Context: an optimization exercise on an open-source flow, tuned for small area. The choices shown serve that exercise and are no tape-out recipe. Function was checked by simulation only, so behaviour that the tests miss may differ from the original. Some runs may be left out. An edit can pass the tests and still lose a function that they never use. Power figures rest on the tool's default switching activity, not on a simulated workload.

### config.mk
export PLATFORM = sky130hd
export DESIGN_NAME = CPU
export DESIGN_NICKNAME = CPU
export VERILOG_FILES = /design/flow/design.v
export SDC_FILE = /design/flow/constraint.sdc
export NUM_CORES = 4
export LEC_CHECK = 0
export CAP_MARGIN = 20
export CORE_MARGIN = 2
export CORE_UTILIZATION = 40
export SETUP_SLACK_MARGIN = 0.2
export SLEW_MARGIN = 20
### constraint.sdc
create_clock -name core_clock -period 15.0 [get_ports {clk}]
set_input_delay 3.0000 -clock core_clock [delete_from_list [all_inputs] [get_ports {clk}]]
set_output_delay 3.0000 -clock core_clock [all_outputs]
set_load 0.01 [all_outputs]
### design.v
module CPU (clk,reset,pc,inst,Addr,Data_I,Data_O,WE,ACK,STB,debug_next_pc);  
    input  clk, reset;                                   
    input  [31:0] inst;                                  
    input  [31:0] Data_I;                                
    input  ACK;
    output [31:0] pc;                                    
    output [31:0] Addr;                                  
    output [31:0] Data_O;                                
    output WE;                                           
    output STB;
    output [31: 0] debug_next_pc;
    reg           wreg;                                  
    reg           wmem,rmem;                             
    reg    [31:0] alu_out;                               
    reg     [4:0] dest_rn;                               
    reg    [31:0] next_pc;                               
    wire   [31:0] pc_plus_4 = pc + 4;                    
    wire  [05:00] opcode = inst[31:26];
    wire  [04:00] rs     = inst[25:21];
    wire  [04:00] rt     = inst[20:16];
    wire  [04:00] rd     = inst[15:11];
    wire  [04:00] sa     = inst[10:06];
    wire  [05:00] func   = inst[05:00];
    wire  [15:00] imm    = inst[15:00];
    wire  [25:00] addr   = inst[25:00];
    wire          sign   = inst[15];
    wire  [31:00] offset = {{14{sign}},imm,2'b00};
    wire  [31:00] j_addr = {pc_plus_4[31:28],addr,2'b00};
    wire i_add  = (opcode == 6'h00) & (func == 6'h20);   
    wire i_sub  = (opcode == 6'h00) & (func == 6'h22);   
    wire i_and  = (opcode == 6'h00) & (func == 6'h24);   
    wire i_or   = (opcode == 6'h00) & (func == 6'h25);   
    wire i_xor  = (opcode == 6'h00) & (func == 6'h26);   
    wire i_sll  = (opcode == 6'h00) & (func == 6'h00);   
    wire i_srl  = (opcode == 6'h00) & (func == 6'h02);   
    wire i_sra  = (opcode == 6'h00) & (func == 6'h03);   
    wire i_jr   = (opcode == 6'h00) & (func == 6'h08);   
    wire i_addi = (opcode == 6'h08);                     
    wire i_andi = (opcode == 6'h0c);                     
    wire i_ori  = (opcode == 6'h0d);                     
    wire i_xori = (opcode == 6'h0e);                     
    wire i_lw   = (opcode == 6'h23);                     
    wire i_sw   = (opcode == 6'h2b);                     
    wire i_beq  = (opcode == 6'h04);                     
    wire i_bne  = (opcode == 6'h05);                     
    wire i_lui  = (opcode == 6'h0f);                     
    wire i_j    = (opcode == 6'h02);                     
    wire i_jal  = (opcode == 6'h03);                     
    reg [31:0] pc;
    always @ (posedge clk or posedge reset) begin
        if (reset) pc <= 0;
        else begin
            if (STB)
                pc <= ACK ? next_pc : pc;
            else
                pc <= next_pc;
        end
    end
    wire   [31:0] data_2_rf = i_lw ? Data_I : alu_out;
    reg    [31:0] regfile [1:31];                        
    wire   [31:0] a = (rs==0) ? 0 : regfile[rs];         
    wire   [31:0] b = (rt==0) ? 0 : regfile[rt];         
    always @ (posedge clk) begin
        if (wreg && (dest_rn != 0)) begin
            regfile[dest_rn] <= data_2_rf;               
        end
    end
    assign WE = wmem;     
    assign Data_O = b;                                
    assign Addr = alu_out;                          
    assign STB = rmem | wmem;
    always @(*) begin
        alu_out = 0;                                     
        dest_rn = rd;                                    
        wreg    = 0;                                     
        wmem    = 0;                                     
        rmem    = 0;                                     
        next_pc = pc_plus_4;
        case (1'b1)
            i_add: begin                                 
                alu_out = a + b;
                wreg    = 1; end
            i_sub: begin                                 
                alu_out = a - b;
                wreg    = 1; end
            i_and: begin                                 
                alu_out = a & b;
                wreg    = 1; end
            i_or: begin                                  
                alu_out = a | b;
                wreg    = 1; end
            i_xor: begin                                 
                alu_out = a ^ b;
                wreg    = 1; end
            i_sll: begin                                 
                alu_out = b << sa;
                wreg    = 1; end
            i_srl: begin                                 
                alu_out = b >> sa;
                wreg    = 1; end
            i_sra: begin                                 
                alu_out = $signed(b) >>> sa;
                wreg    = 1; end
            i_jr: begin                                  
                next_pc = a; end
            i_addi: begin                                
                alu_out = a + {{16{sign}},imm};
                dest_rn = rt;
                wreg    = 1; end
            i_andi: begin                                
                alu_out = a & {16'h0,imm};
                dest_rn = rt;
                wreg    = 1; end
            i_ori: begin                                 
                alu_out = a | {16'h0,imm};
                dest_rn = rt;
                wreg    = 1; end
            i_xori: begin                                
                alu_out = a ^ {16'h0,imm};
                dest_rn = rt;
                wreg    = 1; end
            i_lw: begin                                  
                alu_out = a + {{16{sign}},imm};
                dest_rn = rt;
                rmem    = 1;
                wreg    = 1; end
            i_sw: begin                                  
                alu_out = a + {{16{sign}},imm};
                wmem    = 1; end
            i_beq: begin                                 
                if (a == b) 
                  next_pc = pc_plus_4 + offset; end
            i_bne: begin                                 
                if (a != b) 
                  next_pc = pc_plus_4 + offset; end
            i_lui: begin                                 
                alu_out = {imm,16'h0};
                dest_rn = rt;
                wreg    = 1; end
            i_j: begin                                   
                next_pc = j_addr; end
            i_jal: begin                                 
                alu_out = pc_plus_4;
                wreg    = 1;
                dest_rn = 5'd31;
                next_pc = j_addr; end
            default: ;
        endcase
        wreg = STB ? wreg & ACK : wreg;
    end
    assign debug_next_pc = next_pc;
endmodule
### run.sh
#!/bin/bash
# synth_recipe.tcl (not shown) runs the flow's synth.tcl, then flattens the netlist and writes it again
# the make line also repeats each setting of config.mk as NAME=value (left out here)
make -C /OpenROAD-flow-scripts/flow DESIGN_CONFIG=/design/flow/config.mk WORK_HOME=/design/flow/orfs CLKGATE_MAP_FILE= SYNTH_SCRIPT=/design/flow/synth_recipe.tcl finish
==> run_1/pdn.png <==
Drawn at 1 px/micron. Pins as bars on the die edge. Tap cells in grey.
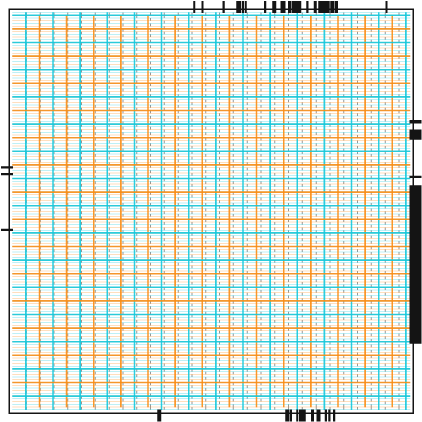
Orange shows VDD. Cyan shows VSS.
197 signal pins sit on the boundary. 2072 tap cells.

==> run_1/density.png <==
Drawn at 1 px/micron. 20 x 20 tiles, from white (low) to dark blue (high), 0 to 100% covered.
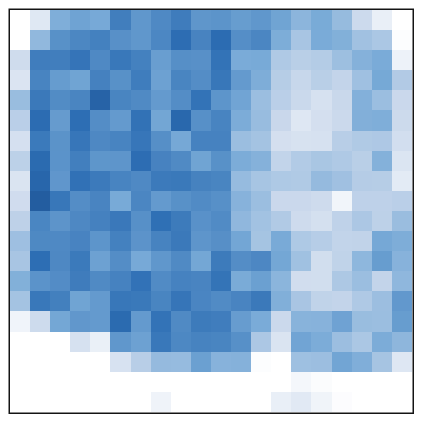
12% of the tiles are nearly empty. The fullest tile reaches 82%. The mean over all tiles is 43%. 2.5% of the tiles are over 75% full.
Core Area: 158000 sq um
starting density of the core: 40.2%
Final Util: 45.7%

==> flow_summary.toml, run 1 <==
[clocking]
cts.sinks = 1024
cts_hold_buffers = 0
htreeDepth = 3
postCtsResizedCells = 0

[sta]
finalCritPeriodShare_pct = 96.7
tns_ps = 0
hold-worst-slack_ps = 551

[power_and_ir_drop]
pwr_density_cell_nw_per_um2 = 119

[yosys]
synth_fp_nets = 5489
yosys.area_share.simple_pct = 7.77
synth-seq-cells = 1024
synthMuxAreaShare_pct = 18.7
synth_common_cells = "edfxtp_1 (992), mux2i_1 (497), nor2_1 (354)"
synth.cell_area_sq_um = 63500
synth_warnings = 1
synth-edff-count = 992

[worst_setup_path]
critPathKind = "input pin to output port"
end_kind = "output port"
required_ps = 12000
cp.arrival_ps = 11500
worst_path_max_delay_cell = "clkdlybuf4s50_1"

[placed_design]
place_congestion = 1.04

[detailed_routing]
drtPass1Iterations = 8

[final_layout]
syn2layout_area_growth_pct = 13.6
drive_above_1_share_pct = 16.0

[outcome]
status = "finished clean"
==> run_1/cell_classes.png <==
Drawn at 1 px/micron. Fill, decap, tap and diode cells in grey.
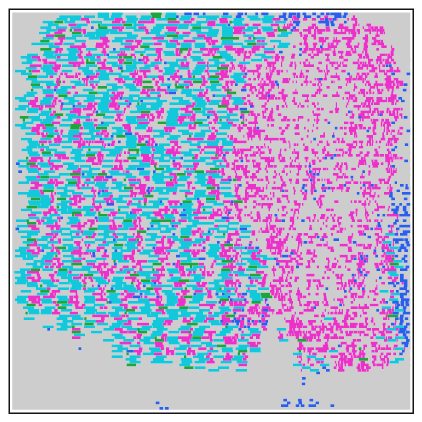
Blue shows other buffers and delay cells, cells 423, share of their area 5.5%. Green shows clock drivers and dummy loads, cells 202, share of their area 5.3%. Magenta shows all other logic, cells 3825, share of their area 45%. Cyan shows flops, cells 1024, share of their area 44%.

==> run 1: stage by stage <==
step                total power (W)  instances
floorplan                   0.00471       5240
global placement            0.00574       7339
detailed placement          0.00574       7342
CTS                         0.00852       7544
global route                0.00881       7547
finish                      0.00856       7550
==> run 1: cell usage in the layout (no fill, tap or decap), types with 102 or more instances in the layout <==
cell,n
inv_1,139
a21oi_1,296
mux4_2,273
edfxtp_1,992
ha_1,178
o22ai_1,126
o221ai_1,143
mux2i_1,497
nor2_1,319
buf_4,212
a211oi_1,102
o21ai_0,224
clkbuf_16,109
clkdlybuf4s50_1,182
nand2_1,297
==> run 1: worst reg2reg max path, stage by stage (launching register included) <==
cell and delay [ps]:
edfxtp_1 390, mux4_2 500, o22ai_1 180, nor3_1 110, o21ai_0 550, inv_1 350, ha_1 340, a21o_1 180
a21oi_1 440, o21ai_0 340, a311oi_1 770, o21ai_0 190, a32o_1 300, o211ai_1 590, o22ai_1 160, a211oi_1 570
o32a_1 390, buf_4 260, mux2_2 590
==> run 1: where the power goes <==
group          total [W]  switching [W]  internal [W]
logic            0.00244        0.00158      0.000865
clock network    0.00280        0.00119       0.00161
registers        0.00332      0.0000680       0.00325
total            0.00856        0.00283       0.00573
==> run 1: flip-flops by register name (all words and copies together) (netlist names) <==
register  flops
regfile     992
pc           32
==> run 1: per-layer routing <==
metal / GRT usage (%) / up-vias / share of wire [%]
met1: 45.4 / 26600 / 38
met2: 52.9 / 3639 / 44
met3: 7.47 / 801 / 11
met5: 0 / - / 0.021
li1: - / 21300 / -
met4: 20.7 / 10 / 7.1
==> run 1: final cells by class <==
cell class	count	area, sq um
Antenna cell	4	10.0
Clock buffer	123	2780
Clock inverter	79	892
Fill cell	14200	85900
Inverter	148	556
Multi-Input combinational cell	3677	30900
Sequential cell	1024	30600
Tap cell	2072	2590
Timing Repair Buffer	423	3820
==> run 1: worst paths after layout <==
kind / start / slack (ps) / endpoint
min in group asynchronous: reset / 2650 / pc[11]
max reg2reg: regfile[23][2] / 7480 / regfile[27][10]
max in group asynchronous: reset / 12010 / pc[29]
min reg2reg: pc[30] / 550 / pc[30]
min: pc[30] / 550 / pc[30]
max: inst[19] / 500 / Addr[31]
--- run 2 (changed files replaced; the others as in run 1) ---
==> design.v <==
module rf_o22ai (input A1, input A2, input B1, input B2, output Y);
    assign Y = ~((A1 | A2) & (B1 | B2));
endmodule
module rf_nor2 (input A, input B, output Y);
    assign Y = ~(A | B);
endmodule
module rf_or16 (input [15:0] t, output y);
    assign y = |t;
endmodule
module rf_nand4 (input A, input B, input C, input D, output Y);
    assign Y = ~(A & B & C & D);
endmodule
module rf_xor2 (input A, input B, output X);
    assign X = A ^ B;
endmodule
module rf_rdbit (input [31:1] seln, input [31:1] q, output y);
    wire [15:0] t;
    genvar k;
    generate for (k = 0; k < 15; k = k + 1) begin : g_t
        rf_o22ai c (.A1(seln[2*k+1]), .A2(q[2*k+1]), .B1(seln[2*k+2]), .B2(q[2*k+2]), .Y(t[k]));
    end endgenerate
    rf_nor2 c15 (.A(seln[31]), .B(q[31]), .Y(t[15]));
    rf_or16 o (.t(t), .y(y));
endmodule
module CPU (clk,reset,pc,inst,Addr,Data_I,Data_O,WE,ACK,STB,debug_next_pc);
    input  clk, reset;
    input  [31:0] inst;
    input  [31:0] Data_I;
    input  ACK;
    output [31:0] pc;
    output [31:0] Addr;
    output [31:0] Data_O;
    output WE;
    output STB;
    output [31:0] debug_next_pc;
    wire [5:0]  op  = inst[31:26];
    wire [5:0]  fn  = inst[5:0];
    wire [4:0]  rs  = inst[25:21];
    wire [4:0]  rt  = inst[20:16];
    wire [4:0]  rd  = inst[15:11];
    wire [4:0]  sa  = inst[10:6];
    wire [15:0] imm = inst[15:0];
    wire rtype  = (op == 6'h00);
    wire i_add  = rtype & (fn == 6'h20);
    wire i_sub  = rtype & (fn == 6'h22);
    wire i_and  = rtype & (fn == 6'h24);
    wire i_or   = rtype & (fn == 6'h25);
    wire i_xor  = rtype & (fn == 6'h26);
    wire i_sll  = rtype & (fn == 6'h00);
    wire i_srl  = rtype & (fn == 6'h02);
    wire i_sra  = rtype & (fn == 6'h03);
    wire i_jr   = rtype & (fn == 6'h08);
    wire i_addi = (op == 6'h08);
    wire i_andi = (op == 6'h0c);
    wire i_ori  = (op == 6'h0d);
    wire i_xori = (op == 6'h0e);
    wire i_lui  = (op == 6'h0f);
    wire i_lw   = (op == 6'h23);
    wire i_sw   = (op == 6'h2b);
    wire i_beq  = (op == 6'h04);
    wire i_bne  = (op == 6'h05);
    wire i_j    = (op == 6'h02);
    wire i_jal  = (op == 6'h03);
    wire is_arith = i_add | i_sub | i_addi;
    wire is_logic = i_and | i_or | i_xor | i_andi | i_ori | i_xori | i_lui;
    wire is_shift = i_sll | i_srl | i_sra;
    assign STB = i_lw | i_sw;
    assign WE  = op[3];                  
    wire   stall = STB & ~ACK;
    wire [31:0] a, b;
    wire [31:0] wd;
    wire        wreg = (is_arith | is_logic | is_shift | i_lw | i_jal) & ~stall;
    wire [4:0]  dest = i_jal ? 5'd31 : (rtype ? rd : rt);
    wire [31:0] wdn = ~wd;
    reg  [31:0] rf [1:31];
    reg  [31:1] pol;
    wire [31:1] en, enn, sna, snb;
    wire [31:0] qb [0:31];           
    wire [31:1] pa, pb;
    genvar r, i;
    generate for (r = 1; r < 32; r = r + 1) begin : g_rf
        assign en[r]  = wreg & (dest == r);
        assign enn[r] = ~en[r];
        assign sna[r] = ~(rs == r);
        assign snb[r] = ~(rt == r);
        wire [31:0] d;
        wire        dp;
        for (i = 0; i < 32; i = i + 1) begin : g_bit
            rf_o22ai c (.A1(en[r]), .A2(rf[r][i]), .B1(enn[r]), .B2(wdn[i]), .Y(d[i]));
            assign qb[i][r] = rf[r][i];
        end
        rf_nor2 cp (.A(en[r]), .B(pol[r]), .Y(dp));
        always @(posedge clk) begin
            rf[r]  <= d;
            pol[r] <= dp;
        end
    end endgenerate
    wire pna, pnb;
    rf_rdbit rpa (.seln(sna), .q(pol), .y(pna));
    rf_rdbit rpb (.seln(snb), .q(pol), .y(pnb));
    generate for (i = 0; i < 32; i = i + 1) begin : g_rd
        wire na, nb;
        rf_rdbit ra (.seln(sna), .q(qb[i][31:1]), .y(na));
        rf_rdbit rb (.seln(snb), .q(qb[i][31:1]), .y(nb));
        rf_xor2 xa (.A(na), .B(pna), .X(a[i]));
        rf_xor2 xb (.A(nb), .B(pnb), .X(b[i]));
    end endgenerate
    wire        sub  = rtype & fn[1] & ~fn[2];
    wire        hi   = ~op[2] & imm[15];             
    wire [31:0] y    = rtype ? (b ^ {32{sub}}) : {{16{hi}}, imm};
    wire [31:0] p    = a ^ y;
    wire [31:0] g    = a & y;
    wire [31:0] sum  = a + y + {31'd0, sub};
    wire [1:0]  lsel = rtype ? fn[1:0] : op[1:0];
    wire [31:0] lres = ({32{lsel[1]}} & p) | ({32{~lsel[1]}} & g) | ({32{lsel[0]}} & p);
    wire        sll  = ~fn[1];
    wire        fill = fn[0] & b[31];
    wire [31:0] brev, srev;
    genvar k;
    generate for (k = 0; k < 32; k = k + 1) begin : g_rev
        assign brev[k] = b[31-k];
    end endgenerate
    wire [31:0] sx   = sll ? brev : b;
    wire [31:0] s0   = sa[0] ? {fill, sx[31:1]} : sx;
    wire [31:0] s1   = sa[1] ? {{2{fill}}, s0[31:2]} : s0;
    wire [31:0] s2   = sa[2] ? {{4{fill}}, s1[31:4]} : s1;
    wire [31:0] s3   = sa[3] ? {{8{fill}}, s2[31:8]} : s2;
    wire [31:0] s4   = sa[4] ? {{16{fill}}, s3[31:16]} : s3;
    generate for (k = 0; k < 32; k = k + 1) begin : g_srev
        assign srev[k] = s4[31-k];
    end endgenerate
    wire [29:0] pc4h = pc[31:2] + 30'd1;
    wire [31:0] pc4  = {pc4h, pc[1:0]};
    wire [31:0] brt  = {pc4h + {{14{imm[15]}}, imm}, pc[1:0]};
    wire        eq   = (a == b);
    wire        taken = (i_beq & eq) | (i_bne & ~eq);
    wire [31:0] next_pc = i_jr ? a :
                          (i_j | i_jal) ? {pc4[31:28], inst[25:0], 2'b00} :
                          taken ? brt : pc4;
    wire is_lgc = i_and | i_or | i_xor | i_andi | i_ori | i_xori;
    assign wd = ({32{i_lw}} & Data_I) |
                ({32{i_jal}} & pc4) |
                ({32{is_shift & sll}} & srev) |
                ({32{is_shift & ~sll}} & s4) |
                ({32{is_lgc}} & lres) |
                ({32{i_lui}} & {imm, 16'd0}) |
                ({32{is_arith}} & sum);
    reg [31:0] pc_r;
    always @(posedge clk or posedge reset)
        if (reset) pc_r <= 32'd0;
        else if (!stall) pc_r <= next_pc;
    assign pc = pc_r;
    assign Addr = sum;
    assign Data_O = b;
    assign debug_next_pc = next_pc;
endmodule
==> config.mk <==
export PLATFORM = sky130hd
export DESIGN_NAME = CPU
export DESIGN_NICKNAME = CPU
export VERILOG_FILES = /design/flow/design.v
export SDC_FILE = /design/flow/constraint.sdc
export NUM_CORES = 4
export LEC_CHECK = 0
export CAP_MARGIN = 20
export CORE_MARGIN = 2
export CORE_UTILIZATION = 55
export CTS_BUF_LIST = sky130_fd_sc_hd__clkbuf_8
export CTS_CLUSTER_DIAMETER = 40
export CTS_CLUSTER_SIZE = 12
export SETUP_SLACK_MARGIN = 0.0
export SLEW_MARGIN = 20
export SYNTH_HIERARCHICAL = 1
export SYNTH_MINIMUM_KEEP_SIZE = 0
==> run_2/layout.png <==
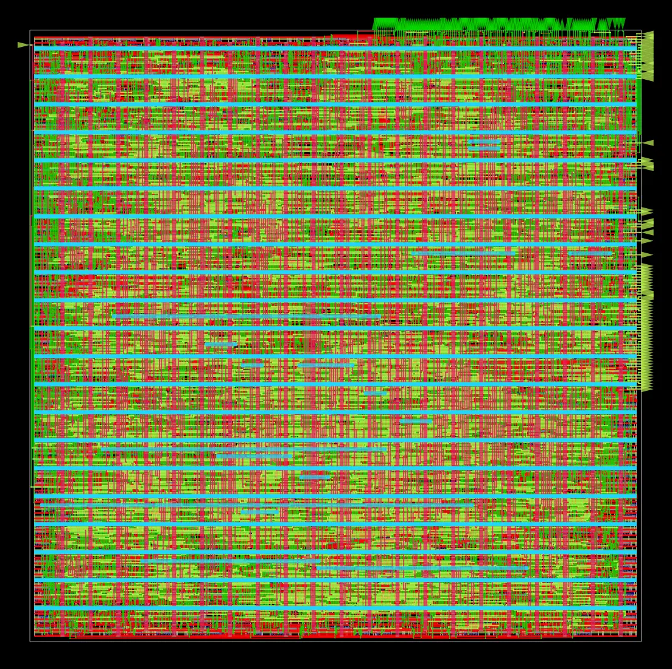
Final Util: 66.4%
number of I/O pins: 197

==> run_2/final_clocks.png <==
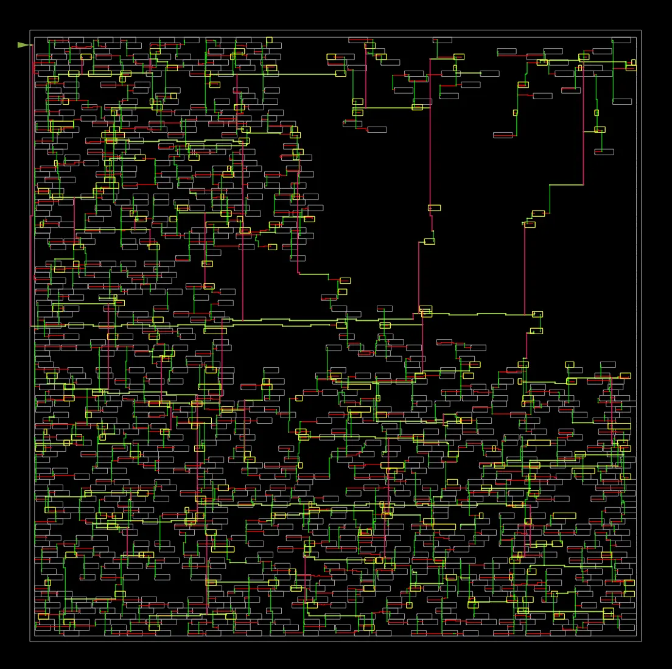
Final Skew: 81.5 ps
clock buffer count: 149
clock sinks: 1055
Clock Latency Late Sink: 910 ps
clock-net power: 0.00247 W

==> run 2 against run 1 <==
  * Total power rose by 9.0%
  * Via count rose by 6.1%
  * Sequential share of layout area fell by 4.7 points
  * Flip-flop and latch count rose by 31
  * Clock skew rose by 13 ps
  * Design area fell by 22%
  * First-iteration DRC count rose by 35%
  * Combinational power rose by 41%
  * Hold slack got worse by 110 ps
==> flow_summary.toml, run 2 <==
[outcome]
status = "finished clean"

[power_and_ir_drop]
leakagePower_nw = 20.9
pwr_density_cell_nw_per_um2 = 165

[sta]
slew_headroom_pct = 8.67
finalCritPeriodShare_pct = 97.7
hold_viol = 0
tns_ps = 0

[clocking]
postCtsResizedCells = 0
cts_hold_buffers = 0
cts_tree = "done"
htreeDepth = 4

[detailed_routing]
vias = 55500
drtPass1Iterations = 11
wire_per_inst_microns = 36.6
drc = 0
wl_mm = 252

[placed_design]
place_inst = 6636
place_congestion = 1.13
dpl.hpwl_mm = 169

[global_route]
grt_max_degree = 53
antenna_found_initial = 23
gr-usage-all-layers_pct = 54.2

[final_layout]
final_cell_mix = "o22ai_1 (1990), dfxtp_1 (1023), nor2_1 (276), buf_4 (271), nor4_1 (203)"
top_regs = "rf (992), pc_r (32), pol (31)"
nets = 5771
layout_commonest_cell = "o22ai_1"
regMostFlops = "rf"
final-instance-count-excl-fill = 6896
largest_reg_flops = 992
drive_above_1_share_pct = 12.8
syn2layout_area_growth_pct = 19.4

[worst_setup_path]
worst_path_max_delay_cell = "nor4_2"
critPathBufInv = 4
end_kind = "output port"
critPathKind = "input pin to output port"
required_ps = 12000
cp.arrival_ps = 11650

[yosys]
synth_common_cells = "o22ai_1 (1990), dfxtp_1 (1023), nor2_1 (303)"
synth.cell_area_sq_um = 47300
synth_area_per_cell_sq_um = 9.18
synth_ff_type = "dfxtp_1"
synth_top_area_cell = "dfxtp_1"
yosys.area_share.simple_pct = 11.1
synth_fp_nets = 5285
ys_types = 87
synth-edff-count = 0
synth_compound_area_share_pct = 33.7
yosysSeqAreaShare_pct = 45.0
synth_warnings = 9
synthXorXnorAreaFrac_pct = 3.85
synthMuxAreaShare_pct = 3.05
synth-seq-cells = 1055

[worst_hold_path]
hold_path_class = "flip-flop to flip-flop"

[floorplanning]
dieArea_sq_um = 88400
core_sq_um = 85100
start_util_pct = 55.6
==> run_2/density.png <==
Drawn at 1 px/micron. 30 x 30 tiles, from white (low) to dark blue (high), 0 to 100% covered.
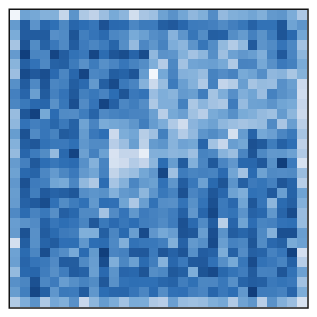
25% of the tiles are over 75% full. The mean over all tiles is 62%. The fullest tile reaches 95%.

run 2: cell types whose count changed after synthesis, sizes merged, moves of 238 or more:
cell / change
mux2i: -466
nor4: +238
edfxtp: -992
o22ai: +1865
mux4: -238
dfxtp: +1023
run 2: logic make-up (layout without fill, tap and decap cells):
kind of cell / Yosys count / count (layout)
AO/OA/AOI/OAI: 2512 / 2512
XOR/XNOR: 208 / 208
adder cells (fa/ha/maj): 65 / 65
buffers and inverters: 173 / 757
flip-flops: 1055 / 1055
multiplexers: 95 / 95
other: 0 / 15
AND/OR/NAND/NOR: 1045 / 1045
run 2: modules after synthesis (local to each module, per instance), a selection:
module    area, sq um  flops+latches  cells inside
CPU             31900           1055          2680
rf_nor2          3.75              0             1
rf_or16          31.3              0             5
rf_xor2          8.76              0             1
rf_o22ai         6.26              0             1
run 2: final cells by class:
cell class | count | area [sq um]
antenna | 15 | 37.5
clock buffer | 149 | 2050
clock inverter | 89 | 1040
fill | 7113 | 28700
inverter | 37 | 139
multi-input combinational | 3925 | 26300
sequential | 1055 | 21300
tap | 1144 | 1430
timing repair buffer | 482 | 4250
run 2: layer usage:
| metal | vias to the layer above | global-route usage [%] | share of wire [%] |
|---|---|---|---|
| li1 | 22500 | - | - |
| met1 | 26100 | 66.3 | 34 |
| met2 | 5469 | 74.5 | 38 |
| met3 | 1385 | 27.7 | 19 |
| met4 | 34 | 34.1 | 8.8 |
| met5 | - | 4.71 | 0.35 |
run 2: final timing paths:
check	depth (start not counted)	start	endpoint	slack (ps)
setup reg to reg	18	rf[23][4]	rf[31][24]	7890
hold / removal	1	pol[13]	pol[13]	440
setup / recovery	19	inst[20]	Addr[27]	350
hold reg to reg	1	pol[13]	pol[13]	440
max in group asynchronous	3	reset	pc_r[26]	12040
min in group asynchronous	3	reset	pc_r[11]	2590
run 2: power by group:
part,leakage (nW),internal [W],switching [W],total [W]
clock,1.59,0.00125,0.00122,0.00247
sequential,9.59,0.00312,0.000291,0.00341
combinational,9.70,0.00135,0.00210,0.00345
total,20.9,0.00572,0.00361,0.00933
run 2: metrics by stage:
stage	total power, W	setup slack, ps	instance area (sq um)	hold slack, ps
6_report	0.00933	348	56500	444
2_1_floorplan	0.00518	2080	47300	413
3_5_place_dp	0.00670	1240	53100	429
4_1_cts	0.00910	1230	56200	442
3_3_place_gp	0.00667	474	53000	424
5_1_grt	0.00953	719	56500	466
==> run_2/cell_classes.png <==
Drawn at 1.5 px/micron. Fill, decap, tap and diode cells in grey.
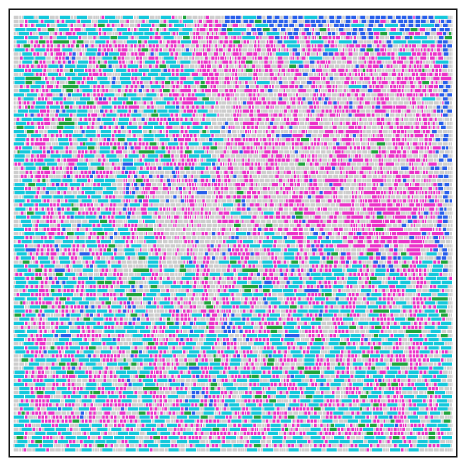

==> run 2 -> run 3 <==
==> flow/run.sh (new file) <==
#!/bin/bash
# Layout flow: the standard ORFS flow (standard.sh, unchanged synthesis) with two changes:
#  - ports are buffered with the smallest buffer cell (buf_1);
#  - the clock tree uses clkbuf_8 with small sink clusters and no dummy loads.
# The whole make output goes to flow_standard.log in the work folder.
set -euo pipefail
bash standard.sh \
  "BUFFER_PORTS_ARGS=-buffer_cell sky130_fd_sc_hd__buf_1" \
  "CTS_ARGS=-sink_clustering_enable -repair_clock_nets -buf_list sky130_fd_sc_hd__clkbuf_8 -sink_clustering_size 12 -sink_clustering_max_diameter 40 -dont_use_dummy_load" \
  "${@:-finish}" > flow_standard.log 2>&1
==> standard.sh (new file) <==
#!/bin/bash
# synth_recipe.tcl (not shown) runs the flow's synth.tcl, then flattens the netlist and writes it again
# the make line also repeats each setting of config.mk as NAME=value (left out here)
make -C /OpenROAD-flow-scripts/flow DESIGN_CONFIG=/design/flow/config.mk WORK_HOME=/design/flow/orfs CLKGATE_MAP_FILE= SYNTH_SCRIPT=/design/flow/synth_recipe.tcl "${@:-finish}"
--- a/config.mk
+++ b/config.mk
@@ -9,7 +9,4 @@
 export CORE_MARGIN = 2
 export CORE_UTILIZATION = 55
-export CTS_BUF_LIST = sky130_fd_sc_hd__clkbuf_8
-export CTS_CLUSTER_DIAMETER = 40
-export CTS_CLUSTER_SIZE = 12
 export SETUP_SLACK_MARGIN = 0.0
 export SLEW_MARGIN = 20
removed: run.sh
==> run_3/cell_classes.png <==
Drawn at 1.5 px/micron. Fill, decap, tap and diode cells in grey.
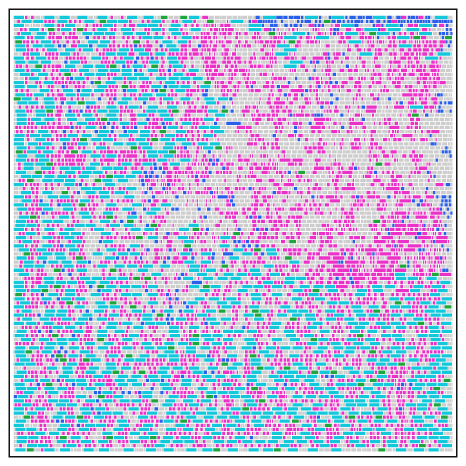
Green shows cells driving clock nets, cells 136, share of their area 3.6%. Magenta shows all other logic, cells 3962, share of their area 50%. Blue shows other buffers and delay cells, cells 460, share of their area 5.3%. Cyan shows flops, cells 1055, share of their area 41%.
Core Area: 85100 sq um
Seq/total area: 39.5%
FP Rows: 107
fin area: 53800 sq um

==> run_3/density.png <==
Drawn at 1 px/micron. 30 x 30 tiles, from white (low) to dark blue (high), 0 to 100% covered.
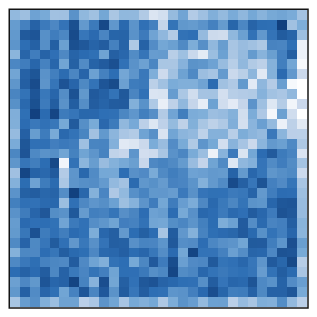
The fullest tile reaches 94%. 23% of the tiles are over 75% full. 0.30% of the tiles are nearly empty. The emptiest ninth of the die: top right. The mean over all tiles is 59%.
Final Util: 63.2%
starting density of the core: 55.6%

==> run 3 against run 2 <==
  * Still clean
  * Synthesized cell count unchanged
  * Design area shrank 4.7%
  * Via count fell by 0.60%
  * Total power is 10% lower
  * Fmax rose by 6.1%
  * Count of clock-buffer cells in the layout down 13
  * Utilization down 3.1 points
  * Global-route usage is 0.61 points higher
  * Critical path depth is 2 higher
  * Clock power is 26% lower
  * Sequential power about the same
  * Worst setup slack improved by 850 ps
  * Largest cell class unchanged
==> flow_summary.toml, run 3 <==
[final_layout]
layout_commonest_cell = "o22ai_1"
nets = 5747
largest_reg_flops = 992
drive_above_1_share_pct = 11.2
syn2layout_area_growth_pct = 13.8

[global_route]
grt_max_degree = 53
antenna_found_initial = 26
gr-usage-all-layers_pct = 54.9

[power_and_ir_drop]
p_seq_share_pct = 40.5
p_comb_share_pct = 37.8
p_int_w = 0.00500
leakagePower_nw = 19.6
pwr_density_cell_nw_per_um2 = 156
clkPwrFrac_pct = 21.6

[worst_setup_path]
startpoint = "inst[17]"
critPathKind = "input pin to output port"
worstReg2RegStart = "rf[26][31]"
required_ps = 12000
reg2reg_to = "rf[2][5]"

[yosys]
synth_top_area_cell = "dfxtp_1"
ys_types = 87
yosysSeqAreaShare_pct = 45.0
synth_common_cells = "o22ai_1 (1990), dfxtp_1 (1023), nor2_1 (303)"
synth_fp_nets = 5285
synth_ff_type = "dfxtp_1"
synth-edff-count = 0

[clocking]
postCtsResizedCells = 0
cts.sinks = 1055
cts_hold_buffers = 0

[detailed_routing]
vias = 55200
wire_per_inst_microns = 37.3

[placed_design]
dpl.hpwl_mm = 170
place_congestion = 1.12
place_area_sq_um = 51700

[outcome]
status = "finished clean"

[sta]
hold_viol = 0

[worst_hold_path]
hold_path_class = "flip-flop to flip-flop"
==> run_3/layout.png <==
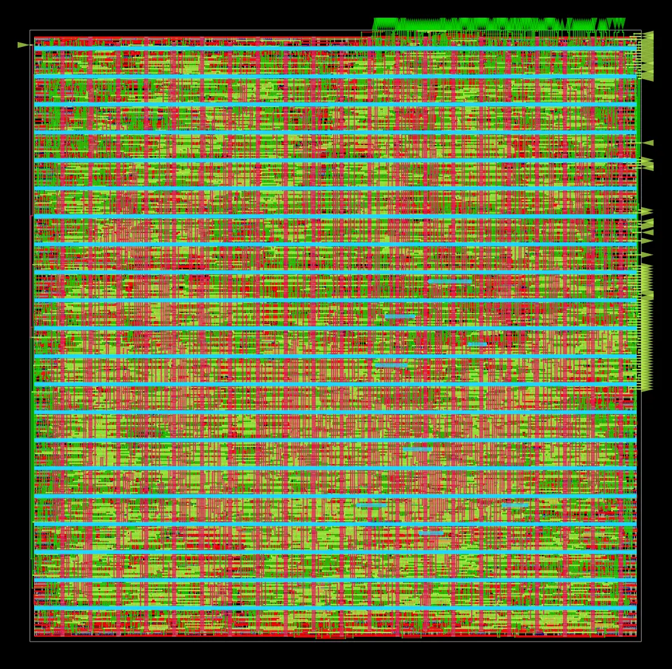
drt total wl: 253 mm
Die X: 297 microns

[run 3: cell counts after synthesis]
No cell type changed its count.
[run 3: power by group through the flow]
stage	combinational, W	clock [W]	sequential [W]
global route	0.00325	0.00191	0.00344
detailed placement	0.00297	0	0.00345
global placement	0.00295	0	0.00344
CTS	0.00297	0.00179	0.00339
floorplan	0.00178	0	0.00340
finish	0.00318	0.00182	0.00340
[run 3: critical path, cell delays in order]
cell      delay (ps)
buf_1            600
nor2b_1          290
nand2_1          780
buf_4            470
o22ai_1          150
nor4_1           780
nand4_1          220
xor2_1           740
mux2_2           410
o21ai_0          370
ha_1             390
a211oi_2         210
nor2_1           110
o41ai_2          430
o22ai_1          140
a311o_1          440
o31a_1           340
a31oi_4          260
o21ai_0          120
xor2_1           300
buf_1            190
[run 3: layer usage]
metal	track usage, %	wire (microns)
met5	1.73	99
met3	25.8	45300
met2	74.3	97300
met1	68.3	86600
met4	37.9	23600
[run 3: worst min path at each step]
stage | endpoint | slack, ps | cells after the start
2_1_floorplan | pol[11] | 410 | 1
5_1_grt | pol[6] | 450 | 1
4_1_cts | pol[4] | 440 | 1
3_3_place_gp | pol[6] | 420 | 1
6_report | pol[3] | 440 | 1
3_5_place_dp | pol[4] | 430 | 1
[run 3: cell families after synthesis]
family	after synthesis	share of synthesized area, %
xor+xnor	208	3.85
compound gates	2512	33.7
simple gates	1045	11.1
flops	1055	45.0
mux	95	3.05
buf+inv	173	1.57
fa+ha+maj	65	1.77
[run 3: modules after synthesis (local to each module, per instance), excerpt]
module    cell area, sq um  flip-flops and latches
rf_or16               31.3                       0
rf_nor2               3.75                       0
rf_xor2               8.76                       0
rf_o22ai              6.26                       0
CPU                  31900                    1055
[run 3: stage by stage]
stage	power (W)	instances	setup WS, ps	hold WS, ps
3_3_place_gp	0.00639	6607	1790	423
4_1_cts	0.00816	6745	1660	436
5_1_grt	0.00859	6758	1260	450
6_report	0.00840	6771	1200	439
2_1_floorplan	0.00518	5153	2080	413
3_5_place_dp	0.00641	6609	1680	430
[run 3: layout make-up]
| cell class | count | area, sq um |
|---|---|---|
| Sequential cell | 1055 | 21300 |
| Multi-Input combinational cell | 3925 | 26300 |
| Inverter | 37 | 139 |
| Clock buffer | 136 | 1870 |
| Fill cell | 7423 | 31300 |
| Timing Repair Buffer | 460 | 2790 |
| Tap cell | 1144 | 1430 |
| Antenna cell | 14 | 35.0 |
==> run 3 -> run 4 <==
--- a/design.v
+++ b/design.v
@@ -122,9 +122,6 @@
     end endgenerate
     wire [31:0] sx   = sll ? brev : b;
-    wire [31:0] s0   = sa[0] ? {fill, sx[31:1]} : sx;
-    wire [31:0] s1   = sa[1] ? {{2{fill}}, s0[31:2]} : s0;
-    wire [31:0] s2   = sa[2] ? {{4{fill}}, s1[31:4]} : s1;
-    wire [31:0] s3   = sa[3] ? {{8{fill}}, s2[31:8]} : s2;
-    wire [31:0] s4   = sa[4] ? {{16{fill}}, s3[31:16]} : s3;
+    wire [32:0] sxs  = $signed({fill, sx}) >>> sa;
+    wire [31:0] s4   = sxs[31:0];
     generate for (k = 0; k < 32; k = k + 1) begin : g_srev
         assign srev[k] = s4[31-k];
--- a/flow/run.sh
+++ b/flow/run.sh
@@ -7,4 +7,4 @@
 bash standard.sh \
   "BUFFER_PORTS_ARGS=-buffer_cell sky130_fd_sc_hd__buf_1" \
-  "CTS_ARGS=-sink_clustering_enable -repair_clock_nets -buf_list sky130_fd_sc_hd__clkbuf_8 -sink_clustering_size 12 -sink_clustering_max_diameter 40 -dont_use_dummy_load" \
+  "CTS_ARGS=-sink_clustering_enable -repair_clock_nets -buf_list sky130_fd_sc_hd__clkbuf_8 -sink_clustering_size 16 -sink_clustering_max_diameter 50 -dont_use_dummy_load" \
   "${@:-finish}" > flow_standard.log 2>&1
--- a/config.mk
+++ b/config.mk
@@ -6,9 +6,9 @@
 export NUM_CORES = 4
 export LEC_CHECK = 0
-export CAP_MARGIN = 20
+export CAP_MARGIN = 0
 export CORE_MARGIN = 2
-export CORE_UTILIZATION = 55
+export CORE_UTILIZATION = 62
 export SETUP_SLACK_MARGIN = 0.0
-export SLEW_MARGIN = 20
+export SLEW_MARGIN = 0
 export SYNTH_HIERARCHICAL = 1
 export SYNTH_MINIMUM_KEEP_SIZE = 0
==> run_4/cell_classes.png <==
Drawn at 1.5 px/micron. Fill, decap, tap and diode cells in grey.
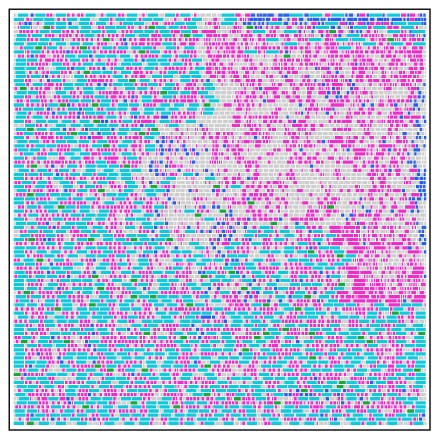
Green shows cells driving clock nets, cells 91, share of their area 2.4%. Cyan shows flops, cells 1055, share of their area 41%. Blue shows other buffers and delay cells, cells 456, share of their area 5.3%. Magenta shows all other logic, cells 3949, share of their area 51%.

==> run_4/pdn.png <==
Drawn at 1.5 px/micron. Pins as bars on the die edge. Tap cells in grey.
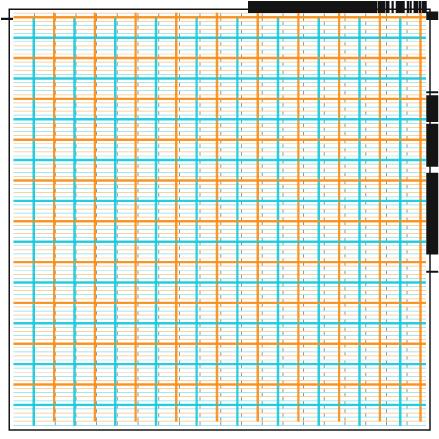
Orange shows VDD. Cyan shows VSS.
20 straps on met5. 102 met1 rails follow the rows. 20 straps on met4. The core has 101 rows.

==> run_4/final_clocks.png <==
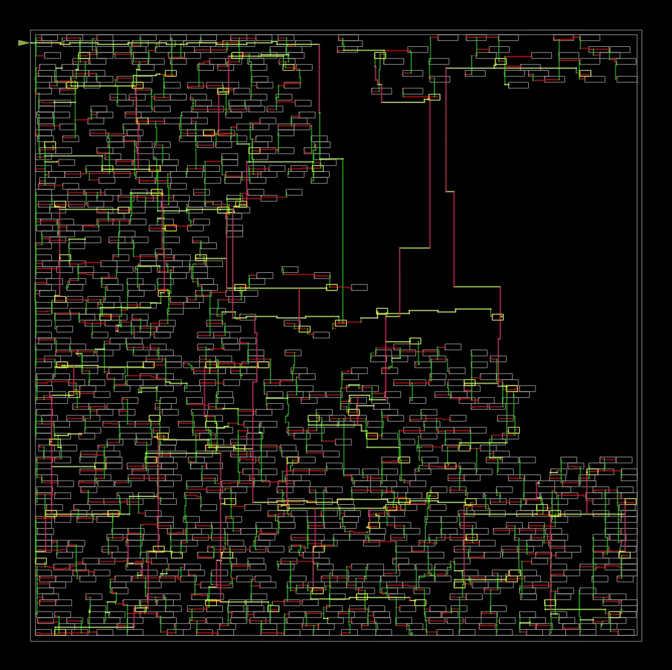
TritonCTS Buffers: 91
clock buffer count: 91
clock-net power: 0.00147 W
Final Skew: 139 ps

==> run 4 against run 3 <==
  * Now fails the layout checks on max-capacitance violations, max-slew violations
  * Combinational power down 3%
  * Worst setup slack lost 200 ps
  * Routed wire length down 2.0%
  * Synthesized area fell by 0.47%
  * Count of clock-buffer cells in the layout fell by 45
  * Critical path type unchanged
==> flow_summary.toml, run 4 <==
[detailed_routing]
wire_per_inst_microns = 37.8
wl_mm = 248

[yosys]
synth_common_cells = "o22ai_1 (1989), dfxtp_1 (1023), nor4_1 (269)"
synth_top_family_by_area = "compound AO/OA/AOI/OAI gates"
synthXorXnorAreaFrac_pct = 3.81
synth_compound_area_share_pct = 33.8

[global_route]
grt_use_met1_pct = 70.5
grt_max_degree = 56
grt_use_met2_pct = 78.8
busiest_layer = "met2"
gr-usage-all-layers_pct = 60.4

[worst_setup_path]
cp_top_family = "simple AND/OR/NAND/NOR gates"
required_ps = 12000
critPathBufInv = 3
critPathKind = "input pin to output port"
max_stage_delay_ps = 1330

[placed_design]
place_inst = 6435
dpl.hpwl_mm = 162

[floorplanning]
core_sq_um = 75600

[final_layout]
final-instance-count-excl-fill = 6549
multi_input_area_sq_um = 25800
largest_reg_flops = 992
layout_commonest_cell = "o22ai_1"
fin_area_sq_um = 52600
fill_cells = 6092

[sta]
fin_ws_ps = 998
hold_viol = 0
hold-worst-slack_ps = 448
slew_violations = 36

[clocking]
postCtsResizedCells = 0
cts.sinks = 1055

[outcome]
so.violations = "max-capacitance violations, max-slew violations"
status = "complete, but fails checks"

[power_and_ir_drop]
leakagePower_nw = 19.7

[worst_hold_path]
hold_path_class = "flip-flop to flip-flop"

[job]
max_cap_violations = 18
run 4: cell count changes after synthesis, sizes merged, moves of 7 or more:
cell and delta:
nor2 -37, inv +27, nand2 +11, a22o +10, o21ai -10, xor2 +31
nand4 -10, buf -16, xnor2 -34, mux2i +7, o21a -7
run 4: cell type report:
| cell class | count | area share [%] |
|---|---|---|
| multi-input cells | 3886 | 49.1 |
| well taps | 978 | 2.33 |
| clock buffers | 91 | 2.38 |
| repair buffers | 456 | 5.16 |
| flip-flops and latches | 1055 | 40.5 |
| inverters | 63 | 0.450 |
| diodes | 20 | 0.0952 |
run 4: cells by family (layout without fill, tap and decap cells):
family          count (synthesis)  in the layout
mux                            99             99
flops                        1055           1055
compound gates               2514           2514
buf+inv                       188            610
fa+ha+maj                      65             65
simple gates                 1003           1003
xor+xnor                      205            205
other cells                     0             20
run 4: layer usage:
| layer | part of all wire, % | vias to the layer above |
|---|---|---|
| met5 | 0.29 | - |
| met3 | 20 | 1979 |
| met2 | 36 | 6096 |
| met4 | 12 | 32 |
| met1 | 32 | 25800 |
| li1 | - | 22200 |
run 4: modules after synthesis, one instance, submodules excluded, excerpt:
| module | area [sq um] | flops+latches | times used |
|---|---|---|---|
| CPU | 31700 | 1055 | 1 |
| rf_xor2 | 8.76 | 0 | 64 |
| rf_o22ai | 6.26 | 0 | 1982 |
| rf_nor2 | 3.75 | 0 | 97 |
| rf_or16 | 31.3 | 0 | 66 |
run 4: power by group:
group          total, W  internal (W)  switching [W]
logic           0.00307       0.00105        0.00202
registers       0.00339       0.00311       0.000276
clock network   0.00147      0.000539       0.000935
total           0.00793       0.00470        0.00323
run 4: path summary, 6_finish.rpt:
kind	startpoint	to	slack (ps)	depth (start not counted)
setup / recovery	inst[16]	debug_next_pc[27]	1000	17
hold / removal	pol[16]	pol[16]	450	1
setup reg to reg	rf[25][11]	rf[5][25]	7580	17
hold reg to reg	pol[16]	pol[16]	450	1
max in group asynchronous	reset	pc_r[30]	12310	3
min in group asynchronous	reset	pc_r[4]	2320	3
run 4: metrics by stage:
stage / power [W] / utilization [%]
floorplan: 0.00512 / -
global placement: 0.00625 / 67.6
detailed placement: 0.00628 / 67.7
CTS: 0.00766 / 69.4
global route: 0.00809 / 69.5
finish: 0.00793 / 69.6
==> run 4 -> run 5 <==
--- a/config.mk
+++ b/config.mk
@@ -6,9 +6,9 @@
 export NUM_CORES = 4
 export LEC_CHECK = 0
-export CAP_MARGIN = 0
+export CAP_MARGIN = 20
 export CORE_MARGIN = 2
 export CORE_UTILIZATION = 62
 export SETUP_SLACK_MARGIN = 0.0
-export SLEW_MARGIN = 0
+export SLEW_MARGIN = 20
 export SYNTH_HIERARCHICAL = 1
 export SYNTH_MINIMUM_KEEP_SIZE = 0
==> run 5 against run 4 <==
  * Critical path depth grew 4
  * Clock skew grew 4.8 ps
  * Register-to-register slack gained 250 ps
  * Synthesized area is the same
  * Routed wire length grew 0.35%
  * Combinational power is essentially flat
  * First-iteration DRC count shrank 2.1%
  * Flip-flop and latch count is the same
  * Clock power is essentially flat
  * Cell count grew 0.23%
  * The run now finishes clean
==> flow_summary.toml, run 5 <==
[power_and_ir_drop]
p_int_w = 0.00472
swShare_pct = 40.8
p_comb_share_pct = 38.8
leakagePower_nw = 19.8
p_seq_share_pct = 42.5
clkPwrFrac_pct = 18.7
power.switching_w = 0.00325

[worst_setup_path]
required_ps = 12000
worstSetupPathDepth = 21
max_stage_delay_ps = 1110
cp_top_family = "simple AND/OR/NAND/NOR gates"
reg2regPathDepth = 18
critPathKind = "input pin to output port"
critPathBufInv = 3

[final_layout]
multi_input_area_sq_um = 26000
fin_area_sq_um = 53000
fill_cells = 6046
syn2layout_area_growth_pct = 12.5

[placed_design]
place_inst = 6444
dpl.hpwl_mm = 162

[outcome]
status = "finished clean"

[global_route]
antenna_found_initial = 18
grt_max_degree = 56
gr-usage-all-layers_pct = 60.7

[yosys]
yosysSeqAreaShare_pct = 45.2
synth_common_cells = "o22ai_1 (1989), dfxtp_1 (1023), nor4_1 (269)"

[clocking]
postCtsResizedCells = 0
cts.sinks = 1055
cts_buffers = 93
htreeDepth = 3

[floorplanning]
die_h_microns = 280

[detailed_routing]
wl_mm = 249
drc = 0
wire_per_inst_microns = 37.9

[sta]
slew_violations = 0
fin_ws_ps = 1030
hold_viol = 0
fmax_ghz = 0.0716
finalSetupViolCount = 0
hold-worst-slack_ps = 448

[worst_hold_path]
hold_path_class = "flip-flop to flip-flop"

[job]
max_cap_violations = 0
-- run 5: cell types whose count changed in the layout (fill, tap and decap cells not counted), moves of 3 or more --
cell      before  now
xor2_2         1    6
buf_2          0    6
clkbuf_8      91   94
nor4_1       219  202
nor4_4         4    8
buf_4        257  262
xor2_1       119  114
nor4_2        47   60
diode_2       20   17
-- run 5: cell families after synthesis --
logic type | count (synthesis) | share of synthesized area [%]
buf+inv | 188 | 1.54
mux | 99 | 3.10
simple gates | 1003 | 10.7
flops | 1055 | 45.2
xor+xnor | 205 | 3.81
compound gates | 2514 | 33.8
fa+ha+maj | 65 | 1.78
-- run 5: power by group through the flow --
| stage | clock network, W | registers (W) | logic, W |
|---|---|---|---|
| CTS | 0.00145 | 0.00337 | 0.00286 |
| global route | 0.00155 | 0.00342 | 0.00315 |
| global placement | 0 | 0.00342 | 0.00283 |
| detailed placement | 0 | 0.00343 | 0.00285 |
| finish | 0.00149 | 0.00339 | 0.00310 |
| floorplan | 0 | 0.00339 | 0.00173 |
-- run 5: worst paths after layout --
check                           start   endpoint  slack (ps)
max in group asynchronous       reset   pc_r[28]       12270
min                           pol[10]    pol[10]         450
max                          inst[16]   Addr[25]        1030
min in group asynchronous       reset   pc_r[24]        2330
max reg2reg                rf[21][11]  rf[5][25]        7830
min reg2reg                   pol[10]    pol[10]         450
-- run 5: Yosys stat by module, one instance, submodules excluded, a selection --
module,copies in the design,area (sq um),cells
CPU,1,31700,2656
rf_o22ai,1982,6.26,1
rf_or16,66,31.3,5
rf_nor2,97,3.75,1
rf_xor2,64,8.76,1
-- run 5: stage by stage --
stage | total power (W) | util [%]
5_1_grt | 0.00813 | 70.0
2_1_floorplan | 0.00512 | -
3_5_place_dp | 0.00629 | 67.9
3_3_place_gp | 0.00625 | 67.6
4_1_cts | 0.00768 | 69.6
6_report | 0.00798 | 70.1
-- run 5: layout make-up --
type / instances / area share (%)
Clock buffer: 93 / 2.42
Multi-Input combinational cell: 3886 / 49.1
Inverter: 63 / 0.447
Tap cell: 978 / 2.31
Timing Repair Buffer: 472 / 5.43
Sequential cell: 1055 / 40.2
Antenna cell: 17 / 0.0803
-- run 5: metal layers --
layer / wire length, microns / track usage [%] / vias up
met4: 28800 / 46.9 / 28
met3: 48700 / 34.9 / 2027
met1: 79800 / 71.4 / 26100
met5: 624 / 5.69 / -
li1: - / - / 22300
met2: 90600 / 79.7 / 6240
==> run_5/gate_families.png <==
Drawn at 1.5 px/micron.
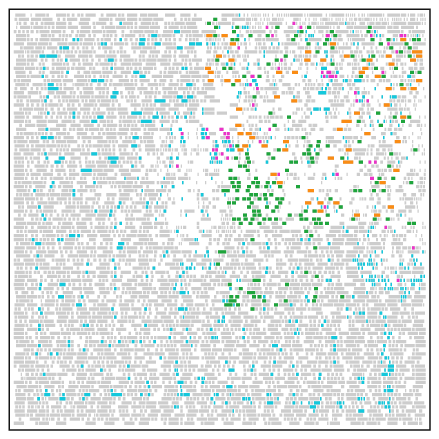
Green shows XOR/XNOR gates, cells 205. Cyan shows NOR gates, cells 597, where all over the die. Magenta shows AND and OR gates, cells 51. Orange shows adder and majority cells, cells 65.
Finished Layout Cells: 6564
multi-input logic portion of the cell area: 49.1%
commonest non-fill, non-tap cell in the layout: o22ai_1

==> run_5/density.png <==
Drawn at 1.5 px/micron. 28 x 28 tiles, from white (low) to dark blue (high), 0 to 100% covered.
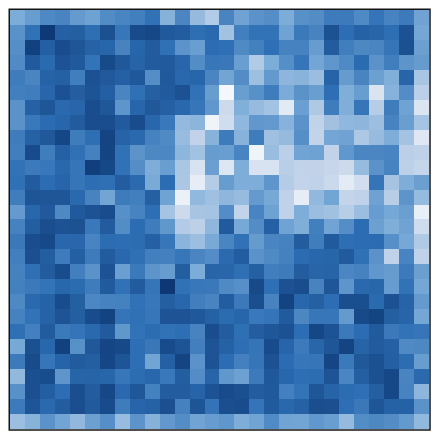
The mean over all tiles is 66%. 39% of the tiles are over 75% full. The fullest tile reaches 97%.
Final Util: 70.1%
Core Area: 75600 sq um
starting density of the core: 62.3%

==> run_5/cell_classes.png <==
Drawn at 1.5 px/micron. Fill, decap, tap and diode cells in grey.
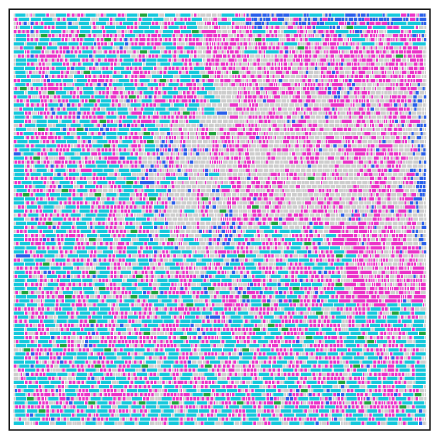
Blue shows other buffers and delay cells, cells 472, share of their area 5.6%. Green shows cells driving clock nets, cells 93, share of their area 2.5%. Magenta shows all other logic, cells 3949, share of their area 51%. Cyan shows flops, cells 1055, share of their area 41%.

==> run 5 -> run 6 <==
==> flow/run.sh (replaced) <==
#!/bin/bash
# Layout flow: the standard ORFS flow (standard.sh) with these changes:
#  - synthesis runs synth_recipe.tcl through flow/synth_area.tcl, which only swaps the ABC
#    script for the area-oriented flow/abc_area.script (registers are unchanged);
#  - ports are buffered with the smallest buffer cell (buf_1);
#  - the clock tree uses clkbuf_8 with small sink clusters and no dummy loads.
# The whole make output goes to flow_standard.log in the work folder.
set -euo pipefail
W=$PWD
export FLOW_ABC_SCRIPT=$W/flow/abc_area.script
export FLOW_REF_SYNTH=$W/synth_recipe.tcl
bash standard.sh \
  "SYNTH_SCRIPT=$W/flow/synth_area.tcl" \
  "BUFFER_PORTS_ARGS=-buffer_cell sky130_fd_sc_hd__buf_1" \
  "CTS_ARGS=-sink_clustering_enable -repair_clock_nets -buf_list sky130_fd_sc_hd__clkbuf_8 -sink_clustering_size 16 -sink_clustering_max_diameter 50 -dont_use_dummy_load" \
  "${@:-finish}" > flow_standard.log 2>&1
==> flow/abc_area.script (new file) <==
&get -n
&st
&dch
&nf -R 1000
&st
&syn2
&if -g -K 6
&synch2
&nf -R 1000
&st
&syn2
&if -g -K 6
&synch2
&nf -R 1000
&st
&syn2
&if -g -K 6
&synch2
&nf -R 1000
&st
&syn2
&if -g -K 6
&synch2
&nf -R 1000
&st
&syn2
&if -g -K 6
&synch2
&nf -R 1000
&put
topo
stime -c
dnsize -c
==> flow/synth_area.tcl (new file) <==
# The standard flow's own synthesis (synth_recipe.tcl, which sources ORFS's synth.tcl), with one change:
# Yosys's abc call runs flow/abc_area.script (ORFS's speed script with delay relaxed in
# every &nf mapping and without ABC's buffering and upsizing) in place of ORFS's script.
proc abc {args} {
  set i [lsearch -exact $args -script]
  if {$i >= 0} { lset args [expr {$i + 1}] $::env(FLOW_ABC_SCRIPT) }
  puts "abc: using $::env(FLOW_ABC_SCRIPT)"
  yosys abc {*}$args
}
source $::env(FLOW_REF_SYNTH)
==> run 6 against run 5 <==
  * The layout now fails its checks (max-capacitance violations, max-slew violations)
  * Clock skew is 26 ps higher
  * Design area fell by 1.1%
  * Non-clock buffer count increased by 2
  * First-iteration DRC count up 9.1%
  * Clock power hardly changed
  * Critical path depth shrank 2
  * Fmax down 2.3%
  * Combinational power is 5% lower
  * Flip-flop and latch count did not move
  * Critical endpoint is now debug_next_pc[18]
==> flow_summary.toml, run 6 <==
[outcome]
status = "complete, but fails checks"
so.violations = "max-capacitance violations, max-slew violations"

[global_route]
gr-usage-all-layers_pct = 61.1
grt_max_degree = 58
antenna_found_initial = 57

[worst_setup_path]
startpoint = "inst[16]"
worstReg2RegStart = "rf[3][2]"
reg2regPathDepth = 24
reg2reg_to = "rf[29][28]"
max_stage_delay_ps = 1080
critPathBufInv = 4
r2r_slack_ps = 7290
critPathKind = "input pin to output port"
cp_top_family = "simple AND/OR/NAND/NOR gates"
crit_end = "debug_next_pc[18]"

[yosys]
synth_common_cells = "o22ai_1 (1989), dfxtp_1 (1023), nor2_1 (309)"
yosysSeqAreaShare_pct = 46.2

[detailed_routing]
wl_mm = 247
wire_per_inst_microns = 37.6
drc = 0

[sta]
hold_viol = 0
slew_violations = 6
fin_ws_ps = 711

[placed_design]
dpl.hpwl_mm = 163
place_inst = 6428

[clocking]
postCtsResizedCells = 0
cts.sinks = 1055
htreeDepth = 3

[floorplanning]
die_h_microns = 277

[final_layout]
syn2layout_area_growth_pct = 13.6
layout_commonest_cell = "o22ai_1"

[power_and_ir_drop]
leakagePower_nw = 19.3

[worst_hold_path]
hold_path_class = "flip-flop to flip-flop"

[job]
max_cap_violations = 4
[run 6: worst min-delay path by stage]
stage                        from       to  slack, ps
after floorplan           pol[11]  pol[11]        410
after global placement     pol[5]   pol[5]        430
after detailed placement  pol[28]  pol[28]        430
after CTS                 pol[21]  pol[21]        440
after global routing      pol[23]  pol[23]        470
final                     pol[30]  pol[30]        450
[run 6: Yosys stat by module (local to each module, per instance), excerpt]
module    flops+latches  times used
rf_or16               0          66
rf_nor2               0          97
CPU                1055           1
rf_o22ai              0        1982
rf_xor2               0          64
[run 6: cell type report]
| type | count | area (sq um) |
|---|---|---|
| inverters | 56 | 213 |
| clock buffers | 92 | 1270 |
| flip-flops and latches | 1055 | 21300 |
| diodes | 48 | 120 |
| repair buffers | 474 | 2940 |
| fillers | 5610 | 21000 |
| multi-input cells | 3893 | 25400 |
| well taps | 959 | 1200 |
[run 6: per-layer routing]
layer / track usage, % / routed length, microns / vias to the layer above
li1: - / - / 22200
met1: 67.1 / 75800 / 26100
met2: 84.2 / 92600 / 6574
met3: 33.6 / 46400 / 2455
met4: 52.9 / 31700 / 41
met5: 8.07 / 783 / -
[run 6: kinds of logic (layout without fill, tap and decap cells)]
kind of cell / count (synthesis) / after routing / share of synthesized area, %
multiplexers: 72 / 72 / 2.54
XOR/XNOR: 210 / 210 / 3.99
flip-flops: 1055 / 1055 / 46.2
adder cells (fa/ha/maj): 65 / 65 / 1.81
AND/OR/NAND/NOR: 1067 / 1067 / 11.4
other: 0 / 48 / 0
AO/OA/AOI/OAI: 2479 / 2479 / 33.7
buffers and inverters: 57 / 622 / 0.472
[run 6: power by group]
part	internal, W	total (W)	switching, W
Sequential	0.00311	0.00339	0.000283
Clock	0.000545	0.00148	0.000936
Combinational	0.000991	0.00296	0.00197
Total	0.00465	0.00783	0.00319
[run 6: through the flow]
step	power [W]	cell area [sq um]	util, %
floorplan	0.00500	46100	-
global placement	0.00610	50500	68.9
detailed placement	0.00616	50800	69.2
CTS	0.00754	52000	70.9
global route	0.00796	52300	71.3
finish	0.00783	52400	71.4
==> run_6/final_clocks.png <==
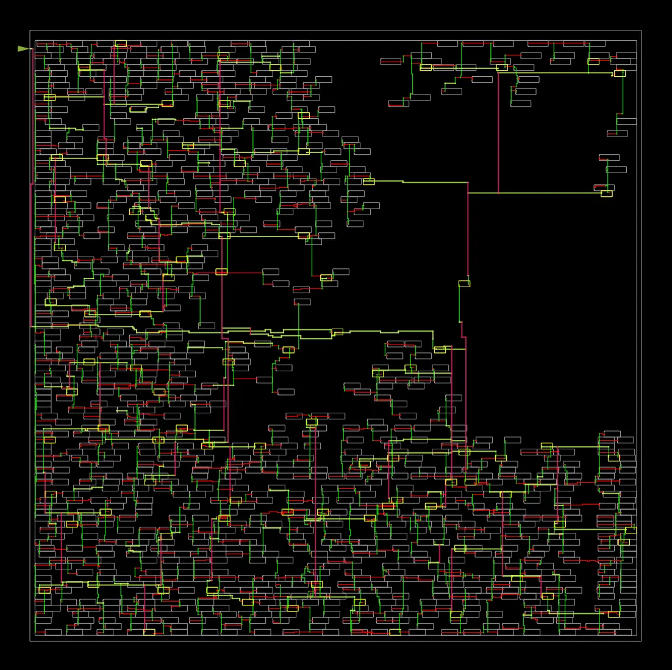
clock-net power: 0.00148 W
TritonCTS Buffers: 92
Final Skew: 171 ps

==> run_6/density.png <==
Drawn at 1.5 px/micron. 28 x 28 tiles, from white (low) to dark blue (high), 0 to 100% covered.
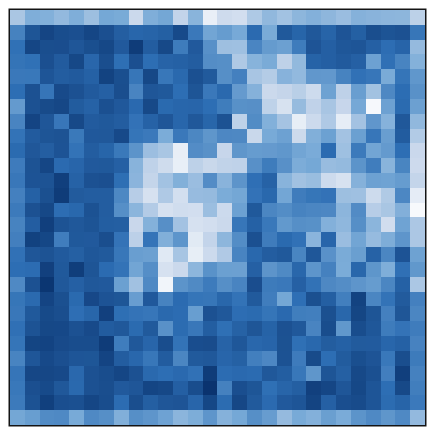
45% of the tiles are over 75% full. The mean over all tiles is 67%. The fullest tile reaches 99%.
Core Area: 73300 sq um
starting density of the core: 62.9%
Final Util: 71.4%

==> run_6/cell_classes.png <==
Drawn at 1.5 px/micron. Fill, decap, tap and diode cells in grey.
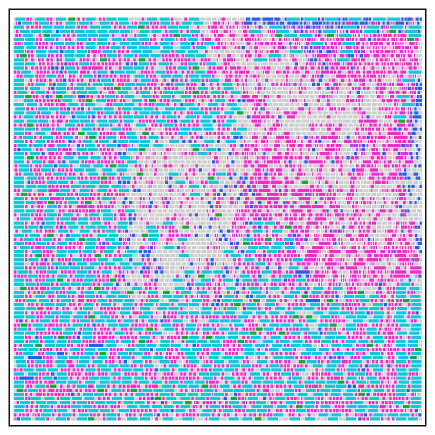
Green shows cells driving clock nets, cells 92, share of their area 2.5%. Magenta shows all other logic, cells 3949, share of their area 50%. Blue shows other buffers and delay cells, cells 474, share of their area 5.8%. Cyan shows flops, cells 1055, share of their area 42%.
Seq/total area: 40.6%
fin area: 52400 sq um
FP Rows: 99

==> run 6 -> run 7 <==
--- a/design.v
+++ b/design.v
@@ -5,6 +5,9 @@
     assign Y = ~(A | B);
 endmodule
-module rf_or16 (input [15:0] t, output y);
-    assign y = |t;
+module rf_or4 (input A, input B, input C, input D, output X);
+    assign X = A | B | C | D;
+endmodule
+module rf_nor4 (input A, input B, input C, input D, output Y);
+    assign Y = ~(A | B | C | D);
 endmodule
 module rf_nand4 (input A, input B, input C, input D, output Y);
@@ -14,6 +17,7 @@
     assign X = A ^ B;
 endmodule
-module rf_rdbit (input [31:1] seln, input [31:1] q, output y);
+module rf_rdbit (input [31:1] seln, input [31:1] q, output yn);
     wire [15:0] t;
+    wire [3:0]  u;
     genvar k;
     generate for (k = 0; k < 15; k = k + 1) begin : g_t
@@ -21,5 +25,8 @@
     end endgenerate
     rf_nor2 c15 (.A(seln[31]), .B(q[31]), .Y(t[15]));
-    rf_or16 o (.t(t), .y(y));
+    generate for (k = 0; k < 4; k = k + 1) begin : g_u
+        rf_or4 o (.A(t[4*k]), .B(t[4*k+1]), .C(t[4*k+2]), .D(t[4*k+3]), .X(u[k]));
+    end endgenerate
+    rf_nor4 n (.A(u[0]), .B(u[1]), .C(u[2]), .D(u[3]), .Y(yn));
 endmodule
 module CPU (clk,reset,pc,inst,Addr,Data_I,Data_O,WE,ACK,STB,debug_next_pc);
@@ -97,10 +104,10 @@
     end endgenerate
     wire pna, pnb;
-    rf_rdbit rpa (.seln(sna), .q(pol), .y(pna));
-    rf_rdbit rpb (.seln(snb), .q(pol), .y(pnb));
+    rf_rdbit rpa (.seln(sna), .q(pol), .yn(pna));
+    rf_rdbit rpb (.seln(snb), .q(pol), .yn(pnb));
     generate for (i = 0; i < 32; i = i + 1) begin : g_rd
         wire na, nb;
-        rf_rdbit ra (.seln(sna), .q(qb[i][31:1]), .y(na));
-        rf_rdbit rb (.seln(snb), .q(qb[i][31:1]), .y(nb));
+        rf_rdbit ra (.seln(sna), .q(qb[i][31:1]), .yn(na));
+        rf_rdbit rb (.seln(snb), .q(qb[i][31:1]), .yn(nb));
         rf_xor2 xa (.A(na), .B(pna), .X(a[i]));
         rf_xor2 xb (.A(nb), .B(pnb), .X(b[i]));
--- a/config.mk
+++ b/config.mk
@@ -8,5 +8,5 @@
 export CAP_MARGIN = 20
 export CORE_MARGIN = 2
-export CORE_UTILIZATION = 62
+export CORE_UTILIZATION = 55
 export SETUP_SLACK_MARGIN = 0.0
 export SLEW_MARGIN = 20
==> run 7 against run 6 <==
  * The run now finishes clean
  * Non-clock buffer count down 35
  * Synthesized cell count is essentially flat
  * Largest power group unchanged
  * Largest cell class unchanged
  * Critical path depth grew 13
  * Routed wire length shrank 3.0%
  * Combinational power fell by 3%
  * Sequential power is essentially flat
==> flow_summary.toml, run 7 <==
[worst_setup_path]
r2r_slack_ps = 6420
critPathKind = "input pin to output port"
reg2regPathDepth = 31
worstReg2RegStart = "pol[28]"
max_stage_delay_ps = 680

[worst_hold_path]
hold_path_class = "flip-flop to flip-flop"
hold-path-endpoint = "pol[20]"

[clocking]
htreeDepth = 3
cts.sinks = 1055
postCtsResizedCells = 0
cts_buffers = 96

[sta]
finClkSkew_ps = 151
hold_viol = 0

[floorplanning]
num_rows = 106

[power_and_ir_drop]
leakagePower_nw = 20.3
p_seq_share_pct = 43.5
p_comb_share_pct = 37.1

[detailed_routing]
wl_mm = 240
met2_length_mm = 93.2
wl_met3_mm = 40.1
top_layer_used = "met5"

[final_layout]
syn2layout_area_growth_pct = 12.6

[placed_design]
place_area_sq_um = 50900

[global_route]
grt_max_degree = 55
antenna_found_initial = 31

[outcome]
status = "finished clean"
==> run 7: changes by cell type after synthesis, moves of 14 or more <==
cell     delta
nand4_1    -64
nor2b_1    +15
nand2_1    +17
nor2_1     -25
nor4_1    -199
o21ai_0    +19
a22oi_1    -14
or4_1     +264
==> run 7: power groups by stage <==
stage	Combinational, W	Sequential, W	Clock (W)
2_1_floorplan	0.00161	0.00338	0
3_3_place_gp	0.00271	0.00342	0
3_5_place_dp	0.00272	0.00343	0
4_1_cts	0.00273	0.00337	0.00150
5_1_grt	0.00298	0.00342	0.00159
6_report	0.00288	0.00338	0.00151
==> run 7: routing by layer <==
layer	track usage, %	vias up
met5	1.02	-
met4	40.0	32
met3	23.5	1378
li1	-	22100
met2	73.4	4884
met1	63.9	25200
==> run 7: cell type report <==
class | instances | share of cell area, %
antenna | 13 | 0.0622
clock buffer | 96 | 2.53
inverter | 52 | 0.373
multi-input combinational | 3902 | 48.6
sequential | 1055 | 40.7
tap | 1080 | 2.58
timing repair buffer | 439 | 5.15
==> run 7: how the worst max path moves through the flow <==
stage | startpoint | endpoint | slack [ps] | cells past startpoint
floorplan | inst[16] | Addr[28] | 270 | 30
global placement | inst[18] | Addr[31] | 950 | 32
detailed placement | inst[18] | Addr[31] | 820 | 32
CTS | inst[18] | Addr[31] | 800 | 32
global route | inst[20] | Addr[31] | 100 | 31
finish | inst[19] | Addr[31] | 410 | 32
==> run 7: logic make-up after synthesis <==
family          count (synthesis)  share of synthesized area (%)
xor+xnor                      205                           3.87
mux                            71                           2.39
fa+ha+maj                      65                           1.80
simple gates                 1082                           12.2
compound gates               2479                           33.4
buf+inv                        53                          0.437
flops                        1055                           45.8
==> run 7: critical path, delay by kind of cell <==
kind	cells	cell delay, ps
simple gates	11	3300
xor+xnor	2	780
fa+ha+maj	1	290
compound gates	15	3270
buf+inv	3	900
==> run 7: Yosys stat by module (local to each module, per instance), excerpt <==
module / cells inside / flip-flops and latches / copies in the design / cell area (sq um)
rf_nor2: 1 / 0 / 97 / 3.75
rf_xor2: 1 / 0 / 64 / 8.76
rf_or4: 1 / 0 / 264 / 7.51
rf_nor4: 1 / 0 / 66 / 6.26
rf_o22ai: 1 / 0 / 1982 / 6.26
CPU: 2537 / 1055 / 1 / 30700
==> run_7/density.png <==
Drawn at 1 px/micron. 29 x 29 tiles, from white (low) to dark blue (high), 0 to 100% covered.
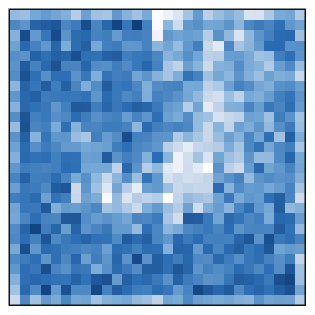
The fullest tile reaches 94%. 18% of the tiles are over 75% full. 0.20% of the tiles are nearly empty. The mean over all tiles is 59%.
Core Area: 83600 sq um
Final Util: 62.6%

==> run_7/cell_classes.png <==
Drawn at 1.5 px/micron. Fill, decap, tap and diode cells in grey.
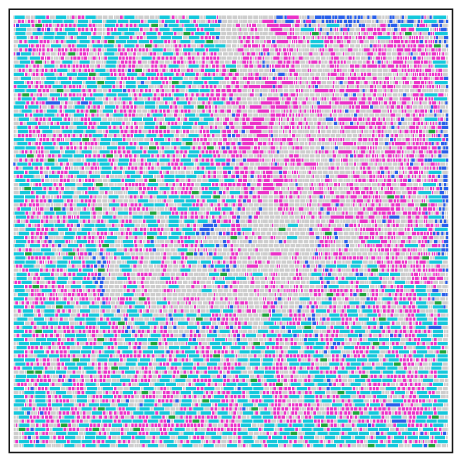
Cyan shows flops, cells 1055, share of their area 42%. Blue shows other buffers and delay cells, cells 439, share of their area 5.3%. Magenta shows all other logic, cells 3954, share of their area 50%. Green shows cells driving clock nets, cells 96, share of their area 2.6%.

==> run_7/pdn.png <==
Drawn at 1.5 px/micron. Pins as bars on the die edge. Tap cells in grey.
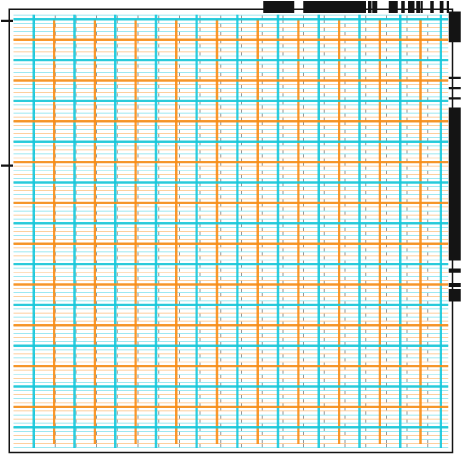
Orange shows VDD. Cyan shows VSS.
197 signal pins sit on the boundary. 107 met1 rails follow the rows. 21 straps on met4. The core has 106 rows. 1080 tap cells.

==> run 7 -> run 8 <==
==> flow/abc_area.script (replaced) <==
&get -n
&st
&dch -f
&nf -R 1000 -p
&st
&syn2
&if -g -K 6
&synch2
&nf -R 1000 -p
&st
&syn2
&if -g -K 6
&synch2
&nf -R 1000 -p
&put
topo
stime -c
dnsize -c
--- a/flow/synth_area.tcl
+++ b/flow/synth_area.tcl
@@ -1,5 +1,6 @@
 # The standard flow's own synthesis (synth_recipe.tcl, which sources ORFS's synth.tcl), with one change:
 # Yosys's abc call runs flow/abc_area.script (ORFS's speed script with delay relaxed in
-# every &nf mapping and without ABC's buffering and upsizing) in place of ORFS's script.
+# every &nf mapping, with pin permutation, and without ABC's buffering and upsizing) in place
+# of ORFS's script.
 proc abc {args} {
   set i [lsearch -exact $args -script]
==> run_8/cell_classes.png <==
Drawn at 1.5 px/micron. Fill, decap, tap and diode cells in grey.
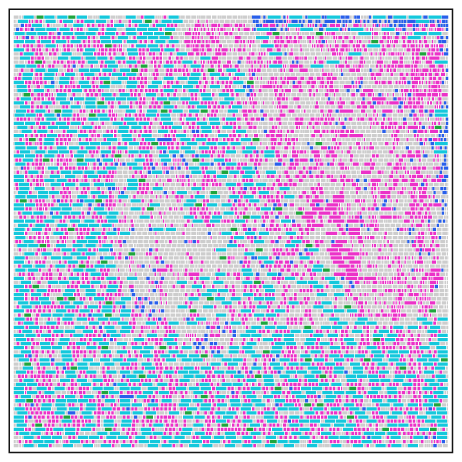
Magenta shows all other logic, cells 3932, share of their area 51%. Green shows cells driving clock nets, cells 97, share of their area 2.6%. Blue shows other buffers and delay cells, cells 414, share of their area 4.8%. Cyan shows flops, cells 1055, share of their area 42%.

==> run_8/final_clocks.png <==
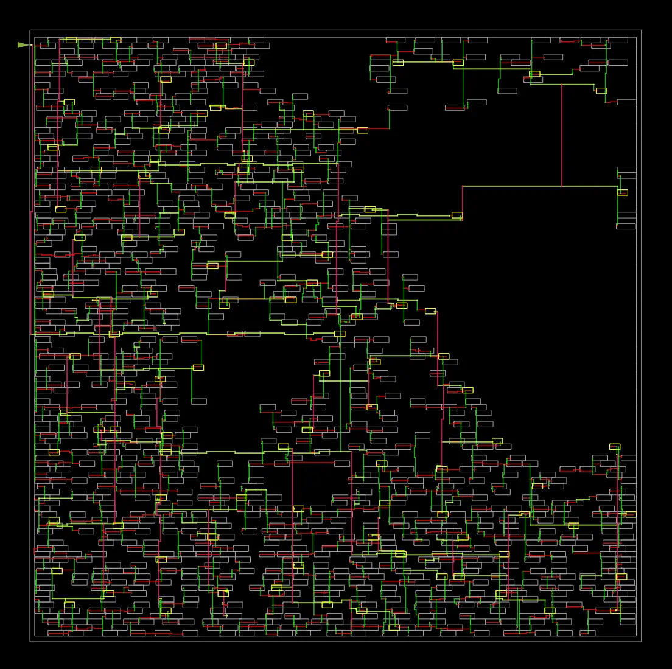
Final Skew: 149 ps
Clock Latency Late Sink: 880 ps
TritonCTS Buffers: 97
clock-net power: 0.00153 W
sequential cell count: 1055

==> run 8 against run 7 <==
  * Total power up 1.6%
  * Count of clock-buffer cells in the layout up 1
  * Global-route usage up 3.4 points
  * Clock skew down 2.6 ps
  * Highest routed layer unchanged
  * Still clean on timing, DRC and antenna
  * Register-to-register slack better by 1100 ps
==> flow_summary.toml, run 8 <==
[global_route]
grt_pass1_wl_mm = 354
grt_max_degree = 51
gr-usage-all-layers_pct = 56.3
antenna_found_initial = 53

[yosys]
synth_top_family_by_area = "compound AO/OA/AOI/OAI gates"
synth_area_per_cell_sq_um = 9.30
synthXorXnorAreaFrac_pct = 4.04
synthArstFlopShare_pct = 3.03
synth_top_area_cell = "dfxtp_1"
synthMuxAreaShare_pct = 2.62
yosys.area_share.simple_pct = 11.9
synth_adder_area_share_pct = 1.80
synth_compound_area_share_pct = 33.3

[clocking]
htreeDepth = 3
cts.sinks = 1055
postCtsResizedCells = 0

[outcome]
status = "finished clean"

[floorplanning]
num_rows = 106
core_sq_um = 83600

[worst_hold_path]
hold_path_class = "flip-flop to flip-flop"

[final_layout]
top_regs = "rf (992), pc_r (32), pol (31)"
syn2layout_area_growth_pct = 12.2
regMostFlops = "rf"
layout_commonest_cell = "o22ai_1"

[detailed_routing]
wl_mm = 255

[worst_setup_path]
critPathKind = "input pin to output port"
max_stage_delay_ps = 940

[power_and_ir_drop]
leakagePower_nw = 20.3

[sta]
hold_viol = 0
==> run_8/density.png <==
Drawn at 1 px/micron. 29 x 29 tiles, from white (low) to dark blue (high), 0 to 100% covered.
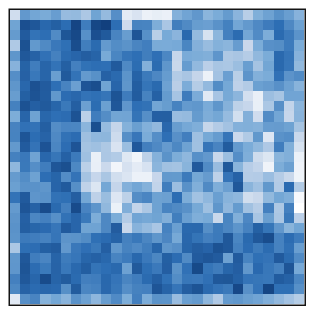
23% of the tiles are over 75% full. 0.10% of the tiles are nearly empty. The fullest tile reaches 94%. The mean over all tiles is 58%.
Final Util: 62.3%
starting density of the core: 55.5%

==> run 8: cell count changes after synthesis, sizes merged, moves of 12 or more <==
cell	previous run	this run
o21ai	144	129
nor2b	33	21
xnor2	73	39
nor2	284	300
xor2	132	175
==> run 8: path summary, 6_finish.rpt <==
path	cells past startpoint	end	start	slack, ps
max	21	debug_next_pc[18]	inst[17]	410
min	1	pol[23]	pol[23]	450
max reg2reg	22	rf[9][27]	pol[4]	7510
min reg2reg	1	pol[23]	pol[23]	450
max in group asynchronous	3	pc_r[0]	reset	12340
min in group asynchronous	3	pc_r[28]	reset	2240
==> run 8: metal layers <==
| metal | global-route usage, % | part of all wire (%) | routed length (microns) |
|---|---|---|---|
| met5 | 1.76 | 0.13 | 340 |
| met4 | 45.7 | 11 | 27800 |
| met3 | 26.9 | 17 | 44000 |
| met2 | 77.7 | 39 | 98900 |
| met1 | 66.0 | 33 | 83800 |
==> run 8: per-module statistics from Yosys (local to each module, per instance), excerpt <==
module	flops+latches	cell area [sq um]	cells	times used
rf_or4	0	7.51	1	264
CPU	1055	30700	2515	1
rf_nor4	0	6.26	1	66
rf_xor2	0	8.76	1	64
rf_o22ai	0	6.26	1	1982
rf_nor2	0	3.75	1	97
==> run 8: through the flow <==
step | cell area [sq um] | setup WS [ps] | total power, W
after floorplan | 46400 | 1010 | 0.00500
after global placement | 50600 | 1150 | 0.00619
after detailed placement | 50600 | 1190 | 0.00622
after CTS | 51900 | 1170 | 0.00767
after global routing | 52000 | 617 | 0.00806
final | 52100 | 406 | 0.00790
==> run 8: report_power, final <==
group | internal (W) | switching, W | total [W]
Clock | 0.000573 | 0.000958 | 0.00153
Combinational | 0.000965 | 0.00203 | 0.00299
Sequential | 0.00311 | 0.000268 | 0.00338
==> run 8: area by class of cell <==
class                   count  area [sq um]  area share (%)
inverters                  52           195           0.375
repair buffers            414          2430            4.67
multi-input cells        3880         25400            48.8
well taps                1080          1350            2.60
flip-flops and latches   1055         21300            40.9
diodes                     30          75.1           0.144
clock buffers              97          1340            2.56
==> run 8: worst max-delay path, delay by kind of cell <==
family | cells | cell delay (ps)
AO/OA/AOI/OAI | 2 | 400
XOR/XNOR | 3 | 1240
buffers and inverters | 6 | 2020
AND/OR/NAND/NOR | 10 | 4880
==> run 8 -> run 9 <==
==> flow/run.sh (replaced) <==
#!/bin/bash
# Layout flow: the standard ORFS flow (standard.sh, unchanged synthesis) with two changes:
#  - ports are buffered with the smallest buffer cell (buf_1);
#  - the clock tree uses clkbuf_8 with small sink clusters and no dummy loads.
# The whole make output goes to flow_standard.log in the work folder.
set -euo pipefail
bash standard.sh \
  "BUFFER_PORTS_ARGS=-buffer_cell sky130_fd_sc_hd__buf_1" \
  "CTS_ARGS=-sink_clustering_enable -repair_clock_nets -buf_list sky130_fd_sc_hd__clkbuf_8 -sink_clustering_size 16 -sink_clustering_max_diameter 50 -dont_use_dummy_load" \
  "${@:-finish}" > flow_standard.log 2>&1
removed: flow/abc_area.script
removed: flow/synth_area.tcl
==> run 9 against run 8 <==
  * Still clean
  * Design area rose by 1.6%
  * Total power grew 0.79%
  * Sequential share of layout area down 0.66 points
  * Largest power group unchanged
  * Combinational power increased by 2%
  * Highest routed layer unchanged
  * Synthesized area rose by 2.9%
  * Sequential power hardly changed
  * Critical endpoint is now Addr[31]
  * Die area rose by 2.9%
  * Largest cell class unchanged
  * Via count shrank 1.5%
  * Flip-flop and latch count unchanged
  * Count of clock-buffer cells in the layout increased by 3
  * Non-clock buffer count is 9 lower
==> flow_summary.toml, run 9 <==
[outcome]
status = "finished clean"

[power_and_ir_drop]
swShare_pct = 40.7
leakagePower_nw = 20.6
p_seq_w = 0.00337
p_comb_w = 0.00305
power.switching_w = 0.00324
clkPwrFrac_pct = 19.3
p_comb_share_pct = 38.3

[global_route]
grt_use_met1_pct = 68.1
grt_use_met2_pct = 73.2
met3_usage_pct = 22.8
busiest_layer = "met2"
grt_max_degree = 50
gr-usage-all-layers_pct = 53.7

[floorplanning]
start_util_pct = 55.2
core_sq_um = 86500
num_rows = 108

[worst_hold_path]
hold_path_class = "flip-flop to flip-flop"
hold_start = "pol[16]"

[detailed_routing]
met2_length_mm = 95.8
wl_met1_mm = 87.7

[final_layout]
layout_commonest_cell = "o22ai_1"
syn2layout_area_growth_pct = 10.8
regMostFlops = "rf"
top_regs = "rf (992), pc_r (32), pol (31)"
multi_input_area_sq_um = 26200
register_area_sq_um = 21300

[clocking]
postCtsResizedCells = 0
cts_buffers = 100
worstSkewPairLatency_ps = 890
postCtsSetupBuffers = 0
htreeDepth = 3
cts.sinks = 1055

[yosys]
ys_types = 68
synth_area_per_cell_sq_um = 9.30
synth_top_area_cell = "dfxtp_1"
synthArstFlopShare_pct = 3.03

[sta]
finClkSkew_ps = 172
hold_viol = 0

[worst_setup_path]
startpoint = "inst[20]"
critPathKind = "input pin to output port"
## run 9: cell types whose count changed in the layout (fill, tap and decap cells not counted), moves of 32 or more
cell | before | now
xor2_1 | 175 | 117
nor2_1 | 294 | 255
inv_1 | 0 | 56
nor4_2 | 1 | 65
nor4_1 | 75 | 14
xnor2_1 | 39 | 81
nand2_1 | 246 | 214
clkinv_1 | 52 | 3
## run 9: path summary, 6_finish.rpt
kind / endpoint / slack, ps / depth (start not counted)
worst max-delay path: Addr[31] / 1090 / 21
worst min-delay path: pol[16] / 450 / 1
worst max register to register: rf[24][4] / 7710 / 16
worst min register to register: pol[16] / 450 / 1
max in group asynchronous: pc_r[29] / 12350 / 3
min in group asynchronous: pc_r[21] / 2290 / 3
## run 9: per-stage QoR
| step | setup WS [ps] | power [W] | hold slack [ps] | cell area (sq um) | util [%] |
|---|---|---|---|---|---|
| 3_3_place_gp | 1630 | 0.00626 | 423 | 51500 | 59.6 |
| 3_5_place_dp | 1590 | 0.00628 | 428 | 51500 | 59.6 |
| 2_1_floorplan | 855 | 0.00510 | 413 | 47800 | - |
| 4_1_cts | 1580 | 0.00775 | 444 | 52900 | 61.2 |
| 6_report | 1090 | 0.00797 | 446 | 52900 | 61.2 |
| 5_1_grt | 986 | 0.00815 | 456 | 52900 | 61.2 |
## run 9: layout make-up
class                      instances  area share, %
inverter                          61          0.433
tap                             1155           2.73
timing repair buffer             405           4.51
clock buffer                     100           2.60
antenna                            5         0.0236
multi-input combinational       3899           49.5
sequential                      1055           40.2
## run 9: worst max-delay path: stages
cell and delay [ps]:
buf_1 470, nor3b_1 390, nand2_1 680, buf_4 480, o22ai_1 130, or4_1 690
nor4_2 690, xor2_1 660, mux2_2 410, o21ai_0 180, ha_1 310, a21oi_1 320
o21ai_0 220, a21oi_1 500, a211oi_1 180, o22ai_1 390, o21ai_0 230, a21oi_1 280
a21oi_1 120, xor2_1 340, buf_1 190
## run 9: cells by family after synthesis
family / Yosys count / share of synthesized area, %
buffers and inverters: 186 / 1.53
AO/OA/AOI/OAI: 2517 / 33.2
XOR/XNOR: 199 / 3.65
multiplexers: 95 / 2.97
flip-flops: 1055 / 44.5
adder cells (fa/ha/maj): 65 / 1.75
AND/OR/NAND/NOR: 1023 / 12.4
==> run_9/pdn.png <==
Drawn at 1.5 px/micron. Pins as bars on the die edge. Tap cells in grey.
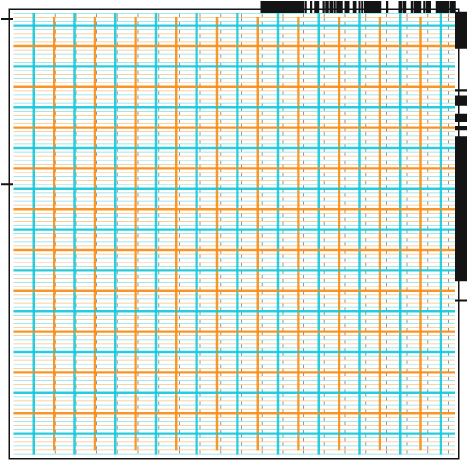
Orange shows VDD. Cyan shows VSS.
197 signal pins sit on the boundary. 21 straps on met4. 1155 tap cells. 109 met1 rails follow the rows. 21 straps on met5.

==> run_9/cell_classes.png <==
Drawn at 1.5 px/micron. Fill, decap, tap and diode cells in grey.
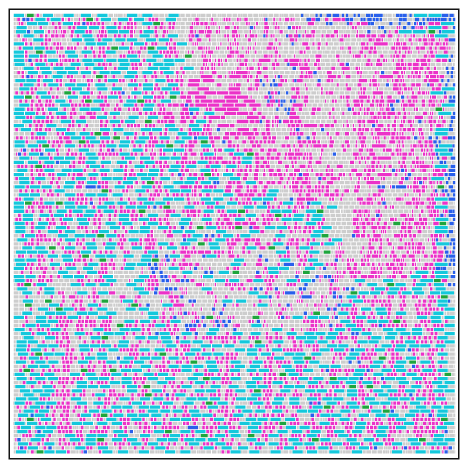
Blue shows other buffers and delay cells, cells 405, share of their area 4.6%. Magenta shows all other logic, cells 3960, share of their area 51%. Green shows cells driving clock nets, cells 100, share of their area 2.7%. Cyan shows flops, cells 1055, share of their area 41%.

==> run_9/layout.png <==
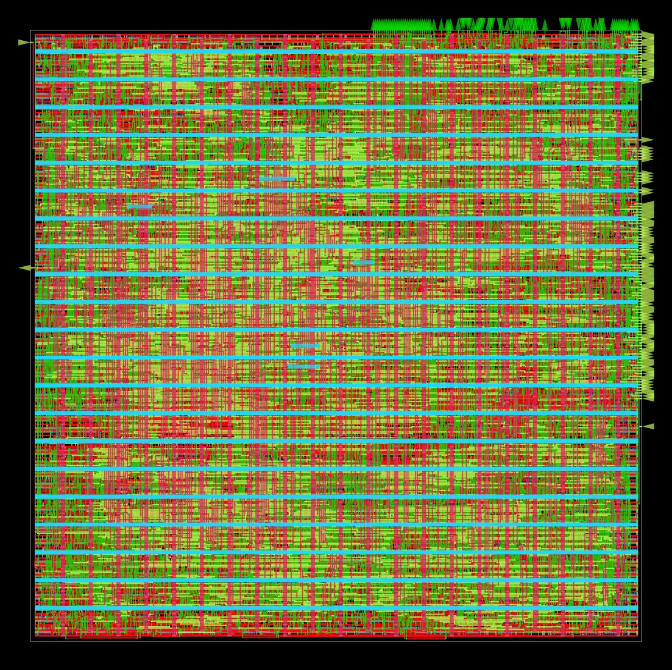
fin area: 52900 sq um
Die ar.: 89200 sq um
Die Span Y: 299 microns
Die X: 299 microns
drt total wl: 250 mm

-- port drivers added, routing unchanged --
No port has a modelled driver above. Below, the same layouts with a new extraction and two added sets of constraints.
Step 1 (the two cells are an assumption about what drives the block):
set clk [get_ports {clk}]
set_driving_cell -lib_cell sky130_fd_sc_hd__clkbuf_16 $clk
set_driving_cell -lib_cell sky130_fd_sc_hd__buf_2 [delete_from_list [all_inputs] $clk]
Step 2 moves the port delays by t, midway between the first and last clock arrival at a register: inputs arrive t later, outputs are due t later. That takes back most of the time a late clock gives input paths.
a / b / c = ideal ports / drivers / drivers and shift; a / b = the first two.
| run | t, ns | slack for setup (ns) | worst hold slack (ns) | worst data-port slew with drivers (ns) |
|---|---|---|---|---|
| run 1 | 0.819 | 0.497 / 0.475 / 0.475 | 0.551 / 0.551 / 0.551 | 0.11 |
| run 2 | 0.938 | 0.348 / 0.301 / 0.301 | 0.444 / 0.444 / 0.444 | 0.08 |
| run 3 | 0.895 | 1.197 / 1.163 / 1.163 | 0.439 / 0.439 / 0.439 | 0.08 |
| run 4 | 0.816 | 0.998 / 0.974 / 0.974 | 0.448 / 0.448 / 0.448 | 0.08 |
| run 5 | 0.797 | 1.034 / 1.011 / 1.011 | 0.448 / 0.448 / 0.448 | 0.09 |
| run 6 | 0.821 | 0.711 / 0.683 / 0.683 | 0.446 / 0.446 / 0.446 | 0.06 |
| run 7 | 0.865 | 0.414 / 0.348 / 0.348 | 0.450 / 0.450 / 0.450 | 0.07 |
| run 8 | 0.883 | 0.406 / 0.380 / 0.380 | 0.452 / 0.452 / 0.452 | 0.16 |
| run 9 | 0.886 | 1.088 / 1.057 / 1.057 | 0.446 / 0.446 / 0.446 | 0.07 |
For run 7, which loses most, drivers alone change the setup slack by -0.066 ns; drivers and shift together by -0.066 ns.
